From an optimization exercise on the open Yosys and OpenROAD flow, aimed at small area; shortcuts taken in it are not production practice.
At most, simulation tests tie the RTL to the original design; equivalence was not proved.
Some runs may be left out. An edit can pass the tests and still lose a function that they never use.
For runs 3 and 4, only the layout was checked, not whether the RTL still works.
Power is estimated from default activity; no workload was simulated.

Run 1, gate families picked out:
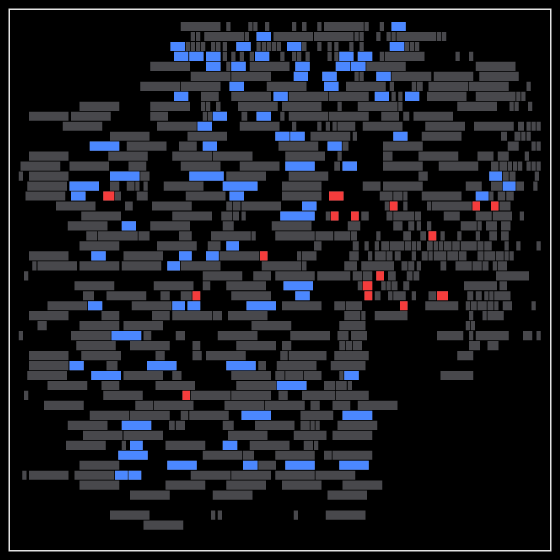
Run 1, clock wiring as the flow saved it:
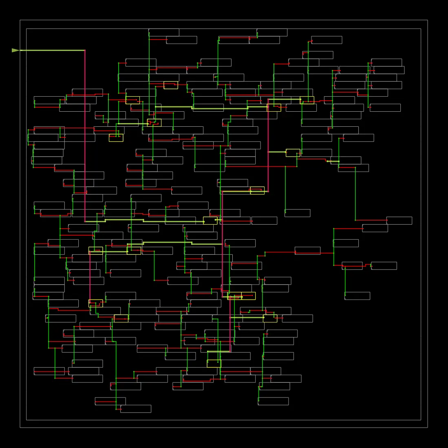
Run 1, placed cells, one color a class:
The bar under the picture is 50 um long.
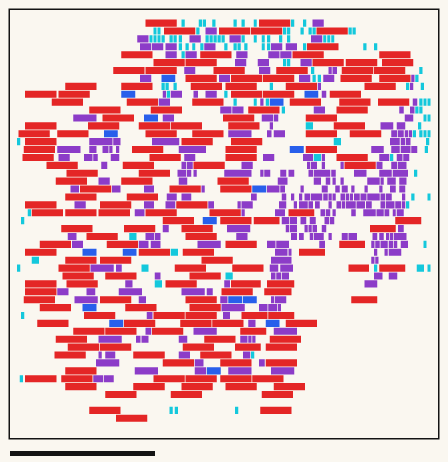
===== flow/run.sh =====
#!/bin/bash
# Standard ORFS layout (standard.sh: unchanged synthesis, floorplan,
# power grid and tap cells), with two changes to how the layout is built:
#  - port buffers use the smallest buffer cell (every port still gets one);
#  - clock tree synthesis uses clkbuf_8 buffers and no dummy loads.
# The make output goes to standard_flow.log; ORFS keeps each step's log
# under orfs/logs.
set -euo pipefail
bash standard.sh \
  "BUFFER_PORTS_ARGS=-buffer_cell sky130_fd_sc_hd__buf_1" \
  "CTS_ARGS=-sink_clustering_enable -repair_clock_nets -dont_use_dummy_load -buf_list sky130_fd_sc_hd__clkbuf_8" \
  finish > standard_flow.log 2>&1

===== config.mk =====
export PLATFORM = sky130hd
export DESIGN_NAME = coretest
export DESIGN_NICKNAME = coretest
export VERILOG_FILES = /design/flow/design.v
export SDC_FILE = /design/flow/constraint.sdc
export NUM_CORES = 4
export LEC_CHECK = 0
export CAP_MARGIN = 20
export CORE_MARGIN = 2
export CORE_UTILIZATION = 40
export SLEW_MARGIN = 20

===== standard.sh =====
#!/bin/bash
# synth_recipe.tcl (not shown) runs the flow's synth.tcl, then flattens the netlist and writes it again
# the make line also repeats each setting of config.mk as NAME=value (left out here)
make -C /OpenROAD-flow-scripts/flow DESIGN_CONFIG=/design/flow/config.mk WORK_HOME=/design/flow/orfs CLKGATE_MAP_FILE= SYNTH_SCRIPT=/design/flow/synth_recipe.tcl "${@:-finish}"

===== design.v =====
module coretest(
                input wire           clk,
                input wire           reset_n,
                input wire           rx_syn,
                input wire [7 : 0]   rx_data,
                output wire          rx_ack,
                output wire          tx_syn,
                output wire [7 : 0]  tx_data,
                input wire           tx_ack,
                output wire          core_reset_n,
                output wire          core_cs,
                output wire          core_we,
                output wire [15 : 0] core_address,
                output wire [31 : 0] core_write_data,
                input wire  [31 : 0] core_read_data,
                input wire           core_error
               );
  localparam [1 : 0] C_UNK = 2'b00;
  localparam [1 : 0] C_RST = 2'b01;
  localparam [1 : 0] C_RD  = 2'b10;
  localparam [1 : 0] C_WR  = 2'b11;
  localparam [3 : 0] S_IDLE  = 4'd0;
  localparam [3 : 0] S_CMD   = 4'd1;
  localparam [3 : 0] S_PARSE = 4'd2;
  localparam [3 : 0] S_GET   = 4'd3;
  localparam [3 : 0] S_EOC   = 4'd4;
  localparam [3 : 0] S_X0    = 4'd5;
  localparam [3 : 0] S_X1    = 4'd6;
  localparam [3 : 0] S_X2    = 4'd7;
  localparam [3 : 0] S_PRE   = 4'd8;
  localparam [3 : 0] S_SEND0 = 4'd9;
  localparam [3 : 0] S_SEND1 = 4'd10;
  localparam [3 : 0] S_SYN   = 4'd11;
  localparam [3 : 0] S_NOACK = 4'd12;
  localparam [3 : 0] S_NEXT  = 4'd13;
  localparam [3 : 0] S_SENT  = 4'd14;
  localparam [3 : 0] S_DONE  = 4'd15;
  reg           rx_syn_reg;
  reg           tx_ack_reg;
  reg           rx_wr_reg;       
  reg           rx_ack_reg;      
  reg [3 : 0]   rx_ctr_reg;      
  reg [119 : 0] rx_fifo_reg;     
  reg [3 : 0]   st_reg;
  reg [1 : 0]   cls_reg;
  reg           err_reg;
  reg [3 : 0]   ptr_reg;
  reg [15 : 0]  addr_reg;
  reg [31 : 0]  data_reg;
  wire          empty   = (rx_ctr_reg == 4'h0);
  wire          full    = (rx_ctr_reg == 4'hf);
  wire [127 : 0] fifo_ext = {rx_fifo_reg, 8'h00};
  wire [7 : 0]  rx_byte = fifo_ext[{rx_ctr_reg, 3'b000} +: 8];
  wire          get_st  = (st_reg == S_IDLE) || (st_reg == S_CMD) ||
                          (st_reg == S_GET)  || (st_reg == S_EOC);
  wire          get_end = (ptr_reg == 4'h5) || ((ptr_reg == 4'h1) && !cls_reg[0]);
  wire          consume = get_st && !empty;
  wire          access  = (st_reg == S_X1) || (st_reg == S_X2);
  reg  [3 : 0]  len;
  reg  [7 : 0]  type_byte;
  always @*
    begin
      if (cls_reg == C_UNK)
        begin
          len = 4'h3; type_byte = 8'hfe;
        end
      else if (err_reg)
        begin
          len = 4'h3; type_byte = 8'hfd;
        end
      else if (cls_reg == C_RST)
        begin
          len = 4'h2; type_byte = 8'h7d;
        end
      else if (cls_reg == C_RD)
        begin
          len = 4'h8; type_byte = 8'h7f;
        end
      else
        begin
          len = 4'h4; type_byte = 8'h7e;
        end
    end
  wire          last     = (ptr_reg == len);
  wire          tx_shift = (st_reg == S_NEXT) && !last && (ptr_reg[3 : 1] != 3'h0);
  reg  [7 : 0]  tx_byte;
  always @*
    begin
      if (ptr_reg == 4'h0)
        tx_byte = 8'haa;
      else if (ptr_reg == 4'h1)
        tx_byte = type_byte;
      else if (last)
        tx_byte = 8'h55;
      else if (err_reg && (cls_reg != C_UNK))
        tx_byte = {3'b000, cls_reg[1], 3'b000, cls_reg[0]};
      else
        tx_byte = addr_reg[15 : 8];
    end
  assign rx_ack          = rx_ack_reg;
  assign tx_syn          = (st_reg == S_SYN);
  assign tx_data         = tx_byte;
  assign core_reset_n    = !(access && (cls_reg == C_RST)) & reset_n;
  assign core_cs         = access && cls_reg[1];
  assign core_we         = access && (cls_reg == C_WR);
  assign core_address    = addr_reg;
  assign core_write_data = data_reg;
  always @ (posedge clk or negedge reset_n)
    begin : ctrl_update
      if (!reset_n)
        begin
          rx_syn_reg <= 1'b0;
          rx_wr_reg  <= 1'b0;
          rx_ack_reg <= 1'b0;
          rx_ctr_reg <= 4'h0;
          st_reg     <= S_IDLE;
          ptr_reg    <= 4'h0;
        end
      else
        begin
          rx_syn_reg <= rx_syn;
          rx_wr_reg  <= !rx_wr_reg && !rx_ack_reg && rx_syn_reg && !full;
          rx_ack_reg <= rx_wr_reg || (rx_ack_reg && rx_syn_reg);
          if (rx_wr_reg && !consume)
            rx_ctr_reg <= rx_ctr_reg + 1'b1;
          else if (consume && !rx_wr_reg)
            rx_ctr_reg <= rx_ctr_reg - 1'b1;
          if (((st_reg == S_NEXT) && !last) ||
              ((st_reg == S_GET) && !empty && !get_end))
            ptr_reg <= ptr_reg + 1'b1;
          else if ((st_reg == S_DONE) || ((st_reg == S_GET) && !empty))
            ptr_reg <= 4'h0;
          case (st_reg)
            S_IDLE:  if (!empty && (rx_byte == 8'h55)) st_reg <= S_CMD;
            S_CMD:   if (!empty) st_reg <= S_PARSE;
            S_PARSE: st_reg <= (cls_reg == C_UNK) ? S_PRE :
                               (cls_reg == C_RST) ? S_EOC : S_GET;
            S_GET:   if (!empty && get_end) st_reg <= S_EOC;
            S_EOC:   if (!empty) st_reg <= (rx_byte == 8'haa) ? S_X0 : S_PRE;
            S_X0:    st_reg <= S_X1;
            S_X1:    st_reg <= S_X2;
            S_X2:    st_reg <= S_SEND0;
            S_PRE:   st_reg <= S_SEND0;
            S_SEND0: st_reg <= S_SEND1;
            S_SEND1: st_reg <= S_SYN;
            S_SYN:   if (tx_ack_reg) st_reg <= S_NOACK;
            S_NOACK: if (!tx_ack_reg) st_reg <= S_NEXT;
            S_NEXT:  st_reg <= last ? S_SENT : S_SYN;
            S_SENT:  st_reg <= S_DONE;
            default: st_reg <= S_IDLE;
          endcase
        end
    end
  always @ (posedge clk)
    begin : data_update
      tx_ack_reg <= tx_ack;
      if (rx_wr_reg)
        rx_fifo_reg <= {rx_fifo_reg[111 : 0], rx_data};
      if ((st_reg == S_CMD) && !empty)
        begin
          if ((rx_byte[7 : 5] == 3'h0) && (rx_byte[3 : 1] == 3'h0) &&
              (rx_byte[4] || rx_byte[0]))
            cls_reg <= {rx_byte[4], rx_byte[0]};
          else
            cls_reg <= C_UNK;
        end
      if ((st_reg == S_EOC) && !empty)
        err_reg <= (rx_byte != 8'haa);
      else if ((st_reg == S_X1) && cls_reg[1])
        err_reg <= core_error;
      if ((((st_reg == S_CMD) || ((st_reg == S_GET) && (ptr_reg[3 : 1] == 3'h0))) && !empty) ||
          (st_reg == S_PARSE))
        addr_reg <= {addr_reg[7 : 0], rx_byte};
      else if (tx_shift)
        addr_reg <= {addr_reg[7 : 0], data_reg[31 : 24]};
      if (((st_reg == S_GET) && (ptr_reg[3 : 1] != 3'h0) && !empty) || tx_shift)
        data_reg <= {data_reg[23 : 0], rx_byte};
      else if ((st_reg == S_X1) && (cls_reg == C_RD))
        data_reg <= core_read_data;
    end
endmodule  

===== constraint.sdc =====
create_clock -name core_clock -period 5.0 [get_ports {clk}]
set_input_delay 1.0000 -clock core_clock [delete_from_list [all_inputs] [get_ports {clk}]]
set_output_delay 1.0000 -clock core_clock [all_outputs]
set_load 0.01 [all_outputs]

==> run notes, run 1 <==
number of fill cells in the layout=1804; Fmax=240.8 MHz; DRC Markers=0; top cells by area, synth=edfxtp_1 (63%), mux2_2 (6.2%), mux4_2 (4.9%); Main power group=registers; CTS Buf Count=17; Sequential Area=5537 um^2; Buf+Inv Stages, Crit Path=2; largest net degree at the start of global routing=between 60 and 70; clock buffer count=17; Simple-Gate Fraction of Synth Area=5.970%; final hold vios=0; Largest cell class=sequential cells; gr ovfl total=0; Pint=3.483 mW; status=complete, no violations; syn_area_per_cell=16.20 um^2; Critical Path RT=4.00 ns; site row count=52; syn_nets=around 570; Pre-antenna DRT Iters=5; post-CTS setup buffers=0; Setup crit start kind=register; Combinational Power=1.99 mW; PortBufs=105; multi-input logic area=approximately 2500 um^2; clk pwr=0.756 mW; largest family of logic cells by synthesized area=multiplexers; Hold WS=~0.43 ns; vias=4705; Crit Path Class=register to output pin; DRT iter0 DRCs=410; worst slack, placed=between 1 and 1.5 ns; routed len/inst=~19 um; GRT Total Usage=15.74%; fraction of area in multi-input gates=27.21%; sequential area share after synthesis=67.32%; die width=147.3 um; asr flop ratio synth=8.021%; first-pass GRT wire length=26.63 mm; clk cell area share=2.570%; clock share of power=13.7%; Final WS setup=0.8469 ns; Worst slew margin=between 20% and 30%; antenna viol nets, final=0; most frequent cells after synthesis=edfxtp_1 (171), mux2_2 (45), nor2_1 (24), nand2_1 (22); RSZ-0062 raised after global routing=no; vias in the first global route=4962; FF+latch count=187; max-slew violations=0; Non-Filler Instances=884; YS warnings=1; maximum root-to-sink buffer count=2; commonest non-fill, non-tap cell in the layout=edfxtp_1; CP max stage delay=0.66 ns; Ant. Diodes=0; Unique masters post-synth=64; Setup crit end kind=output pin; Placed Area=~9000 um^2; Resized cells post-CTS=0; inverter count=13; Placeable Area=20170 um^2; area grow syn2layout=10.81%; Routed WL=16.42 mm; number of flip-flops in the largest register=120; GPL Wtd Cong=0.8275; Synth Area in Adders=under 10%; Max Fanout on Critical Path=9; # Taps=270; CTS Root Cell=clkbuf_8; Clock transition at path regs=0.08 ns; initial antenna violation count=0; via/cell ratio=roughly 5.3; Ports=106; DIE AREA=21700 um^2; switching share of power=36.79%; Crit path max-delay family=compound AO/OA/AOI/OAI gates
## Picture notes: 'gate families picked out'
[mux cells] blue | cells: 79
[and/or cells] red | cells: 16

## Picture notes: 'clock wiring as the flow saved it'
Clock Latency Late Sink: 0.46 ns
CTS sink count: 187
Clock Skew: 0.02196 ns

## Picture notes: 'placed cells, one color a class'
[registers] red | cells: 187 | share of their area: 63%
[remaining buffers and delay cells] cyan | cells: 115 | share of their area: 5.4%
[remaining logic cells] purple | cells: 295 | share of their area: 29%
[clock-net drivers] blue | cells: 17 | share of their area: 2.7%

run 1: kinds of logic (layout without fill, tap and decap cells):
| family | count (synthesis) | count (layout) |
|---|---|---|
| AO/OA/AOI/OAI | 87 | 87 |
| XOR/XNOR | 7 | 7 |
| adder cells (fa/ha/maj) | 14 | 14 |
| buffers and inverters | 38 | 145 |
| flip-flops | 187 | 187 |
| multiplexers | 79 | 79 |
| AND/OR/NAND/NOR | 95 | 95 |
run 1: final timing paths:
kind                            startpoint                to  slack (ns)  cells after the start
max                             cls_reg[1]        tx_data[0]        0.85                      8
min                        rx_fifo_reg[93]  rx_fifo_reg[101]        0.43                      0
max reg2reg                     cls_reg[1]      data_reg[14]        1.52                     10
min reg2reg                rx_fifo_reg[93]  rx_fifo_reg[101]        0.43                      0
max in group asynchronous          reset_n         rx_wr_reg        4.28                      2
min in group asynchronous          reset_n        ptr_reg[1]        0.48                      2
run 1: per-layer routing:
metal	global-route usage [%]	part of all wire, %	up-vias
li1	-	-	2193
met1	21.31	45	2353
met2	24.91	49	130
met3	3.820	4.3	29
met4	5.721	1.8	0
met5	0	0	-
Run 1, metal layers overlaid:
Only two layers are drawn.
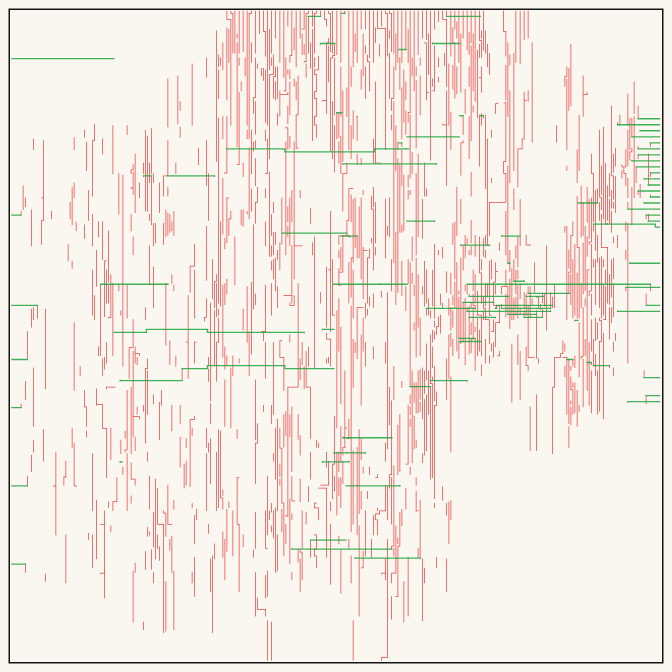

==> run 2, diff against run 1 <==
--- a/design.v
+++ b/design.v
@@ -51,4 +51,10 @@
   wire          full    = (rx_ctr_reg == 4'hf);
-  wire [127 : 0] fifo_ext = {rx_fifo_reg, 8'h00};
-  wire [7 : 0]  rx_byte = fifo_ext[{rx_ctr_reg, 3'b000} +: 8];
+  reg  [7 : 0]  rx_byte;
+  integer       ri;
+  always @*
+    begin : rx_read
+      rx_byte = 8'h00;
+      for (ri = 1 ; ri < 16 ; ri = ri + 1)
+        rx_byte = rx_byte | (rx_fifo_reg[8 * ri - 1 -: 8] & {8{rx_ctr_reg == ri}});
+    end
   wire          get_st  = (st_reg == S_IDLE) || (st_reg == S_CMD) ||
==> flow/run.sh (replaced) <==
#!/bin/bash
# Layout with standard.sh (ORFS: floorplan, power grid, tap cells,
# placement, CTS, routing as standard), changed in how the cells are made:
#  - synthesis: the standard synthesis script, but ABC maps for area
#    (flow/area.abc) and Yosys maps no half/full adder cells, so ABC
#    optimises that logic too; the registers are the same as the standard
#    synthesis's;
#  - port buffers use the smallest buffer cell (every port still gets one);
#  - clock tree synthesis uses clkbuf_8 and no dummy loads;
#  - power recovery downsizes cells on paths with positive slack.
# make's output goes to standard_flow.log; ORFS keeps each step's log
# under orfs/logs.
set -euo pipefail
here=$(pwd)
export MY_ABC_SCRIPT="$here/flow/area.abc"
bash standard.sh \
  "SYNTH_SCRIPT=$here/flow/synth_area.tcl" \
  "ADDER_MAP_FILE=" \
  "RECOVER_POWER=100" \
  "BUFFER_PORTS_ARGS=-buffer_cell sky130_fd_sc_hd__buf_1" \
  "CTS_ARGS=-sink_clustering_enable -repair_clock_nets -dont_use_dummy_load -buf_list sky130_fd_sc_hd__clkbuf_8" \
  finish > standard_flow.log 2>&1
==> flow/area.abc (new file) <==
&get -n
&st
&dch
&nf -R 1000 -p -F 8 -A 4 -a
&put
topo
dnsize -c
==> flow/synth_area.tcl (new file) <==
# synth_recipe.tcl (the standard synthesis: synth without the fsm and share
# passes, ORFS's synth.tcl, then flatten and rename), except that ABC maps
# the combinational logic with the area-oriented script named by
# MY_ABC_SCRIPT instead of ORFS's speed script. Registers are mapped by
# dfflibmap before ABC runs, so they are the standard synthesis's.
proc synth {args} { yosys synth -nofsm -noshare {*}$args }
proc _abc_override {name1 name2 op} {
  upvar #0 abc_args a
  set i [lsearch -exact $a -script]
  if {$i >= 0} { lset a [expr {$i + 1}] $::env(MY_ABC_SCRIPT) }
}
trace add variable ::abc_args write _abc_override
source $::env(SCRIPTS_DIR)/synth.tcl
# left out here: clear keep_hierarchy, flatten, clean up, hide names made inside functions, write 1_2_yosys.v
Run 2, metal layers overlaid:
Only two layers are drawn.
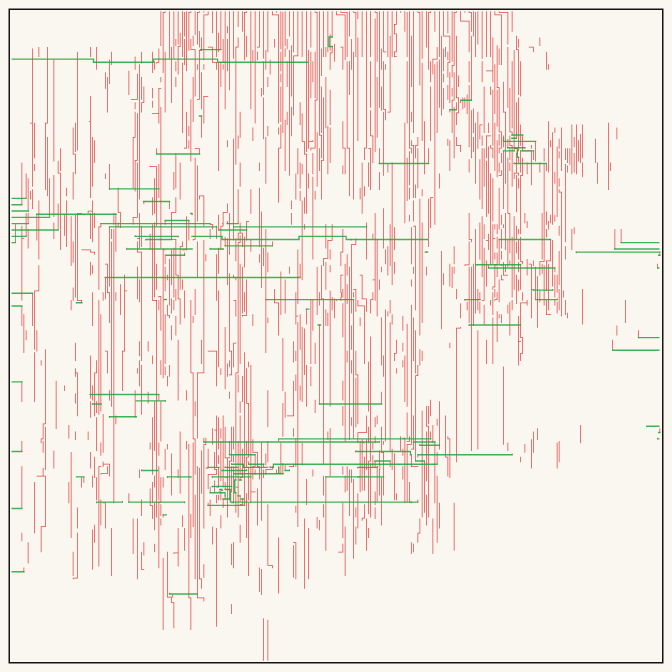
[M3] green | wire length: 929 um
[M2] red | wire length: 8260 um
Routed WL: 17.14 mm
GRT Total Usage: 17.68%
routed len/inst: 20.21 um
vias: 4859

Run 2, clock wiring as the flow saved it:
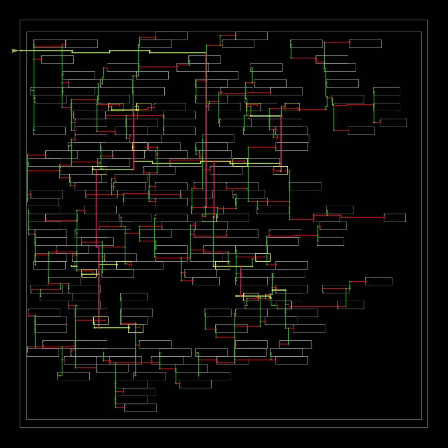
clk pwr: 0.751 mW
CTS Buf Count: 17
FF+latch count: 187
Clock Skew: 0.03532 ns

==> run 2 against run 1 <==
  * Now fails the layout checks on max-capacitance violations, max-slew violations
  * Sequential share of layout area increased by 5.5 points
  * Synthesized cell count shrank 3.0%
  * Sequential power shrank 6%
  * Critical endpoint is now data_reg[26]
==> run notes, run 2 <==
met1 Usage GRT=25.09%; post-CTS setup buffers=0; Final WS setup=0.9028 ns; Crit Path Class=register to register; hold path cells=0; sequential area share after synthesis=roughly three quarters; asr flop ratio synth=8.021%; DRC Markers=0; number of flip-flops in the largest register=120; commonest non-fill, non-tap cell in the layout=edfxtp_1; initial antenna violation count=0; Resized cells post-CTS=0; CTS Root Cell=clkbuf_8; most frequent cells after synthesis=edfxtp_1 (171), a22oi_1 (46), nand2_1 (41), nor2_1 (38), o21ai_0 (27); max-slew violations=between 100 and 150; maximum root-to-sink buffer count=2; met3 wire len=928 um; GRT busiest layer=met2; Worst slew margin=-25.69%; Non-Filler Instances=848; Ports=106; Placeable Area=18090 um^2; CTS sink count=roughly 190; Ant. Diodes=0; min-delay src=rx_fifo_reg[81]; status=complete, but fails checks; Failed Checks=max-capacitance violations, max-slew violations; first-pass GRT wire length=26.59 mm; Unique masters post-synth=37; Max Fanout on Critical Path=between 40 and 50; GPL Wtd Cong=0.8517; Synth Area in Adders=0%; Critical Path RT=5.01 ns; syn_nets=537; Placed Area=8134 um^2; Fmax=around 240 MHz; PortBufs=105; number of fill cells in the layout=approximately 1600; Setup crit start kind=register; worst setup path end=data_reg[26]; r2r setup slk=between 0.9 and 1 ns; GR Util met3=3.248%; Setup crit end kind=register; gr ovfl total=0; Hold WS=~0.44 ns; Worst R2R Start=cls_reg[1]; site row count=49; met2 routed WL=8.258 mm; routing usage on met2=27.74%; via/cell ratio=5.730; worst slack, placed=1.163 ns; final hold vios=0; DRT iter0 DRCs=544; largest family of logic cells by synthesized area=compound AO/OA/AOI/OAI gates; Clock transition at path regs=0.10 ns; antenna viol nets, final=0; largest net degree at the start of global routing=76; syn_area_per_cell=15.06 um^2; YS warnings=1; max_cap viols=2; R2R Path End=data_reg[26]
run 2: layout make-up:
| type | count | area (um^2) | area share [%] |
|---|---|---|---|
| Tap cell | 229 | 286.5 | 3.433 |
| Sequential cell | 187 | 5530 | 66.27 |
| Inverter | 5 | 18.77 | 0.2249 |
| Clock buffer | 17 | 234.0 | 2.804 |
| Multi-Input combinational cell | 300 | 1859 | 22.28 |
| Timing Repair Buffer | 110 | 416.7 | 4.993 |
run 2: cells by family after synthesis:
kind of cell,after synthesis
AO/OA/AOI/OAI,124
XOR/XNOR,5
buffers and inverters,5
flip-flops,187
multiplexers,25
AND/OR/NAND/NOR,146
run 2: worst max-delay path, cell delays in order, from the launching register on:
cell	delay, ns
edfxtp_1	0.54
o21ai_0	0.79
a22oi_1	0.15
a21oi_1	0.17
nand3_1	0.20
nand2b_1	0.20
nand2_1	0.09
nand2_1	0.07
clkbuf_2	0.70
o21ai_0	0.19
clkbuf_2	0.55
run 2: where the power goes:
group | switching [mW] | internal [mW] | total, mW
combinational | 1.05 | 0.469 | 1.52
clock | 0.450 | 0.301 | 0.751
sequential | 0.323 | 2.29 | 2.61
total | 1.82 | 3.06 | 4.88
Run 2, gate families picked out:
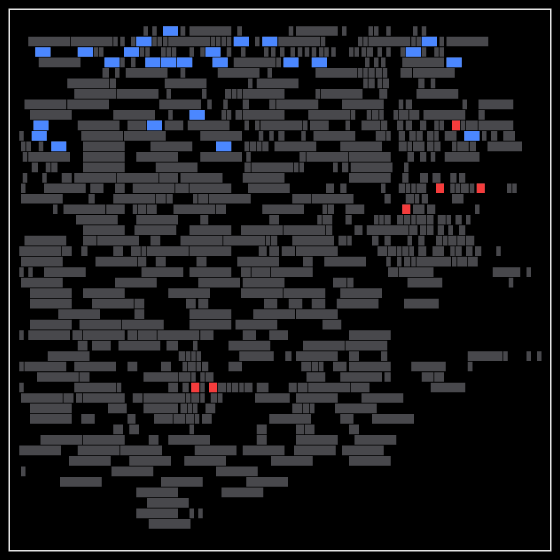

==> run 3: a larger rewrite; changed files in full <==
removed: flow/run.sh
removed: flow/area.abc
removed: flow/synth_area.tcl
removed: standard.sh
==> design.v <==
module coretest(
                input wire           clk,
                input wire           reset_n,
                input wire           rx_syn,
                input wire [7 : 0]   rx_data,
                output wire          rx_ack,
                output wire          tx_syn,
                output wire [7 : 0]  tx_data,
                input wire           tx_ack,
                output wire          core_reset_n,
                output wire          core_cs,
                output wire          core_we,
                output wire [15 : 0] core_address,
                output wire [31 : 0] core_write_data,
                input wire  [31 : 0] core_read_data,
                input wire           core_error
               );
  localparam [1 : 0] C_UNK = 2'b00;
  localparam [1 : 0] C_RST = 2'b01;
  localparam [1 : 0] C_RD  = 2'b10;
  localparam [1 : 0] C_WR  = 2'b11;
  localparam [4 : 0] S_IDLE  = 5'd0;
  localparam [4 : 0] S_CMD   = 5'd1;
  localparam [4 : 0] S_PARSE = 5'd2;
  localparam [4 : 0] S_A0    = 5'd3;
  localparam [4 : 0] S_A1    = 5'd4;
  localparam [4 : 0] S_D0    = 5'd5;
  localparam [4 : 0] S_D1    = 5'd6;
  localparam [4 : 0] S_D2    = 5'd7;
  localparam [4 : 0] S_D3    = 5'd8;
  localparam [4 : 0] S_EOC   = 5'd9;
  localparam [4 : 0] S_X0    = 5'd10;
  localparam [4 : 0] S_X1    = 5'd11;
  localparam [4 : 0] S_X2    = 5'd12;
  localparam [4 : 0] S_PRE   = 5'd13;
  localparam [4 : 0] S_SEND0 = 5'd14;
  localparam [4 : 0] S_SEND1 = 5'd15;
  localparam [4 : 0] S_SYN   = 5'd16;
  localparam [4 : 0] S_NOACK = 5'd17;
  localparam [4 : 0] S_NEXT  = 5'd18;
  localparam [4 : 0] S_SENT  = 5'd19;
  localparam [4 : 0] S_DONE  = 5'd20;
  reg           rx_syn_reg;
  reg           tx_ack_reg;
  reg           rx_wr_reg;       
  reg           rx_ack_reg;      
  reg [3 : 0]   rx_ctr_reg;      
  reg [119 : 0] rx_fifo_reg;     
  reg [4 : 0]   st_reg;
  reg [1 : 0]   cls_reg;
  reg           err_reg;
  reg [3 : 0]   ptr_reg;
  reg [15 : 0]  addr_reg;
  reg [31 : 0]  data_reg;
  wire          empty   = (rx_ctr_reg == 4'h0);
  wire          full    = (rx_ctr_reg == 4'hf);
  wire [127 : 0] fifo_ext = {rx_fifo_reg, 8'h00};
  wire [7 : 0]  rx_byte = fifo_ext[{rx_ctr_reg, 3'b000} +: 8];
  wire          get_st  = (st_reg == S_IDLE) || (st_reg == S_CMD) ||
                          (st_reg == S_A0)   || (st_reg == S_A1)  ||
                          (st_reg == S_D0)   || (st_reg == S_D1)  ||
                          (st_reg == S_D2)   || (st_reg == S_D3)  ||
                          (st_reg == S_EOC);
  wire          consume = get_st && !empty;
  wire          access  = (st_reg == S_X1) || (st_reg == S_X2);
  reg  [3 : 0]  len;
  reg  [7 : 0]  type_byte;
  always @*
    begin
      if (cls_reg == C_UNK)
        begin
          len = 4'h3; type_byte = 8'hfe;
        end
      else if (err_reg)
        begin
          len = 4'h3; type_byte = 8'hfd;
        end
      else if (cls_reg == C_RST)
        begin
          len = 4'h2; type_byte = 8'h7d;
        end
      else if (cls_reg == C_RD)
        begin
          len = 4'h8; type_byte = 8'h7f;
        end
      else
        begin
          len = 4'h4; type_byte = 8'h7e;
        end
    end
  wire          last     = (ptr_reg == len);
  wire          tx_shift = (st_reg == S_NEXT) && !last && (ptr_reg[3 : 1] != 3'h0);
  reg  [7 : 0]  tx_byte;
  always @*
    begin
      if (ptr_reg == 4'h0)
        tx_byte = 8'haa;
      else if (ptr_reg == 4'h1)
        tx_byte = type_byte;
      else if (last)
        tx_byte = 8'h55;
      else if (err_reg && (cls_reg != C_UNK))
        tx_byte = {3'b000, cls_reg[1], 3'b000, cls_reg[0]};
      else
        tx_byte = addr_reg[15 : 8];
    end
  assign rx_ack          = rx_ack_reg;
  assign tx_syn          = (st_reg == S_SYN);
  assign tx_data         = tx_byte;
  assign core_reset_n    = !(access && (cls_reg == C_RST)) & reset_n;
  assign core_cs         = access && cls_reg[1];
  assign core_we         = access && (cls_reg == C_WR);
  assign core_address    = addr_reg;
  assign core_write_data = data_reg;
  always @ (posedge clk or negedge reset_n)
    begin : ctrl_update
      if (!reset_n)
        begin
          rx_syn_reg <= 1'b0;
          rx_wr_reg  <= 1'b0;
          rx_ack_reg <= 1'b0;
          rx_ctr_reg <= 4'h0;
          st_reg     <= S_IDLE;
          ptr_reg    <= 4'h0;
        end
      else
        begin
          rx_syn_reg <= rx_syn;
          rx_wr_reg  <= !rx_wr_reg && !rx_ack_reg && rx_syn_reg && !full;
          rx_ack_reg <= rx_wr_reg || (rx_ack_reg && rx_syn_reg);
          if (rx_wr_reg && !consume)
            rx_ctr_reg <= rx_ctr_reg + 1'b1;
          else if (consume && !rx_wr_reg)
            rx_ctr_reg <= rx_ctr_reg - 1'b1;
          if ((st_reg == S_NEXT) && !last)
            ptr_reg <= ptr_reg + 1'b1;
          else if (st_reg == S_DONE)
            ptr_reg <= 4'h0;
          case (st_reg)
            S_IDLE:  if (!empty && (rx_byte == 8'h55)) st_reg <= S_CMD;
            S_CMD:   if (!empty) st_reg <= S_PARSE;
            S_PARSE: st_reg <= (cls_reg == C_UNK) ? S_PRE :
                               (cls_reg == C_RST) ? S_EOC : S_A0;
            S_A0:    if (!empty) st_reg <= S_A1;
            S_A1:    if (!empty) st_reg <= (cls_reg == C_WR) ? S_D0 : S_EOC;
            S_D0:    if (!empty) st_reg <= S_D1;
            S_D1:    if (!empty) st_reg <= S_D2;
            S_D2:    if (!empty) st_reg <= S_D3;
            S_D3:    if (!empty) st_reg <= S_EOC;
            S_EOC:   if (!empty) st_reg <= (rx_byte == 8'haa) ? S_X0 : S_PRE;
            S_X0:    st_reg <= S_X1;
            S_X1:    st_reg <= S_X2;
            S_X2:    st_reg <= S_SEND0;
            S_PRE:   st_reg <= S_SEND0;
            S_SEND0: st_reg <= S_SEND1;
            S_SEND1: st_reg <= S_SYN;
            S_SYN:   if (tx_ack_reg) st_reg <= S_NOACK;
            S_NOACK: if (!tx_ack_reg) st_reg <= S_NEXT;
            S_NEXT:  st_reg <= last ? S_SENT : S_SYN;
            S_SENT:  st_reg <= S_DONE;
            default: st_reg <= S_IDLE;
          endcase
        end
    end
  always @ (posedge clk)
    begin : data_update
      tx_ack_reg <= tx_ack;
      if (rx_wr_reg)
        rx_fifo_reg <= {rx_fifo_reg[111 : 0], rx_data};
      if ((st_reg == S_CMD) && !empty)
        begin
          if ((rx_byte[7 : 5] == 3'h0) && (rx_byte[3 : 1] == 3'h0) &&
              (rx_byte[4] || rx_byte[0]))
            cls_reg <= {rx_byte[4], rx_byte[0]};
          else
            cls_reg <= C_UNK;
        end
      if ((st_reg == S_EOC) && !empty)
        err_reg <= (rx_byte != 8'haa);
      else if ((st_reg == S_X1) && cls_reg[1])
        err_reg <= core_error;
      if ((((st_reg == S_CMD) || (st_reg == S_A0) || (st_reg == S_A1)) && !empty) ||
          (st_reg == S_PARSE))
        addr_reg <= {addr_reg[7 : 0], rx_byte};
      else if (tx_shift)
        addr_reg <= {addr_reg[7 : 0], data_reg[31 : 24]};
      if ((((st_reg == S_D0) || (st_reg == S_D1) || (st_reg == S_D2) ||
            (st_reg == S_D3)) && !empty) || tx_shift)
        data_reg <= {data_reg[23 : 0], rx_byte};
      else if ((st_reg == S_X1) && (cls_reg == C_RD))
        data_reg <= core_read_data;
    end
endmodule  
==> run.sh <==
#!/bin/bash
# synth_recipe.tcl (not shown) runs the flow's synth.tcl, then flattens the netlist and writes it again
# the make line also repeats each setting of config.mk as NAME=value (left out here)
make -C /OpenROAD-flow-scripts/flow DESIGN_CONFIG=/design/flow/config.mk WORK_HOME=/design/flow/orfs CLKGATE_MAP_FILE= SYNTH_SCRIPT=/design/flow/synth_recipe.tcl finish
Run 3, gate families picked out:
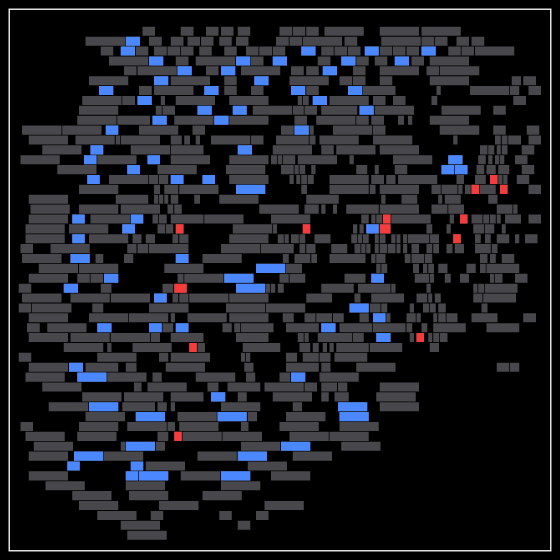
commonest non-fill, non-tap cell in the layout: edfxtp_1
fraction of area in multi-input gates: 25.36%
Non-Filler Instances: 937

Run 3, placed cells, one color a class:
The bar under the picture is 50 um long.
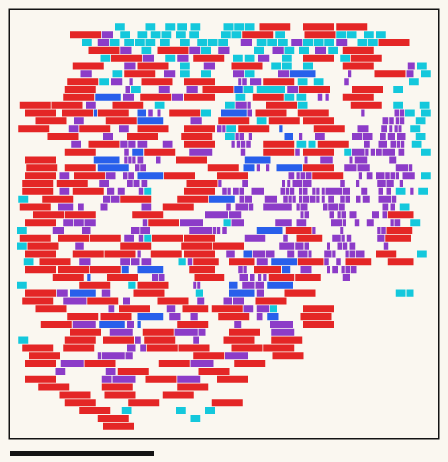
[registers] red | cells: 188 | share of their area: 56%
[remaining logic cells] purple | cells: 331 | share of their area: 27%
[remaining buffers and delay cells] cyan | cells: 116 | share of their area: 12%
[clock drivers and dummy loads] blue | cells: 32 | share of their area: 5.7%

==> run 3 against run 2 <==
  * Now clean on timing, DRC and antenna
  * Final cell count grew 10%
  * Clock power is 74% higher
  * Register-to-register slack better by 0.80 ns
  * Combinational power grew 62%
  * Sequential cell count rose by 1
  * Largest power group unchanged
==> run notes, run 3 <==
syn_nets=605; Buf+Inv Stages, Crit Path=2; WHS Endpoint=rx_fifo_reg[113]; wire length on met1=8.053 mm; Worst Reg-to-Reg Cells=12; gr ovfl total=0; Final setup violation count=0; top cells by area, synth=edfxtp_1 (61%), dfrtp_1 (4.8%), mux4_2 (4.3%); syn_area_per_cell=between 15 and 20 um^2; Critical Path RT=around 4.0 ns; vias in the first global route=5030; Sequential Area=5560 um^2; area grow syn2layout=22.56%; Setup crit start kind=register; number of fill cells in the layout=1715; crit path from=cls_reg[1]; final hold vios=0; antenna viol nets, final=0; Comb power frac=36.7%; highest routed layer=met4; GPL Wtd Cong=0.8481; CP max stage delay=0.58 ns; r2r setup slk=approximately 1.7 ns; worst slack, placed=1.433 ns; clk pwr=1.31 mW; vias=5001; most frequent cells after synthesis=edfxtp_1 (171), nor2_1 (31), nand2_1 (30), o21ai_0 (26), mux2_2 (25); maximum root-to-sink buffer count=2; Clock Latency Late Sink=roughly 0.43 ns; sw power=roughly 2.4 mW; DRC Markers=0; Setup crit end kind=output pin; die width=148.7 um; Placed Area=9667 um^2; RSZ-0062 raised after global routing=no; PortBufs=~110; DIE AREA=approximately 22000 um^2; site row count=52; met3 wire len=roughly 550 um; max_cap viols=0; CP cell instances=inv_1 > ha_1 > or3_1 > a22oi_2 > nor2_1 > a221oi_1 > clkdlybuf4s50_1; min-delay src=rx_fifo_reg[105]; met2 routed WL=8.918 mm; clock share of power=19.4%; status=complete, no violations; Pint=about 4.3 mW; Main power group=registers; Worst slew margin=roughly 34%; Crit Path Class=register to output pin; post-CTS setup buffers=0; CTS sink count=188; Ant. Diodes=0; count leader, synth=edfxtp_1; Max Fanout on Critical Path=9; Worst R2R Start=rx_ctr_reg[2]; Resized cells post-CTS=0; Clock transition at path regs=0.07 ns; DRT iter0 DRCs=270; Final WS setup=1.004 ns; routed len/inst=18.89 um; asr flop ratio synth=8.511%; YS warnings=1; largest net degree at the start of global routing=63; Ports=106; worst setup path end=tx_data[0]; sequential share of power=43.9%; hold path cells=0; Unique masters post-synth=63; via/cell ratio=5.337; GRT Total Usage=16.45%; HPWL Detailed=12.29 mm; initial antenna violation count=0; Crit. path cell count=7; Pre-antenna DRT Iters=5; first-pass GRT wire length=28.15 mm; Routed WL=about 18 mm; Hold WS=0.4455 ns; number of flip-flops in the largest register=120; nets=between 700 and 800; Crit path max-delay family=buffers and inverters; multi-input logic area=~2600 um^2; Clock Skew=roughly 0.0090 ns; Placeable Area=20360 um^2; CTS Buf Count=17; sequential area share after synthesis=around two thirds; Fmax=250.3 MHz; CTS Root Cell=clkbuf_16; CP max stage cell=clkdlybuf4s50_1; Seq power=2.95 mW; R2R Path End=rx_ctr_reg[3]; switching share of power=35.39%
==> run 3: cell types whose count changed after synthesis, moves of 11 or more <==
cell / delta
mux2i_1: +24
ha_1: +11
mux2_1: -13
nand2_1: -11
a22oi_1: -36
mux2_2: +25
nand3_1: -14
inv_1: +11
mux4_2: +16
clkbuf_1: +11
==> run 3: cells by family after synthesis <==
kind of cell / count (synthesis) / synth area share (%)
AO/OA/AOI/OAI: 103 / 8.655
XOR/XNOR: 8 / 0.8371
adder cells (fa/ha/maj): 12 / 1.883
buffers and inverters: 40 / 2.691
flip-flops: 188 / 66.37
multiplexers: 79 / 12.51
AND/OR/NAND/NOR: 118 / 7.055
==> run 3: final cells by class <==
cell class / instances / share of cell area (%)
multi-input combinational: 320 / 25.36
sequential: 188 / 54.20
clock buffer: 18 / 4.183
timing repair buffer: 116 / 11.25
tap: 270 / 3.293
clock inverter: 14 / 1.317
inverter: 11 / 0.4025
==> run 3: layer usage <==
layer	track usage, %	vias to the layer above
met5	0	-
met3	3.742	14
li1	-	2331
met4	4.238	0
met2	26.55	98
met1	22.70	2558
Run 3, metal layers overlaid:
Only two layers are drawn.
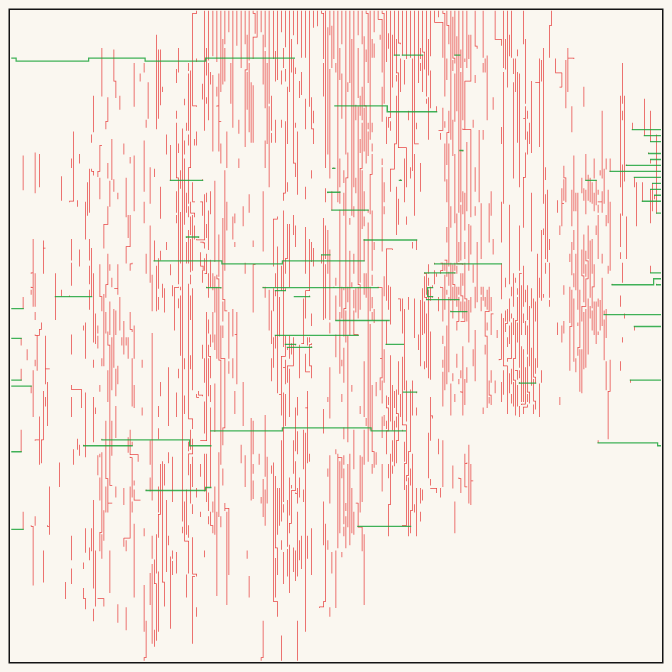

==> run 4: a larger rewrite; changed files in full <==
==> design.v <==
module coretest(
                input wire           clk,
                input wire           reset_n,
                input wire           rx_syn,
                input wire [7 : 0]   rx_data,
                output wire          rx_ack,
                output wire          tx_syn,
                output wire [7 : 0]  tx_data,
                input wire           tx_ack,
                output wire          core_reset_n,
                output wire          core_cs,
                output wire          core_we,
                output wire [15 : 0] core_address,
                output wire [31 : 0] core_write_data,
                input wire  [31 : 0] core_read_data,
                input wire           core_error
               );
  parameter BUFFER_MAX = 4'hf;
  parameter SOC       = 8'h55;
  parameter EOC       = 8'haa;
  parameter RESET_CMD = 8'h01;
  parameter READ_CMD  = 8'h10;
  parameter WRITE_CMD = 8'h11;
  parameter SOR      = 8'haa;
  parameter EOR      = 8'h55;
  parameter UNKNOWN  = 8'hfe;
  parameter ERROR    = 8'hfd;
  parameter READ_OK  = 8'h7f;
  parameter WRITE_OK = 8'h7e;
  parameter RESET_OK = 8'h7d;
  parameter RX_IDLE  = 3'h0;
  parameter RX_ACK   = 3'h1;
  parameter RX_NSYN  = 3'h2;
  parameter TX_IDLE  = 3'h0;
  parameter TX_SYN   = 3'h1;
  parameter TX_NOACK = 3'h2;
  parameter TX_NEXT  = 3'h3;
  parameter TX_SENT  = 3'h4;
  parameter TX_DONE  = 3'h5;
  parameter TEST_IDLE          = 8'h00;
  parameter TEST_GET_CMD       = 8'h10;
  parameter TEST_PARSE_CMD     = 8'h11;
  parameter TEST_GET_ADDR0     = 8'h20;
  parameter TEST_GET_ADDR1     = 8'h21;
  parameter TEST_GET_DATA0     = 8'h24;
  parameter TEST_GET_DATA1     = 8'h25;
  parameter TEST_GET_DATA2     = 8'h26;
  parameter TEST_GET_DATA3     = 8'h27;
  parameter TEST_GET_EOC       = 8'h28;
  parameter TEST_RST_START     = 8'h30;
  parameter TEST_RST_WAIT      = 8'h31;
  parameter TEST_RST_END       = 8'h32;
  parameter TEST_RD_START      = 8'h50;
  parameter TEST_RD_WAIT       = 8'h51;
  parameter TEST_RD_END        = 8'h52;
  parameter TEST_WR_START      = 8'h60;
  parameter TEST_WR_WAIT       = 8'h61;
  parameter TEST_WR_END        = 8'h62;
  parameter TEST_CMD_UNKNOWN   = 8'h80;
  parameter TEST_CMD_ERROR     = 8'h81;
  parameter TEST_SEND_RESPONSE = 8'hc0;
  reg          rx_syn_reg;
  reg          rx_ack_reg;
  reg          rx_ack_new;
  reg          rx_ack_we;
  reg          tx_syn_reg;
  reg          tx_syn_new;
  reg          tx_syn_we;
  reg          tx_ack_reg;
  reg          core_reset_n_reg;
  reg          core_reset_n_new;
  reg          core_reset_n_we;
  reg          core_cs_reg;
  reg          core_cs_new;
  reg          core_cs_we;
  reg          core_we_reg;
  reg          core_we_new;
  reg          core_we_we;
  reg          send_response_reg;
  reg          send_response_new;
  reg          send_response_we;
  reg          response_sent_reg;
  reg          response_sent_new;
  reg          response_sent_we;
  reg [7 : 0]  cmd_reg;
  reg          cmd_we;
  reg [7 : 0]  core_addr_byte0_reg;
  reg          core_addr_byte0_we;
  reg [7 : 0]  core_addr_byte1_reg;
  reg          core_addr_byte1_we;
  reg [7 : 0]  core_wr_data_byte0_reg;
  reg          core_wr_data_byte0_we;
  reg [7 : 0]  core_wr_data_byte1_reg;
  reg          core_wr_data_byte1_we;
  reg [7 : 0]  core_wr_data_byte2_reg;
  reg          core_wr_data_byte2_we;
  reg [7 : 0]  core_wr_data_byte3_reg;
  reg          core_wr_data_byte3_we;
  reg [31 : 0] core_read_data_reg;
  reg          core_error_reg;
  reg          sample_core_output;
  reg [3 : 0]  rx_buffer_rd_ptr_reg;
  reg [3 : 0]  rx_buffer_rd_ptr_new;
  reg          rx_buffer_rd_ptr_we;
  reg          rx_buffer_rd_ptr_inc;
  reg [3 : 0]  rx_buffer_wr_ptr_reg;
  reg [3 : 0]  rx_buffer_wr_ptr_new;
  reg          rx_buffer_wr_ptr_we;
  reg          rx_buffer_wr_ptr_inc;
  reg [3 : 0]  rx_buffer_ctr_reg;
  reg [3 : 0]  rx_buffer_ctr_new;
  reg          rx_buffer_ctr_we;
  reg          rx_buffer_ctr_inc;
  reg          rx_buffer_ctr_dec;
  reg          rx_buffer_full;
  reg          rx_buffer_empty;
  reg [7 : 0]  rx_buffer [0 : 15];
  reg          rx_buffer_we;
  reg [3 : 0]  tx_buffer_ptr_reg;
  reg [3 : 0]  tx_buffer_ptr_new;
  reg          tx_buffer_ptr_we;
  reg          tx_buffer_ptr_inc;
  reg          tx_buffer_ptr_rst;
  reg [7 : 0]  tx_buffer [0 : 8];
  reg          tx_buffer_we;
  reg [3 : 0]  tx_msg_len_reg;
  reg [3 : 0]  tx_msg_len_new;
  reg          tx_msg_len_we;
  reg [2 : 0]  rx_engine_reg;
  reg [2 : 0]  rx_engine_new;
  reg          rx_engine_we;
  reg [2 : 0]  tx_engine_reg;
  reg [2 : 0]  tx_engine_new;
  reg          tx_engine_we;
  reg [7 : 0]  test_engine_reg;
  reg [7 : 0]  test_engine_new;
  reg          test_engine_we;
  reg [7 : 0] tx_buffer_muxed0;
  reg [7 : 0] tx_buffer_muxed1;
  reg [7 : 0] tx_buffer_muxed2;
  reg [7 : 0] tx_buffer_muxed3;
  reg [7 : 0] tx_buffer_muxed4;
  reg [7 : 0] tx_buffer_muxed5;
  reg [7 : 0] tx_buffer_muxed6;
  reg [7 : 0] tx_buffer_muxed7;
  reg [7 : 0] tx_buffer_muxed8;
  reg         update_tx_buffer;
  reg [7 : 0] response_type;
  reg [7 : 0] rx_byte;
  assign rx_ack          = rx_ack_reg;
  assign tx_syn          = tx_syn_reg;
  assign tx_data         = tx_buffer[tx_buffer_ptr_reg];
  assign core_reset_n    = core_reset_n_reg & reset_n;
  assign core_cs         = core_cs_reg;
  assign core_we         = core_we_reg;
  assign core_address    = {core_addr_byte0_reg, core_addr_byte1_reg};
  assign core_write_data = {core_wr_data_byte0_reg, core_wr_data_byte1_reg,
                            core_wr_data_byte2_reg, core_wr_data_byte3_reg};
  always @ (posedge clk or negedge reset_n)
    begin: reg_update
      if (!reset_n)
        begin
          rx_buffer[0]           <= 8'h00;
          rx_buffer[1]           <= 8'h00;
          rx_buffer[2]           <= 8'h00;
          rx_buffer[3]           <= 8'h00;
          rx_buffer[4]           <= 8'h00;
          rx_buffer[5]           <= 8'h00;
          rx_buffer[6]           <= 8'h00;
          rx_buffer[7]           <= 8'h00;
          rx_buffer[8]           <= 8'h00;
          rx_buffer[9]           <= 8'h00;
          rx_buffer[10]          <= 8'h00;
          rx_buffer[11]          <= 8'h00;
          rx_buffer[12]          <= 8'h00;
          rx_buffer[13]          <= 8'h00;
          rx_buffer[14]          <= 8'h00;
          rx_buffer[15]          <= 8'h00;
          tx_buffer[0]           <= 8'h00;
          tx_buffer[1]           <= 8'h00;
          tx_buffer[2]           <= 8'h00;
          tx_buffer[3]           <= 8'h00;
          tx_buffer[4]           <= 8'h00;
          tx_buffer[5]           <= 8'h00;
          tx_buffer[6]           <= 8'h00;
          tx_buffer[7]           <= 8'h00;
          tx_buffer[8]           <= 8'h00;
          rx_syn_reg             <= 0;
          rx_ack_reg             <= 0;
          tx_ack_reg             <= 0;
          tx_syn_reg             <= 0;
          rx_buffer_rd_ptr_reg   <= 4'h0;
          rx_buffer_wr_ptr_reg   <= 4'h0;
          rx_buffer_ctr_reg      <= 4'h0;
          tx_buffer_ptr_reg      <= 4'h0;
          tx_msg_len_reg         <= 4'h0;
          send_response_reg      <= 0;
          response_sent_reg      <= 0;
          cmd_reg                <= 8'h00;
          core_addr_byte0_reg    <= 8'h00;
          core_addr_byte1_reg    <= 8'h00;
          core_wr_data_byte0_reg <= 8'h00;
          core_wr_data_byte1_reg <= 8'h00;
          core_wr_data_byte2_reg <= 8'h00;
          core_wr_data_byte3_reg <= 8'h00;
          core_reset_n_reg       <= 1;
          core_cs_reg            <= 0;
          core_we_reg            <= 0;
          core_error_reg         <= 0;
          core_read_data_reg     <= 32'h00000000;
          rx_engine_reg          <= RX_IDLE;
          tx_engine_reg          <= TX_IDLE;
          test_engine_reg        <= TEST_IDLE;
        end
      else
        begin
          rx_syn_reg <= rx_syn;
          tx_ack_reg <= tx_ack;
          if (rx_ack_we)
            begin
              rx_ack_reg <= rx_ack_new;
            end
          if (tx_syn_we)
            begin
              tx_syn_reg <= tx_syn_new;
            end
          if (rx_buffer_we)
            begin
              rx_buffer[rx_buffer_wr_ptr_reg] <= rx_data;
            end
          if (tx_buffer_we)
            begin
              tx_buffer[0] <= tx_buffer_muxed0;
              tx_buffer[1] <= tx_buffer_muxed1;
              tx_buffer[2] <= tx_buffer_muxed2;
              tx_buffer[3] <= tx_buffer_muxed3;
              tx_buffer[4] <= tx_buffer_muxed4;
              tx_buffer[5] <= tx_buffer_muxed5;
              tx_buffer[6] <= tx_buffer_muxed6;
              tx_buffer[7] <= tx_buffer_muxed7;
              tx_buffer[8] <= tx_buffer_muxed8;
            end
          if (cmd_we)
            begin
              cmd_reg <= rx_byte;
            end
          if (core_addr_byte0_we)
            begin
              core_addr_byte0_reg <= rx_byte;
            end
          if (core_addr_byte1_we)
            begin
              core_addr_byte1_reg <= rx_byte;
            end
          if (core_wr_data_byte0_we)
            begin
              core_wr_data_byte0_reg <= rx_byte;
            end
          if (core_wr_data_byte1_we)
            begin
              core_wr_data_byte1_reg <= rx_byte;
            end
          if (core_wr_data_byte2_we)
            begin
              core_wr_data_byte2_reg <= rx_byte;
            end
          if (core_wr_data_byte3_we)
            begin
              core_wr_data_byte3_reg <= rx_byte;
            end
          if (rx_buffer_rd_ptr_we)
            begin
              rx_buffer_rd_ptr_reg <= rx_buffer_rd_ptr_new;
            end
          if (rx_buffer_wr_ptr_we)
            begin
              rx_buffer_wr_ptr_reg <= rx_buffer_wr_ptr_new;
            end
          if (rx_buffer_ctr_we)
            begin
              rx_buffer_ctr_reg <= rx_buffer_ctr_new;
            end
          if (tx_buffer_ptr_we)
            begin
              tx_buffer_ptr_reg <= tx_buffer_ptr_new;
            end
          if (tx_msg_len_we)
            begin
              tx_msg_len_reg <= tx_msg_len_new;
            end
          if (core_reset_n_we)
            begin
              core_reset_n_reg <= core_reset_n_new;
            end
          if (core_cs_we)
            begin
              core_cs_reg <= core_cs_new;
            end
          if (core_we_we)
            begin
              core_we_reg <= core_we_new;
            end
          if (send_response_we)
            begin
              send_response_reg <= send_response_new;
            end
          if (response_sent_we)
            begin
              response_sent_reg <= response_sent_new;
            end
          if (sample_core_output)
            begin
              core_error_reg     <= core_error;
              core_read_data_reg <= core_read_data;
            end
          if (rx_engine_we)
            begin
              rx_engine_reg <= rx_engine_new;
            end
          if (tx_engine_we)
            begin
              tx_engine_reg <= tx_engine_new;
            end
          if (test_engine_we)
            begin
              test_engine_reg <= test_engine_new;
            end
        end
    end  
  always @*
    begin : read_rx_buffer
      rx_byte = rx_buffer[rx_buffer_rd_ptr_reg];
    end  
  always @*
    begin: tx_buffer_logic
      tx_buffer_muxed0 = 8'h00;
      tx_buffer_muxed1 = 8'h00;
      tx_buffer_muxed2 = 8'h00;
      tx_buffer_muxed3 = 8'h00;
      tx_buffer_muxed4 = 8'h00;
      tx_buffer_muxed5 = 8'h00;
      tx_buffer_muxed6 = 8'h00;
      tx_buffer_muxed7 = 8'h00;
      tx_buffer_muxed8 = 8'h00;
      tx_msg_len_new   = 4'h0;
      tx_msg_len_we    = 0;
      tx_buffer_we     = 0;
      if (update_tx_buffer)
        begin
          tx_buffer_we = 1;
          tx_buffer_muxed0 = SOR;
          case (response_type)
            READ_OK:
              begin
                tx_buffer_muxed1 = READ_OK;
                tx_buffer_muxed2 = core_addr_byte0_reg;
                tx_buffer_muxed3 = core_addr_byte1_reg;
                tx_buffer_muxed4 = core_read_data_reg[31 : 24];
                tx_buffer_muxed5 = core_read_data_reg[23 : 16];
                tx_buffer_muxed6 = core_read_data_reg[15 :  8];
                tx_buffer_muxed7 = core_read_data_reg[7  :  0];
                tx_buffer_muxed8 = EOR;
                tx_msg_len_new   = 4'h8;
                tx_msg_len_we    = 1;
              end
            WRITE_OK:
              begin
                tx_buffer_muxed1 = WRITE_OK;
                tx_buffer_muxed2 = core_addr_byte0_reg;
                tx_buffer_muxed3 = core_addr_byte1_reg;
                tx_buffer_muxed4 = EOR;
                tx_msg_len_new   = 4'h4;
                tx_msg_len_we    = 1;
              end
            RESET_OK:
              begin
                tx_buffer_muxed1 = RESET_OK;
                tx_buffer_muxed2 = EOR;
                tx_msg_len_new   = 4'h2;
                tx_msg_len_we    = 1;
              end
            ERROR:
              begin
                tx_buffer_muxed1 = ERROR;
                tx_buffer_muxed2 = cmd_reg;
                tx_buffer_muxed3 = EOR;
                tx_msg_len_new   = 4'h3;
                tx_msg_len_we    = 1;
              end
            default:
              begin
                tx_buffer_muxed1 = UNKNOWN;
                tx_buffer_muxed2 = cmd_reg;
                tx_buffer_muxed3 = EOR;
                tx_msg_len_new   = 4'h3;
                tx_msg_len_we    = 1;
              end
          endcase  
        end
    end  
  always @*
    begin: rx_buffer_rd_ptr
      rx_buffer_rd_ptr_new = 4'h0;
      rx_buffer_rd_ptr_we  = 1'b0;
      rx_buffer_ctr_dec    = 0;
      if (rx_buffer_rd_ptr_inc)
        begin
          rx_buffer_ctr_dec    = 1;
          rx_buffer_rd_ptr_new = rx_buffer_rd_ptr_reg + 1'b1;
          rx_buffer_rd_ptr_we  = 1'b1;
        end
    end  
  always @*
    begin: rx_buffer_wr_ptr
      rx_buffer_wr_ptr_new = 4'h0;
      rx_buffer_wr_ptr_we  = 1'b0;
      rx_buffer_ctr_inc    = 0;
      if (rx_buffer_wr_ptr_inc)
        begin
          rx_buffer_ctr_inc    = 1;
          rx_buffer_wr_ptr_new = rx_buffer_wr_ptr_reg + 1'b1;
          rx_buffer_wr_ptr_we  = 1'b1;
        end
    end  
  always @*
    begin: rx_buffer_ctr
      rx_buffer_ctr_new = 4'h0;
      rx_buffer_ctr_we  = 1'b0;
      rx_buffer_empty   = 1'b0;
      rx_buffer_full    = 1'b0;
      if (rx_buffer_ctr_inc && !rx_buffer_ctr_dec)
        begin
          rx_buffer_ctr_new = rx_buffer_ctr_reg + 1'b1;
          rx_buffer_ctr_we  = 1'b1;
        end
      else if (rx_buffer_ctr_dec && !rx_buffer_ctr_inc)
        begin
          rx_buffer_ctr_new = rx_buffer_ctr_reg - 1'b1;
          rx_buffer_ctr_we  = 1'b1;
        end
      if (rx_buffer_ctr_reg == 4'h0)
        begin
          rx_buffer_empty = 1'b1;
        end
      if (rx_buffer_ctr_reg == BUFFER_MAX)
        begin
          rx_buffer_full = 1'b1;
        end
    end  
  always @*
    begin: tx_buffer_ptr
      tx_buffer_ptr_new = 4'h0;
      tx_buffer_ptr_we  = 1'b0;
      if (tx_buffer_ptr_inc)
        begin
          tx_buffer_ptr_new = tx_buffer_ptr_reg + 1'b1;
          tx_buffer_ptr_we  = 1'b1;
        end
      else if (tx_buffer_ptr_rst)
        begin
          tx_buffer_ptr_new = 4'h0;
          tx_buffer_ptr_we  = 1'b1;
        end
    end  
  always @*
    begin: rx_engine
      rx_ack_new           = 1'b0;
      rx_ack_we            = 1'b0;
      rx_buffer_we         = 1'b0;
      rx_buffer_wr_ptr_inc = 1'b0;
      rx_engine_new        = RX_IDLE;
      rx_engine_we         = 1'b0;
      case (rx_engine_reg)
        RX_IDLE:
          begin
            if (rx_syn_reg)
              begin
                if (!rx_buffer_full)
                  begin
                    rx_buffer_we  = 1'b1;
                    rx_engine_new = RX_ACK;
                    rx_engine_we  = 1'b1;
                  end
              end
          end
        RX_ACK:
          begin
            rx_ack_new           = 1'b1;
            rx_ack_we            = 1'b1;
            rx_buffer_wr_ptr_inc = 1'b1;
            rx_engine_new        = RX_NSYN;
            rx_engine_we         = 1'b1;
          end
        RX_NSYN:
          begin
            if (!rx_syn_reg)
              begin
                rx_ack_new    = 1'b0;
                rx_ack_we     = 1'b1;
                rx_engine_new = RX_IDLE;
                rx_engine_we  = 1;
              end
          end
        default:
          begin
          end
      endcase  
    end  
  always @*
    begin: tx_engine
      tx_buffer_ptr_inc = 0;
      tx_buffer_ptr_rst = 0;
      response_sent_new = 0;
      response_sent_we  = 0;
      tx_syn_new        = 0;
      tx_syn_we         = 0;
      tx_engine_new     = TX_IDLE;
      tx_engine_we      = 0;
      case (tx_engine_reg)
        TX_IDLE:
          begin
            if (send_response_reg)
              begin
                tx_syn_new    = 1;
                tx_syn_we     = 1;
                tx_engine_new = TX_SYN;
                tx_engine_we  = 1;
              end
          end
        TX_SYN:
          begin
            if (tx_ack_reg)
              begin
                tx_syn_new    = 0;
                tx_syn_we     = 1;
                tx_engine_new = TX_NOACK;
                tx_engine_we  = 1;
              end
          end
        TX_NOACK:
          begin
            if (!tx_ack_reg)
              begin
                tx_engine_new = TX_NEXT;
                tx_engine_we  = 1;
              end
          end
        TX_NEXT:
          begin
            if (tx_buffer_ptr_reg == tx_msg_len_reg)
              begin
                tx_engine_new = TX_SENT;
                tx_engine_we  = 1;
              end
            else
              begin
                tx_buffer_ptr_inc = 1;
                tx_syn_new        = 1;
                tx_syn_we         = 1;
                tx_engine_new     = TX_SYN;
                tx_engine_we      = 1;
              end
          end
        TX_SENT:
          begin
            response_sent_new = 1;
            response_sent_we  = 1;
            tx_engine_new     = TX_DONE;
            tx_engine_we      = 1;
          end
        TX_DONE:
          begin
            response_sent_new = 0;
            response_sent_we  = 1;
            tx_buffer_ptr_rst = 1;
            tx_engine_new     = TX_IDLE;
            tx_engine_we      = 1;
          end
        default:
          begin
            tx_engine_new = TX_IDLE;
            tx_engine_we  = 1;
          end
      endcase  
    end  
  always @*
    begin: test_engine
      core_reset_n_new      = 1;
      core_reset_n_we       = 0;
      core_cs_new           = 0;
      core_cs_we            = 0;
      core_we_new           = 0;
      core_we_we            = 0;
      sample_core_output    = 0;
      update_tx_buffer      = 0;
      response_type         = 8'h00;
      rx_buffer_rd_ptr_inc  = 0;
      cmd_we                = 0;
      core_addr_byte0_we    = 0;
      core_addr_byte1_we    = 0;
      core_wr_data_byte0_we = 0;
      core_wr_data_byte1_we = 0;
      core_wr_data_byte2_we = 0;
      core_wr_data_byte3_we = 0;
      send_response_new     = 0;
      send_response_we      = 0;
      test_engine_new       = TEST_IDLE;
      test_engine_we        = 0;
      case (test_engine_reg)
        TEST_IDLE:
          begin
            if (!rx_buffer_empty)
              begin
                rx_buffer_rd_ptr_inc = 1;
                if (rx_byte == SOC)
                  begin
                    test_engine_new = TEST_GET_CMD;
                    test_engine_we  = 1;
                  end
              end
          end
        TEST_GET_CMD:
          begin
            if (!rx_buffer_empty)
              begin
                rx_buffer_rd_ptr_inc = 1;
                cmd_we               = 1;
                test_engine_new      = TEST_PARSE_CMD;
                test_engine_we       = 1;
              end
          end
        TEST_PARSE_CMD:
          begin
            case (cmd_reg)
              RESET_CMD:
                begin
                  test_engine_new = TEST_GET_EOC;
                  test_engine_we  = 1;
                end
              READ_CMD:
                begin
                  test_engine_new = TEST_GET_ADDR0;
                  test_engine_we  = 1;
                end
              WRITE_CMD:
                begin
                  test_engine_new = TEST_GET_ADDR0;
                  test_engine_we  = 1;
                end
              default:
                begin
                  test_engine_new = TEST_CMD_UNKNOWN;
                  test_engine_we  = 1;
                end
            endcase  
          end
        TEST_GET_ADDR0:
          begin
            if (!rx_buffer_empty)
              begin
                rx_buffer_rd_ptr_inc = 1;
                core_addr_byte0_we   = 1;
                test_engine_new      = TEST_GET_ADDR1;
                test_engine_we       = 1;
              end
          end
        TEST_GET_ADDR1:
          begin
            if (!rx_buffer_empty)
              begin
                rx_buffer_rd_ptr_inc = 1;
                core_addr_byte1_we   = 1;
                case (cmd_reg)
                  READ_CMD:
                    begin
                      test_engine_new = TEST_GET_EOC;
                      test_engine_we  = 1;
                    end
                  WRITE_CMD:
                    begin
                      test_engine_new = TEST_GET_DATA0;
                      test_engine_we  = 1;
                    end
                  default:
                    begin
                      test_engine_new = TEST_CMD_UNKNOWN;
                      test_engine_we  = 1;
                    end
                endcase  
              end
          end
        TEST_GET_DATA0:
          begin
            if (!rx_buffer_empty)
              begin
                rx_buffer_rd_ptr_inc  = 1;
                core_wr_data_byte0_we = 1;
                test_engine_new       = TEST_GET_DATA1;
                test_engine_we        = 1;
              end
          end
        TEST_GET_DATA1:
          begin
            if (!rx_buffer_empty)
              begin
                rx_buffer_rd_ptr_inc  = 1;
                core_wr_data_byte1_we = 1;
                test_engine_new       = TEST_GET_DATA2;
                test_engine_we        = 1;
              end
          end
        TEST_GET_DATA2:
          begin
            if (!rx_buffer_empty)
              begin
                rx_buffer_rd_ptr_inc  = 1;
                core_wr_data_byte2_we = 1;
                test_engine_new       = TEST_GET_DATA3;
                test_engine_we        = 1;
              end
          end
        TEST_GET_DATA3:
          begin
            if (!rx_buffer_empty)
              begin
                rx_buffer_rd_ptr_inc  = 1;
                core_wr_data_byte3_we = 1;
                test_engine_new       = TEST_GET_EOC;
                test_engine_we        = 1;
              end
          end
        TEST_GET_EOC:
          begin
            if (!rx_buffer_empty)
              begin
                rx_buffer_rd_ptr_inc = 1;
                if (rx_byte == EOC)
                  begin
                    case (cmd_reg)
                      RESET_CMD:
                        begin
                          test_engine_new = TEST_RST_START;
                          test_engine_we  = 1;
                        end
                      READ_CMD:
                        begin
                          test_engine_new = TEST_RD_START;
                          test_engine_we  = 1;
                        end
                      WRITE_CMD:
                        begin
                          test_engine_new = TEST_WR_START;
                          test_engine_we  = 1;
                        end
                      default:
                        begin
                          test_engine_new = TEST_CMD_UNKNOWN;
                          test_engine_we  = 1;
                        end
                    endcase  
                  end
                else
                  begin
                    test_engine_new  = TEST_CMD_ERROR;
                    test_engine_we   = 1;
                  end
              end
          end
        TEST_RST_START:
          begin
            core_reset_n_new = 0;
            core_reset_n_we  = 1;
            test_engine_new  = TEST_RST_WAIT;
            test_engine_we   = 1;
          end
        TEST_RST_WAIT:
          begin
            test_engine_new = TEST_RST_END;
            test_engine_we  = 1;
          end
        TEST_RST_END:
          begin
            core_reset_n_new = 1;
            core_reset_n_we  = 1;
            update_tx_buffer = 1;
            response_type    = RESET_OK;
            test_engine_new  = TEST_SEND_RESPONSE;
            test_engine_we   = 1;
          end
        TEST_RD_START:
          begin
            core_cs_new     = 1;
            core_cs_we      = 1;
            test_engine_new = TEST_RD_WAIT;
            test_engine_we  = 1;
          end
        TEST_RD_WAIT:
          begin
            sample_core_output = 1;
            test_engine_new    = TEST_RD_END;
            test_engine_we     = 1;
          end
        TEST_RD_END:
          begin
            core_cs_new        = 0;
            core_cs_we         = 1;
            sample_core_output = 0;
            if (core_error_reg)
              begin
                update_tx_buffer = 1;
                response_type    = ERROR;
              end
            else
              begin
                update_tx_buffer = 1;
                response_type    = READ_OK;
              end
            test_engine_new = TEST_SEND_RESPONSE;
            test_engine_we  = 1;
          end
        TEST_WR_START:
          begin
            core_cs_new = 1;
            core_cs_we  = 1;
            core_we_new = 1;
            core_we_we  = 1;
            test_engine_new = TEST_WR_WAIT;
            test_engine_we  = 1;
          end
        TEST_WR_WAIT:
          begin
            sample_core_output = 1;
            test_engine_new  = TEST_WR_END;
            test_engine_we   = 1;
          end
        TEST_WR_END:
          begin
            core_cs_new        = 0;
            core_cs_we         = 1;
            core_we_new        = 0;
            core_we_we         = 1;
            sample_core_output = 0;
            if (core_error_reg)
              begin
                update_tx_buffer = 1;
                response_type    = ERROR;
              end
            else
              begin
                update_tx_buffer = 1;
                response_type    = WRITE_OK;
              end
            test_engine_new  = TEST_SEND_RESPONSE;
            test_engine_we   = 1;
          end
        TEST_CMD_UNKNOWN:
          begin
            update_tx_buffer = 1;
            response_type    = UNKNOWN;
            test_engine_new  = TEST_SEND_RESPONSE;
            test_engine_we   = 1;
          end
        TEST_CMD_ERROR:
          begin
            update_tx_buffer = 1;
            response_type    = ERROR;
            test_engine_new  = TEST_SEND_RESPONSE;
            test_engine_we   = 1;
          end
        TEST_SEND_RESPONSE:
          begin
            send_response_new = 1;
            send_response_we  = 1;
            if (response_sent_reg)
              begin
                send_response_new = 0;
                send_response_we  = 1;
                test_engine_new   = TEST_IDLE;
                test_engine_we    = 1;
              end
          end
        default:
          begin
            test_engine_new = TEST_IDLE;
            test_engine_we  = 1;
          end
      endcase  
    end  
endmodule  
Run 4, metal layers overlaid:
Only two layers are drawn.
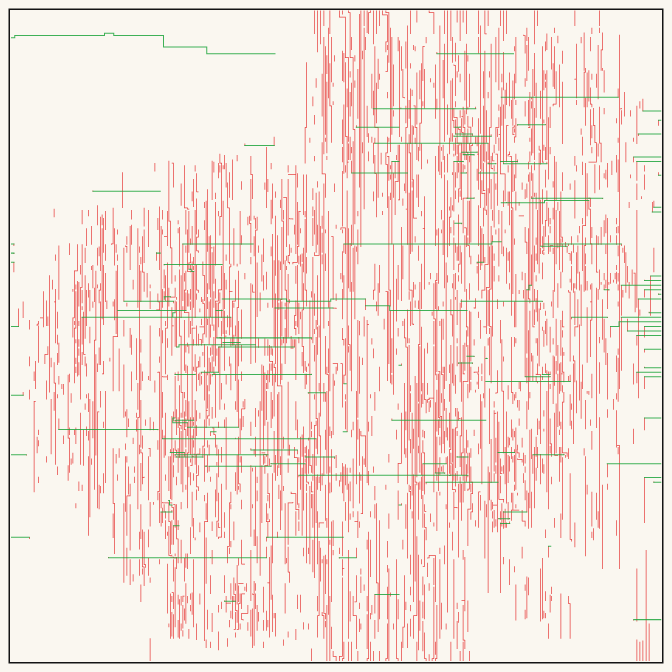
[M2] red | wire length: 17600 um
[M3] green | wire length: 1510 um
GRT Total Usage: 19.75%
Routed WL: 36.97 mm
vias: 9843

==> run 4 against run 3 <==
  * Final cell count increased by 88%
  * Sequential cell count grew 124
  * Core utilization fell by 2.8 points
  * Clock-buffer cell count is 33 higher
  * Sequential power up 36%
  * Die area rose by 70%
==> run notes, run 4 <==
CP cell instances=ha_1 > nor3b_1 > a21oi_1 > o311ai_0 > clkdlybuf4s50_1; largest net degree at the start of global routing=77; r2r setup slk=1.20 ns; DRT iter0 DRCs=729; Hold WS=between 0.3 and 0.4 ns; hold buffer count at cts=0; final hold vios=0; most frequent cells after synthesis=dfrtp_1 (311), mux2_2 (217), nand2_1 (112), nor2_1 (48), o21ai_0 (48); syn_nets=1257; top cells by area, synth=dfrtp_1 (54%), mux2_2 (17%), nand2_1 (2.9%); worst slack, placed=1.214 ns; Critical Path RT=4.00 ns; Ant. Diodes=0; via/cell ratio=5.577; CTS Buf Count=35; Non-Filler Instances=1765; post-synthesis compound-gate area fraction=12.61%; asr flop ratio synth=100.0%; Synth Area in Adders=1.741%; CTS sink count=~310; post-CTS setup buffers=0; Placeable Area=about 35000 um^2; DRC Markers=0; YS warnings=3; CTS Root Cell=clkbuf_16; Setup crit start kind=register; number of flip-flops in the largest register=128; Clock transition at path regs=0.06 ns; Worst slew margin=approximately 30%; Ports=around 110; Worst R2R Start=rx_buffer_rd_ptr_reg[0]; syn_area_per_cell=12.06 um^2; count leader, synth=dfrtp_1; antenna viol nets, final=0; number of fill cells in the layout=3224; gr ovfl total=0; worst setup path end=tx_data[1]; Fmax=~240 MHz; crit path from=tx_buffer_ptr_reg[1]; largest family of logic cells by synthesized area=multiplexers; main flop type after synthesis=dfrtp_1; Resized cells post-CTS=0; site row count=69; first-pass GRT wire length=just under 60 mm; Crit Path Class=register to output pin; R2R Path End=test_engine_reg[4]; Crit path max-delay family=buffers and inverters; vias in the first global route=approximately 9900; Max Fanout on Critical Path=14; die width=193.6 um; Placed Area=15800 um^2; Worst Reg-to-Reg Cells=9; DIE AREA=37460 um^2; initial antenna violation count=0; Post-Synth XOR/XNOR Area=0.7922%; max_cap viols=0; HP Class=input port to asynchronous set/reset pin; routed len/inst=20.94 um; Final setup violation count=0; HPWL Detailed=25.06 mm; commonest non-fill, non-tap cell in the layout=dfrtp_1; PortBufs=approximately 110; multi-input logic area=6106 um^2; sequential area share after synthesis=54.33%; Crit. path cell count=5; Pre-antenna DRT Iters=5; Sequential Area=7810 um^2; area grow syn2layout=17.56%; Unique masters post-synth=77; max-slew violations=0; post-synthesis mux area share=18.43%; Buf+Inv Stages, Crit Path=1; CP max stage delay=approximately 0.63 ns; RSZ-0062 raised after global routing=no; CP max stage cell=clkdlybuf4s50_1; status=complete, no violations; maximum root-to-sink buffer count=3; Starting Density=40.51%
Run 4, clock wiring as the flow saved it:
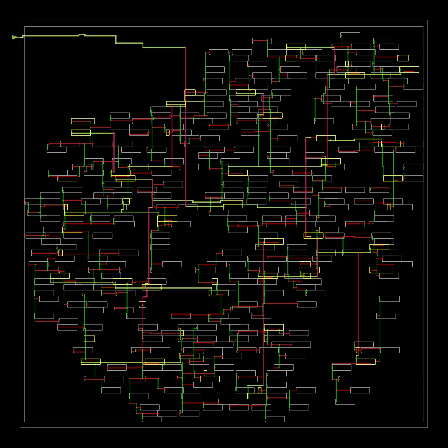
clk pwr: 2.49 mW
FF+latch count: 312
Clock Latency Late Sink: 0.53 ns
Clock Skew: 0.01837 ns

## run 4: cell count changes after synthesis, moves of 11 or more
cell,previous run,this run
mux2_2,25,217
edfxtp_1,171,0
inv_1,11,33
nand2_1,30,112
a22o_1,2,39
clkbuf_1,11,44
a21oi_1,21,34
o21ai_0,26,48
mux2_1,12,0
nor3_1,7,18
dfrtp_1,16,311
nor2_1,31,48
mux4_2,16,2
a31oi_1,1,13
## run 4: routing by layer
| metal | part of all wire (%) | up-vias | global-route usage [%] |
|---|---|---|---|
| met3 | 4.1 | 45 | 3.190 |
| li1 | - | 4541 | - |
| met2 | 48 | 210 | 31.46 |
| met4 | 1.8 | 0 | 4.665 |
| met1 | 46 | 5047 | 28.32 |
| met5 | 0 | - | 0 |
## run 4: cell type report
class	instances	share of cell area (%)
Sequential cell	312	46.22
Multi-Input combinational cell	778	36.14
Tap cell	461	3.414
Inverter	34	0.7553
Clock buffer	51	5.895
Timing Repair Buffer	121	6.961
Clock inverter	8	0.6146
## run 4: power breakdown
| group | switching (mW) | internal, mW | leakage (nW) |
|---|---|---|---|
| logic | 2.00 | 1.62 | 2.96 |
| registers | 0.714 | 3.29 | 3.89 |
| clock network | 1.01 | 1.48 | 0.536 |

port drivers added, routing unchanged:
The flow's constraints put no driver on any port. The routed layouts listed below were extracted and timed again, unchanged, in two steps. Step 1 sets driving cells, clkbuf_16 on the clock port and buf_2 on the other inputs (assumed; they add their load-dependent delay and slew). Step 2 times the ports against the registers' clock, not the clock port: input delays grow and output delays shrink by t, the midpoint of the rising clock arrivals with the driver on. a / b / c = ideal / step 1 / step 2; a / b = the first two.
run | shift t [ns] | setup slack, ns | hold slack, ns | worst setup path after step 2 | worst register clock-pin slew, ns
run 1 | 0.482 | 0.847 / 0.810 / 1.292 | 0.435 / 0.435 / 0.435 | register to output | 0.09 / 0.09
run 2 | 0.480 | 0.903 / 0.878 / 0.903 | 0.443 / 0.443 / 0.443 | register to register | 0.10 / 0.10
run 3 | 0.472 | 1.004 / 0.961 / 1.433 | 0.445 / 0.445 / 0.445 | register to output | 0.07 / 0.07
run 4 | 0.570 | 0.895 / 0.847 / 1.201 | 0.378 / 0.382 / 0.471 | register to register | 0.06 / 0.06
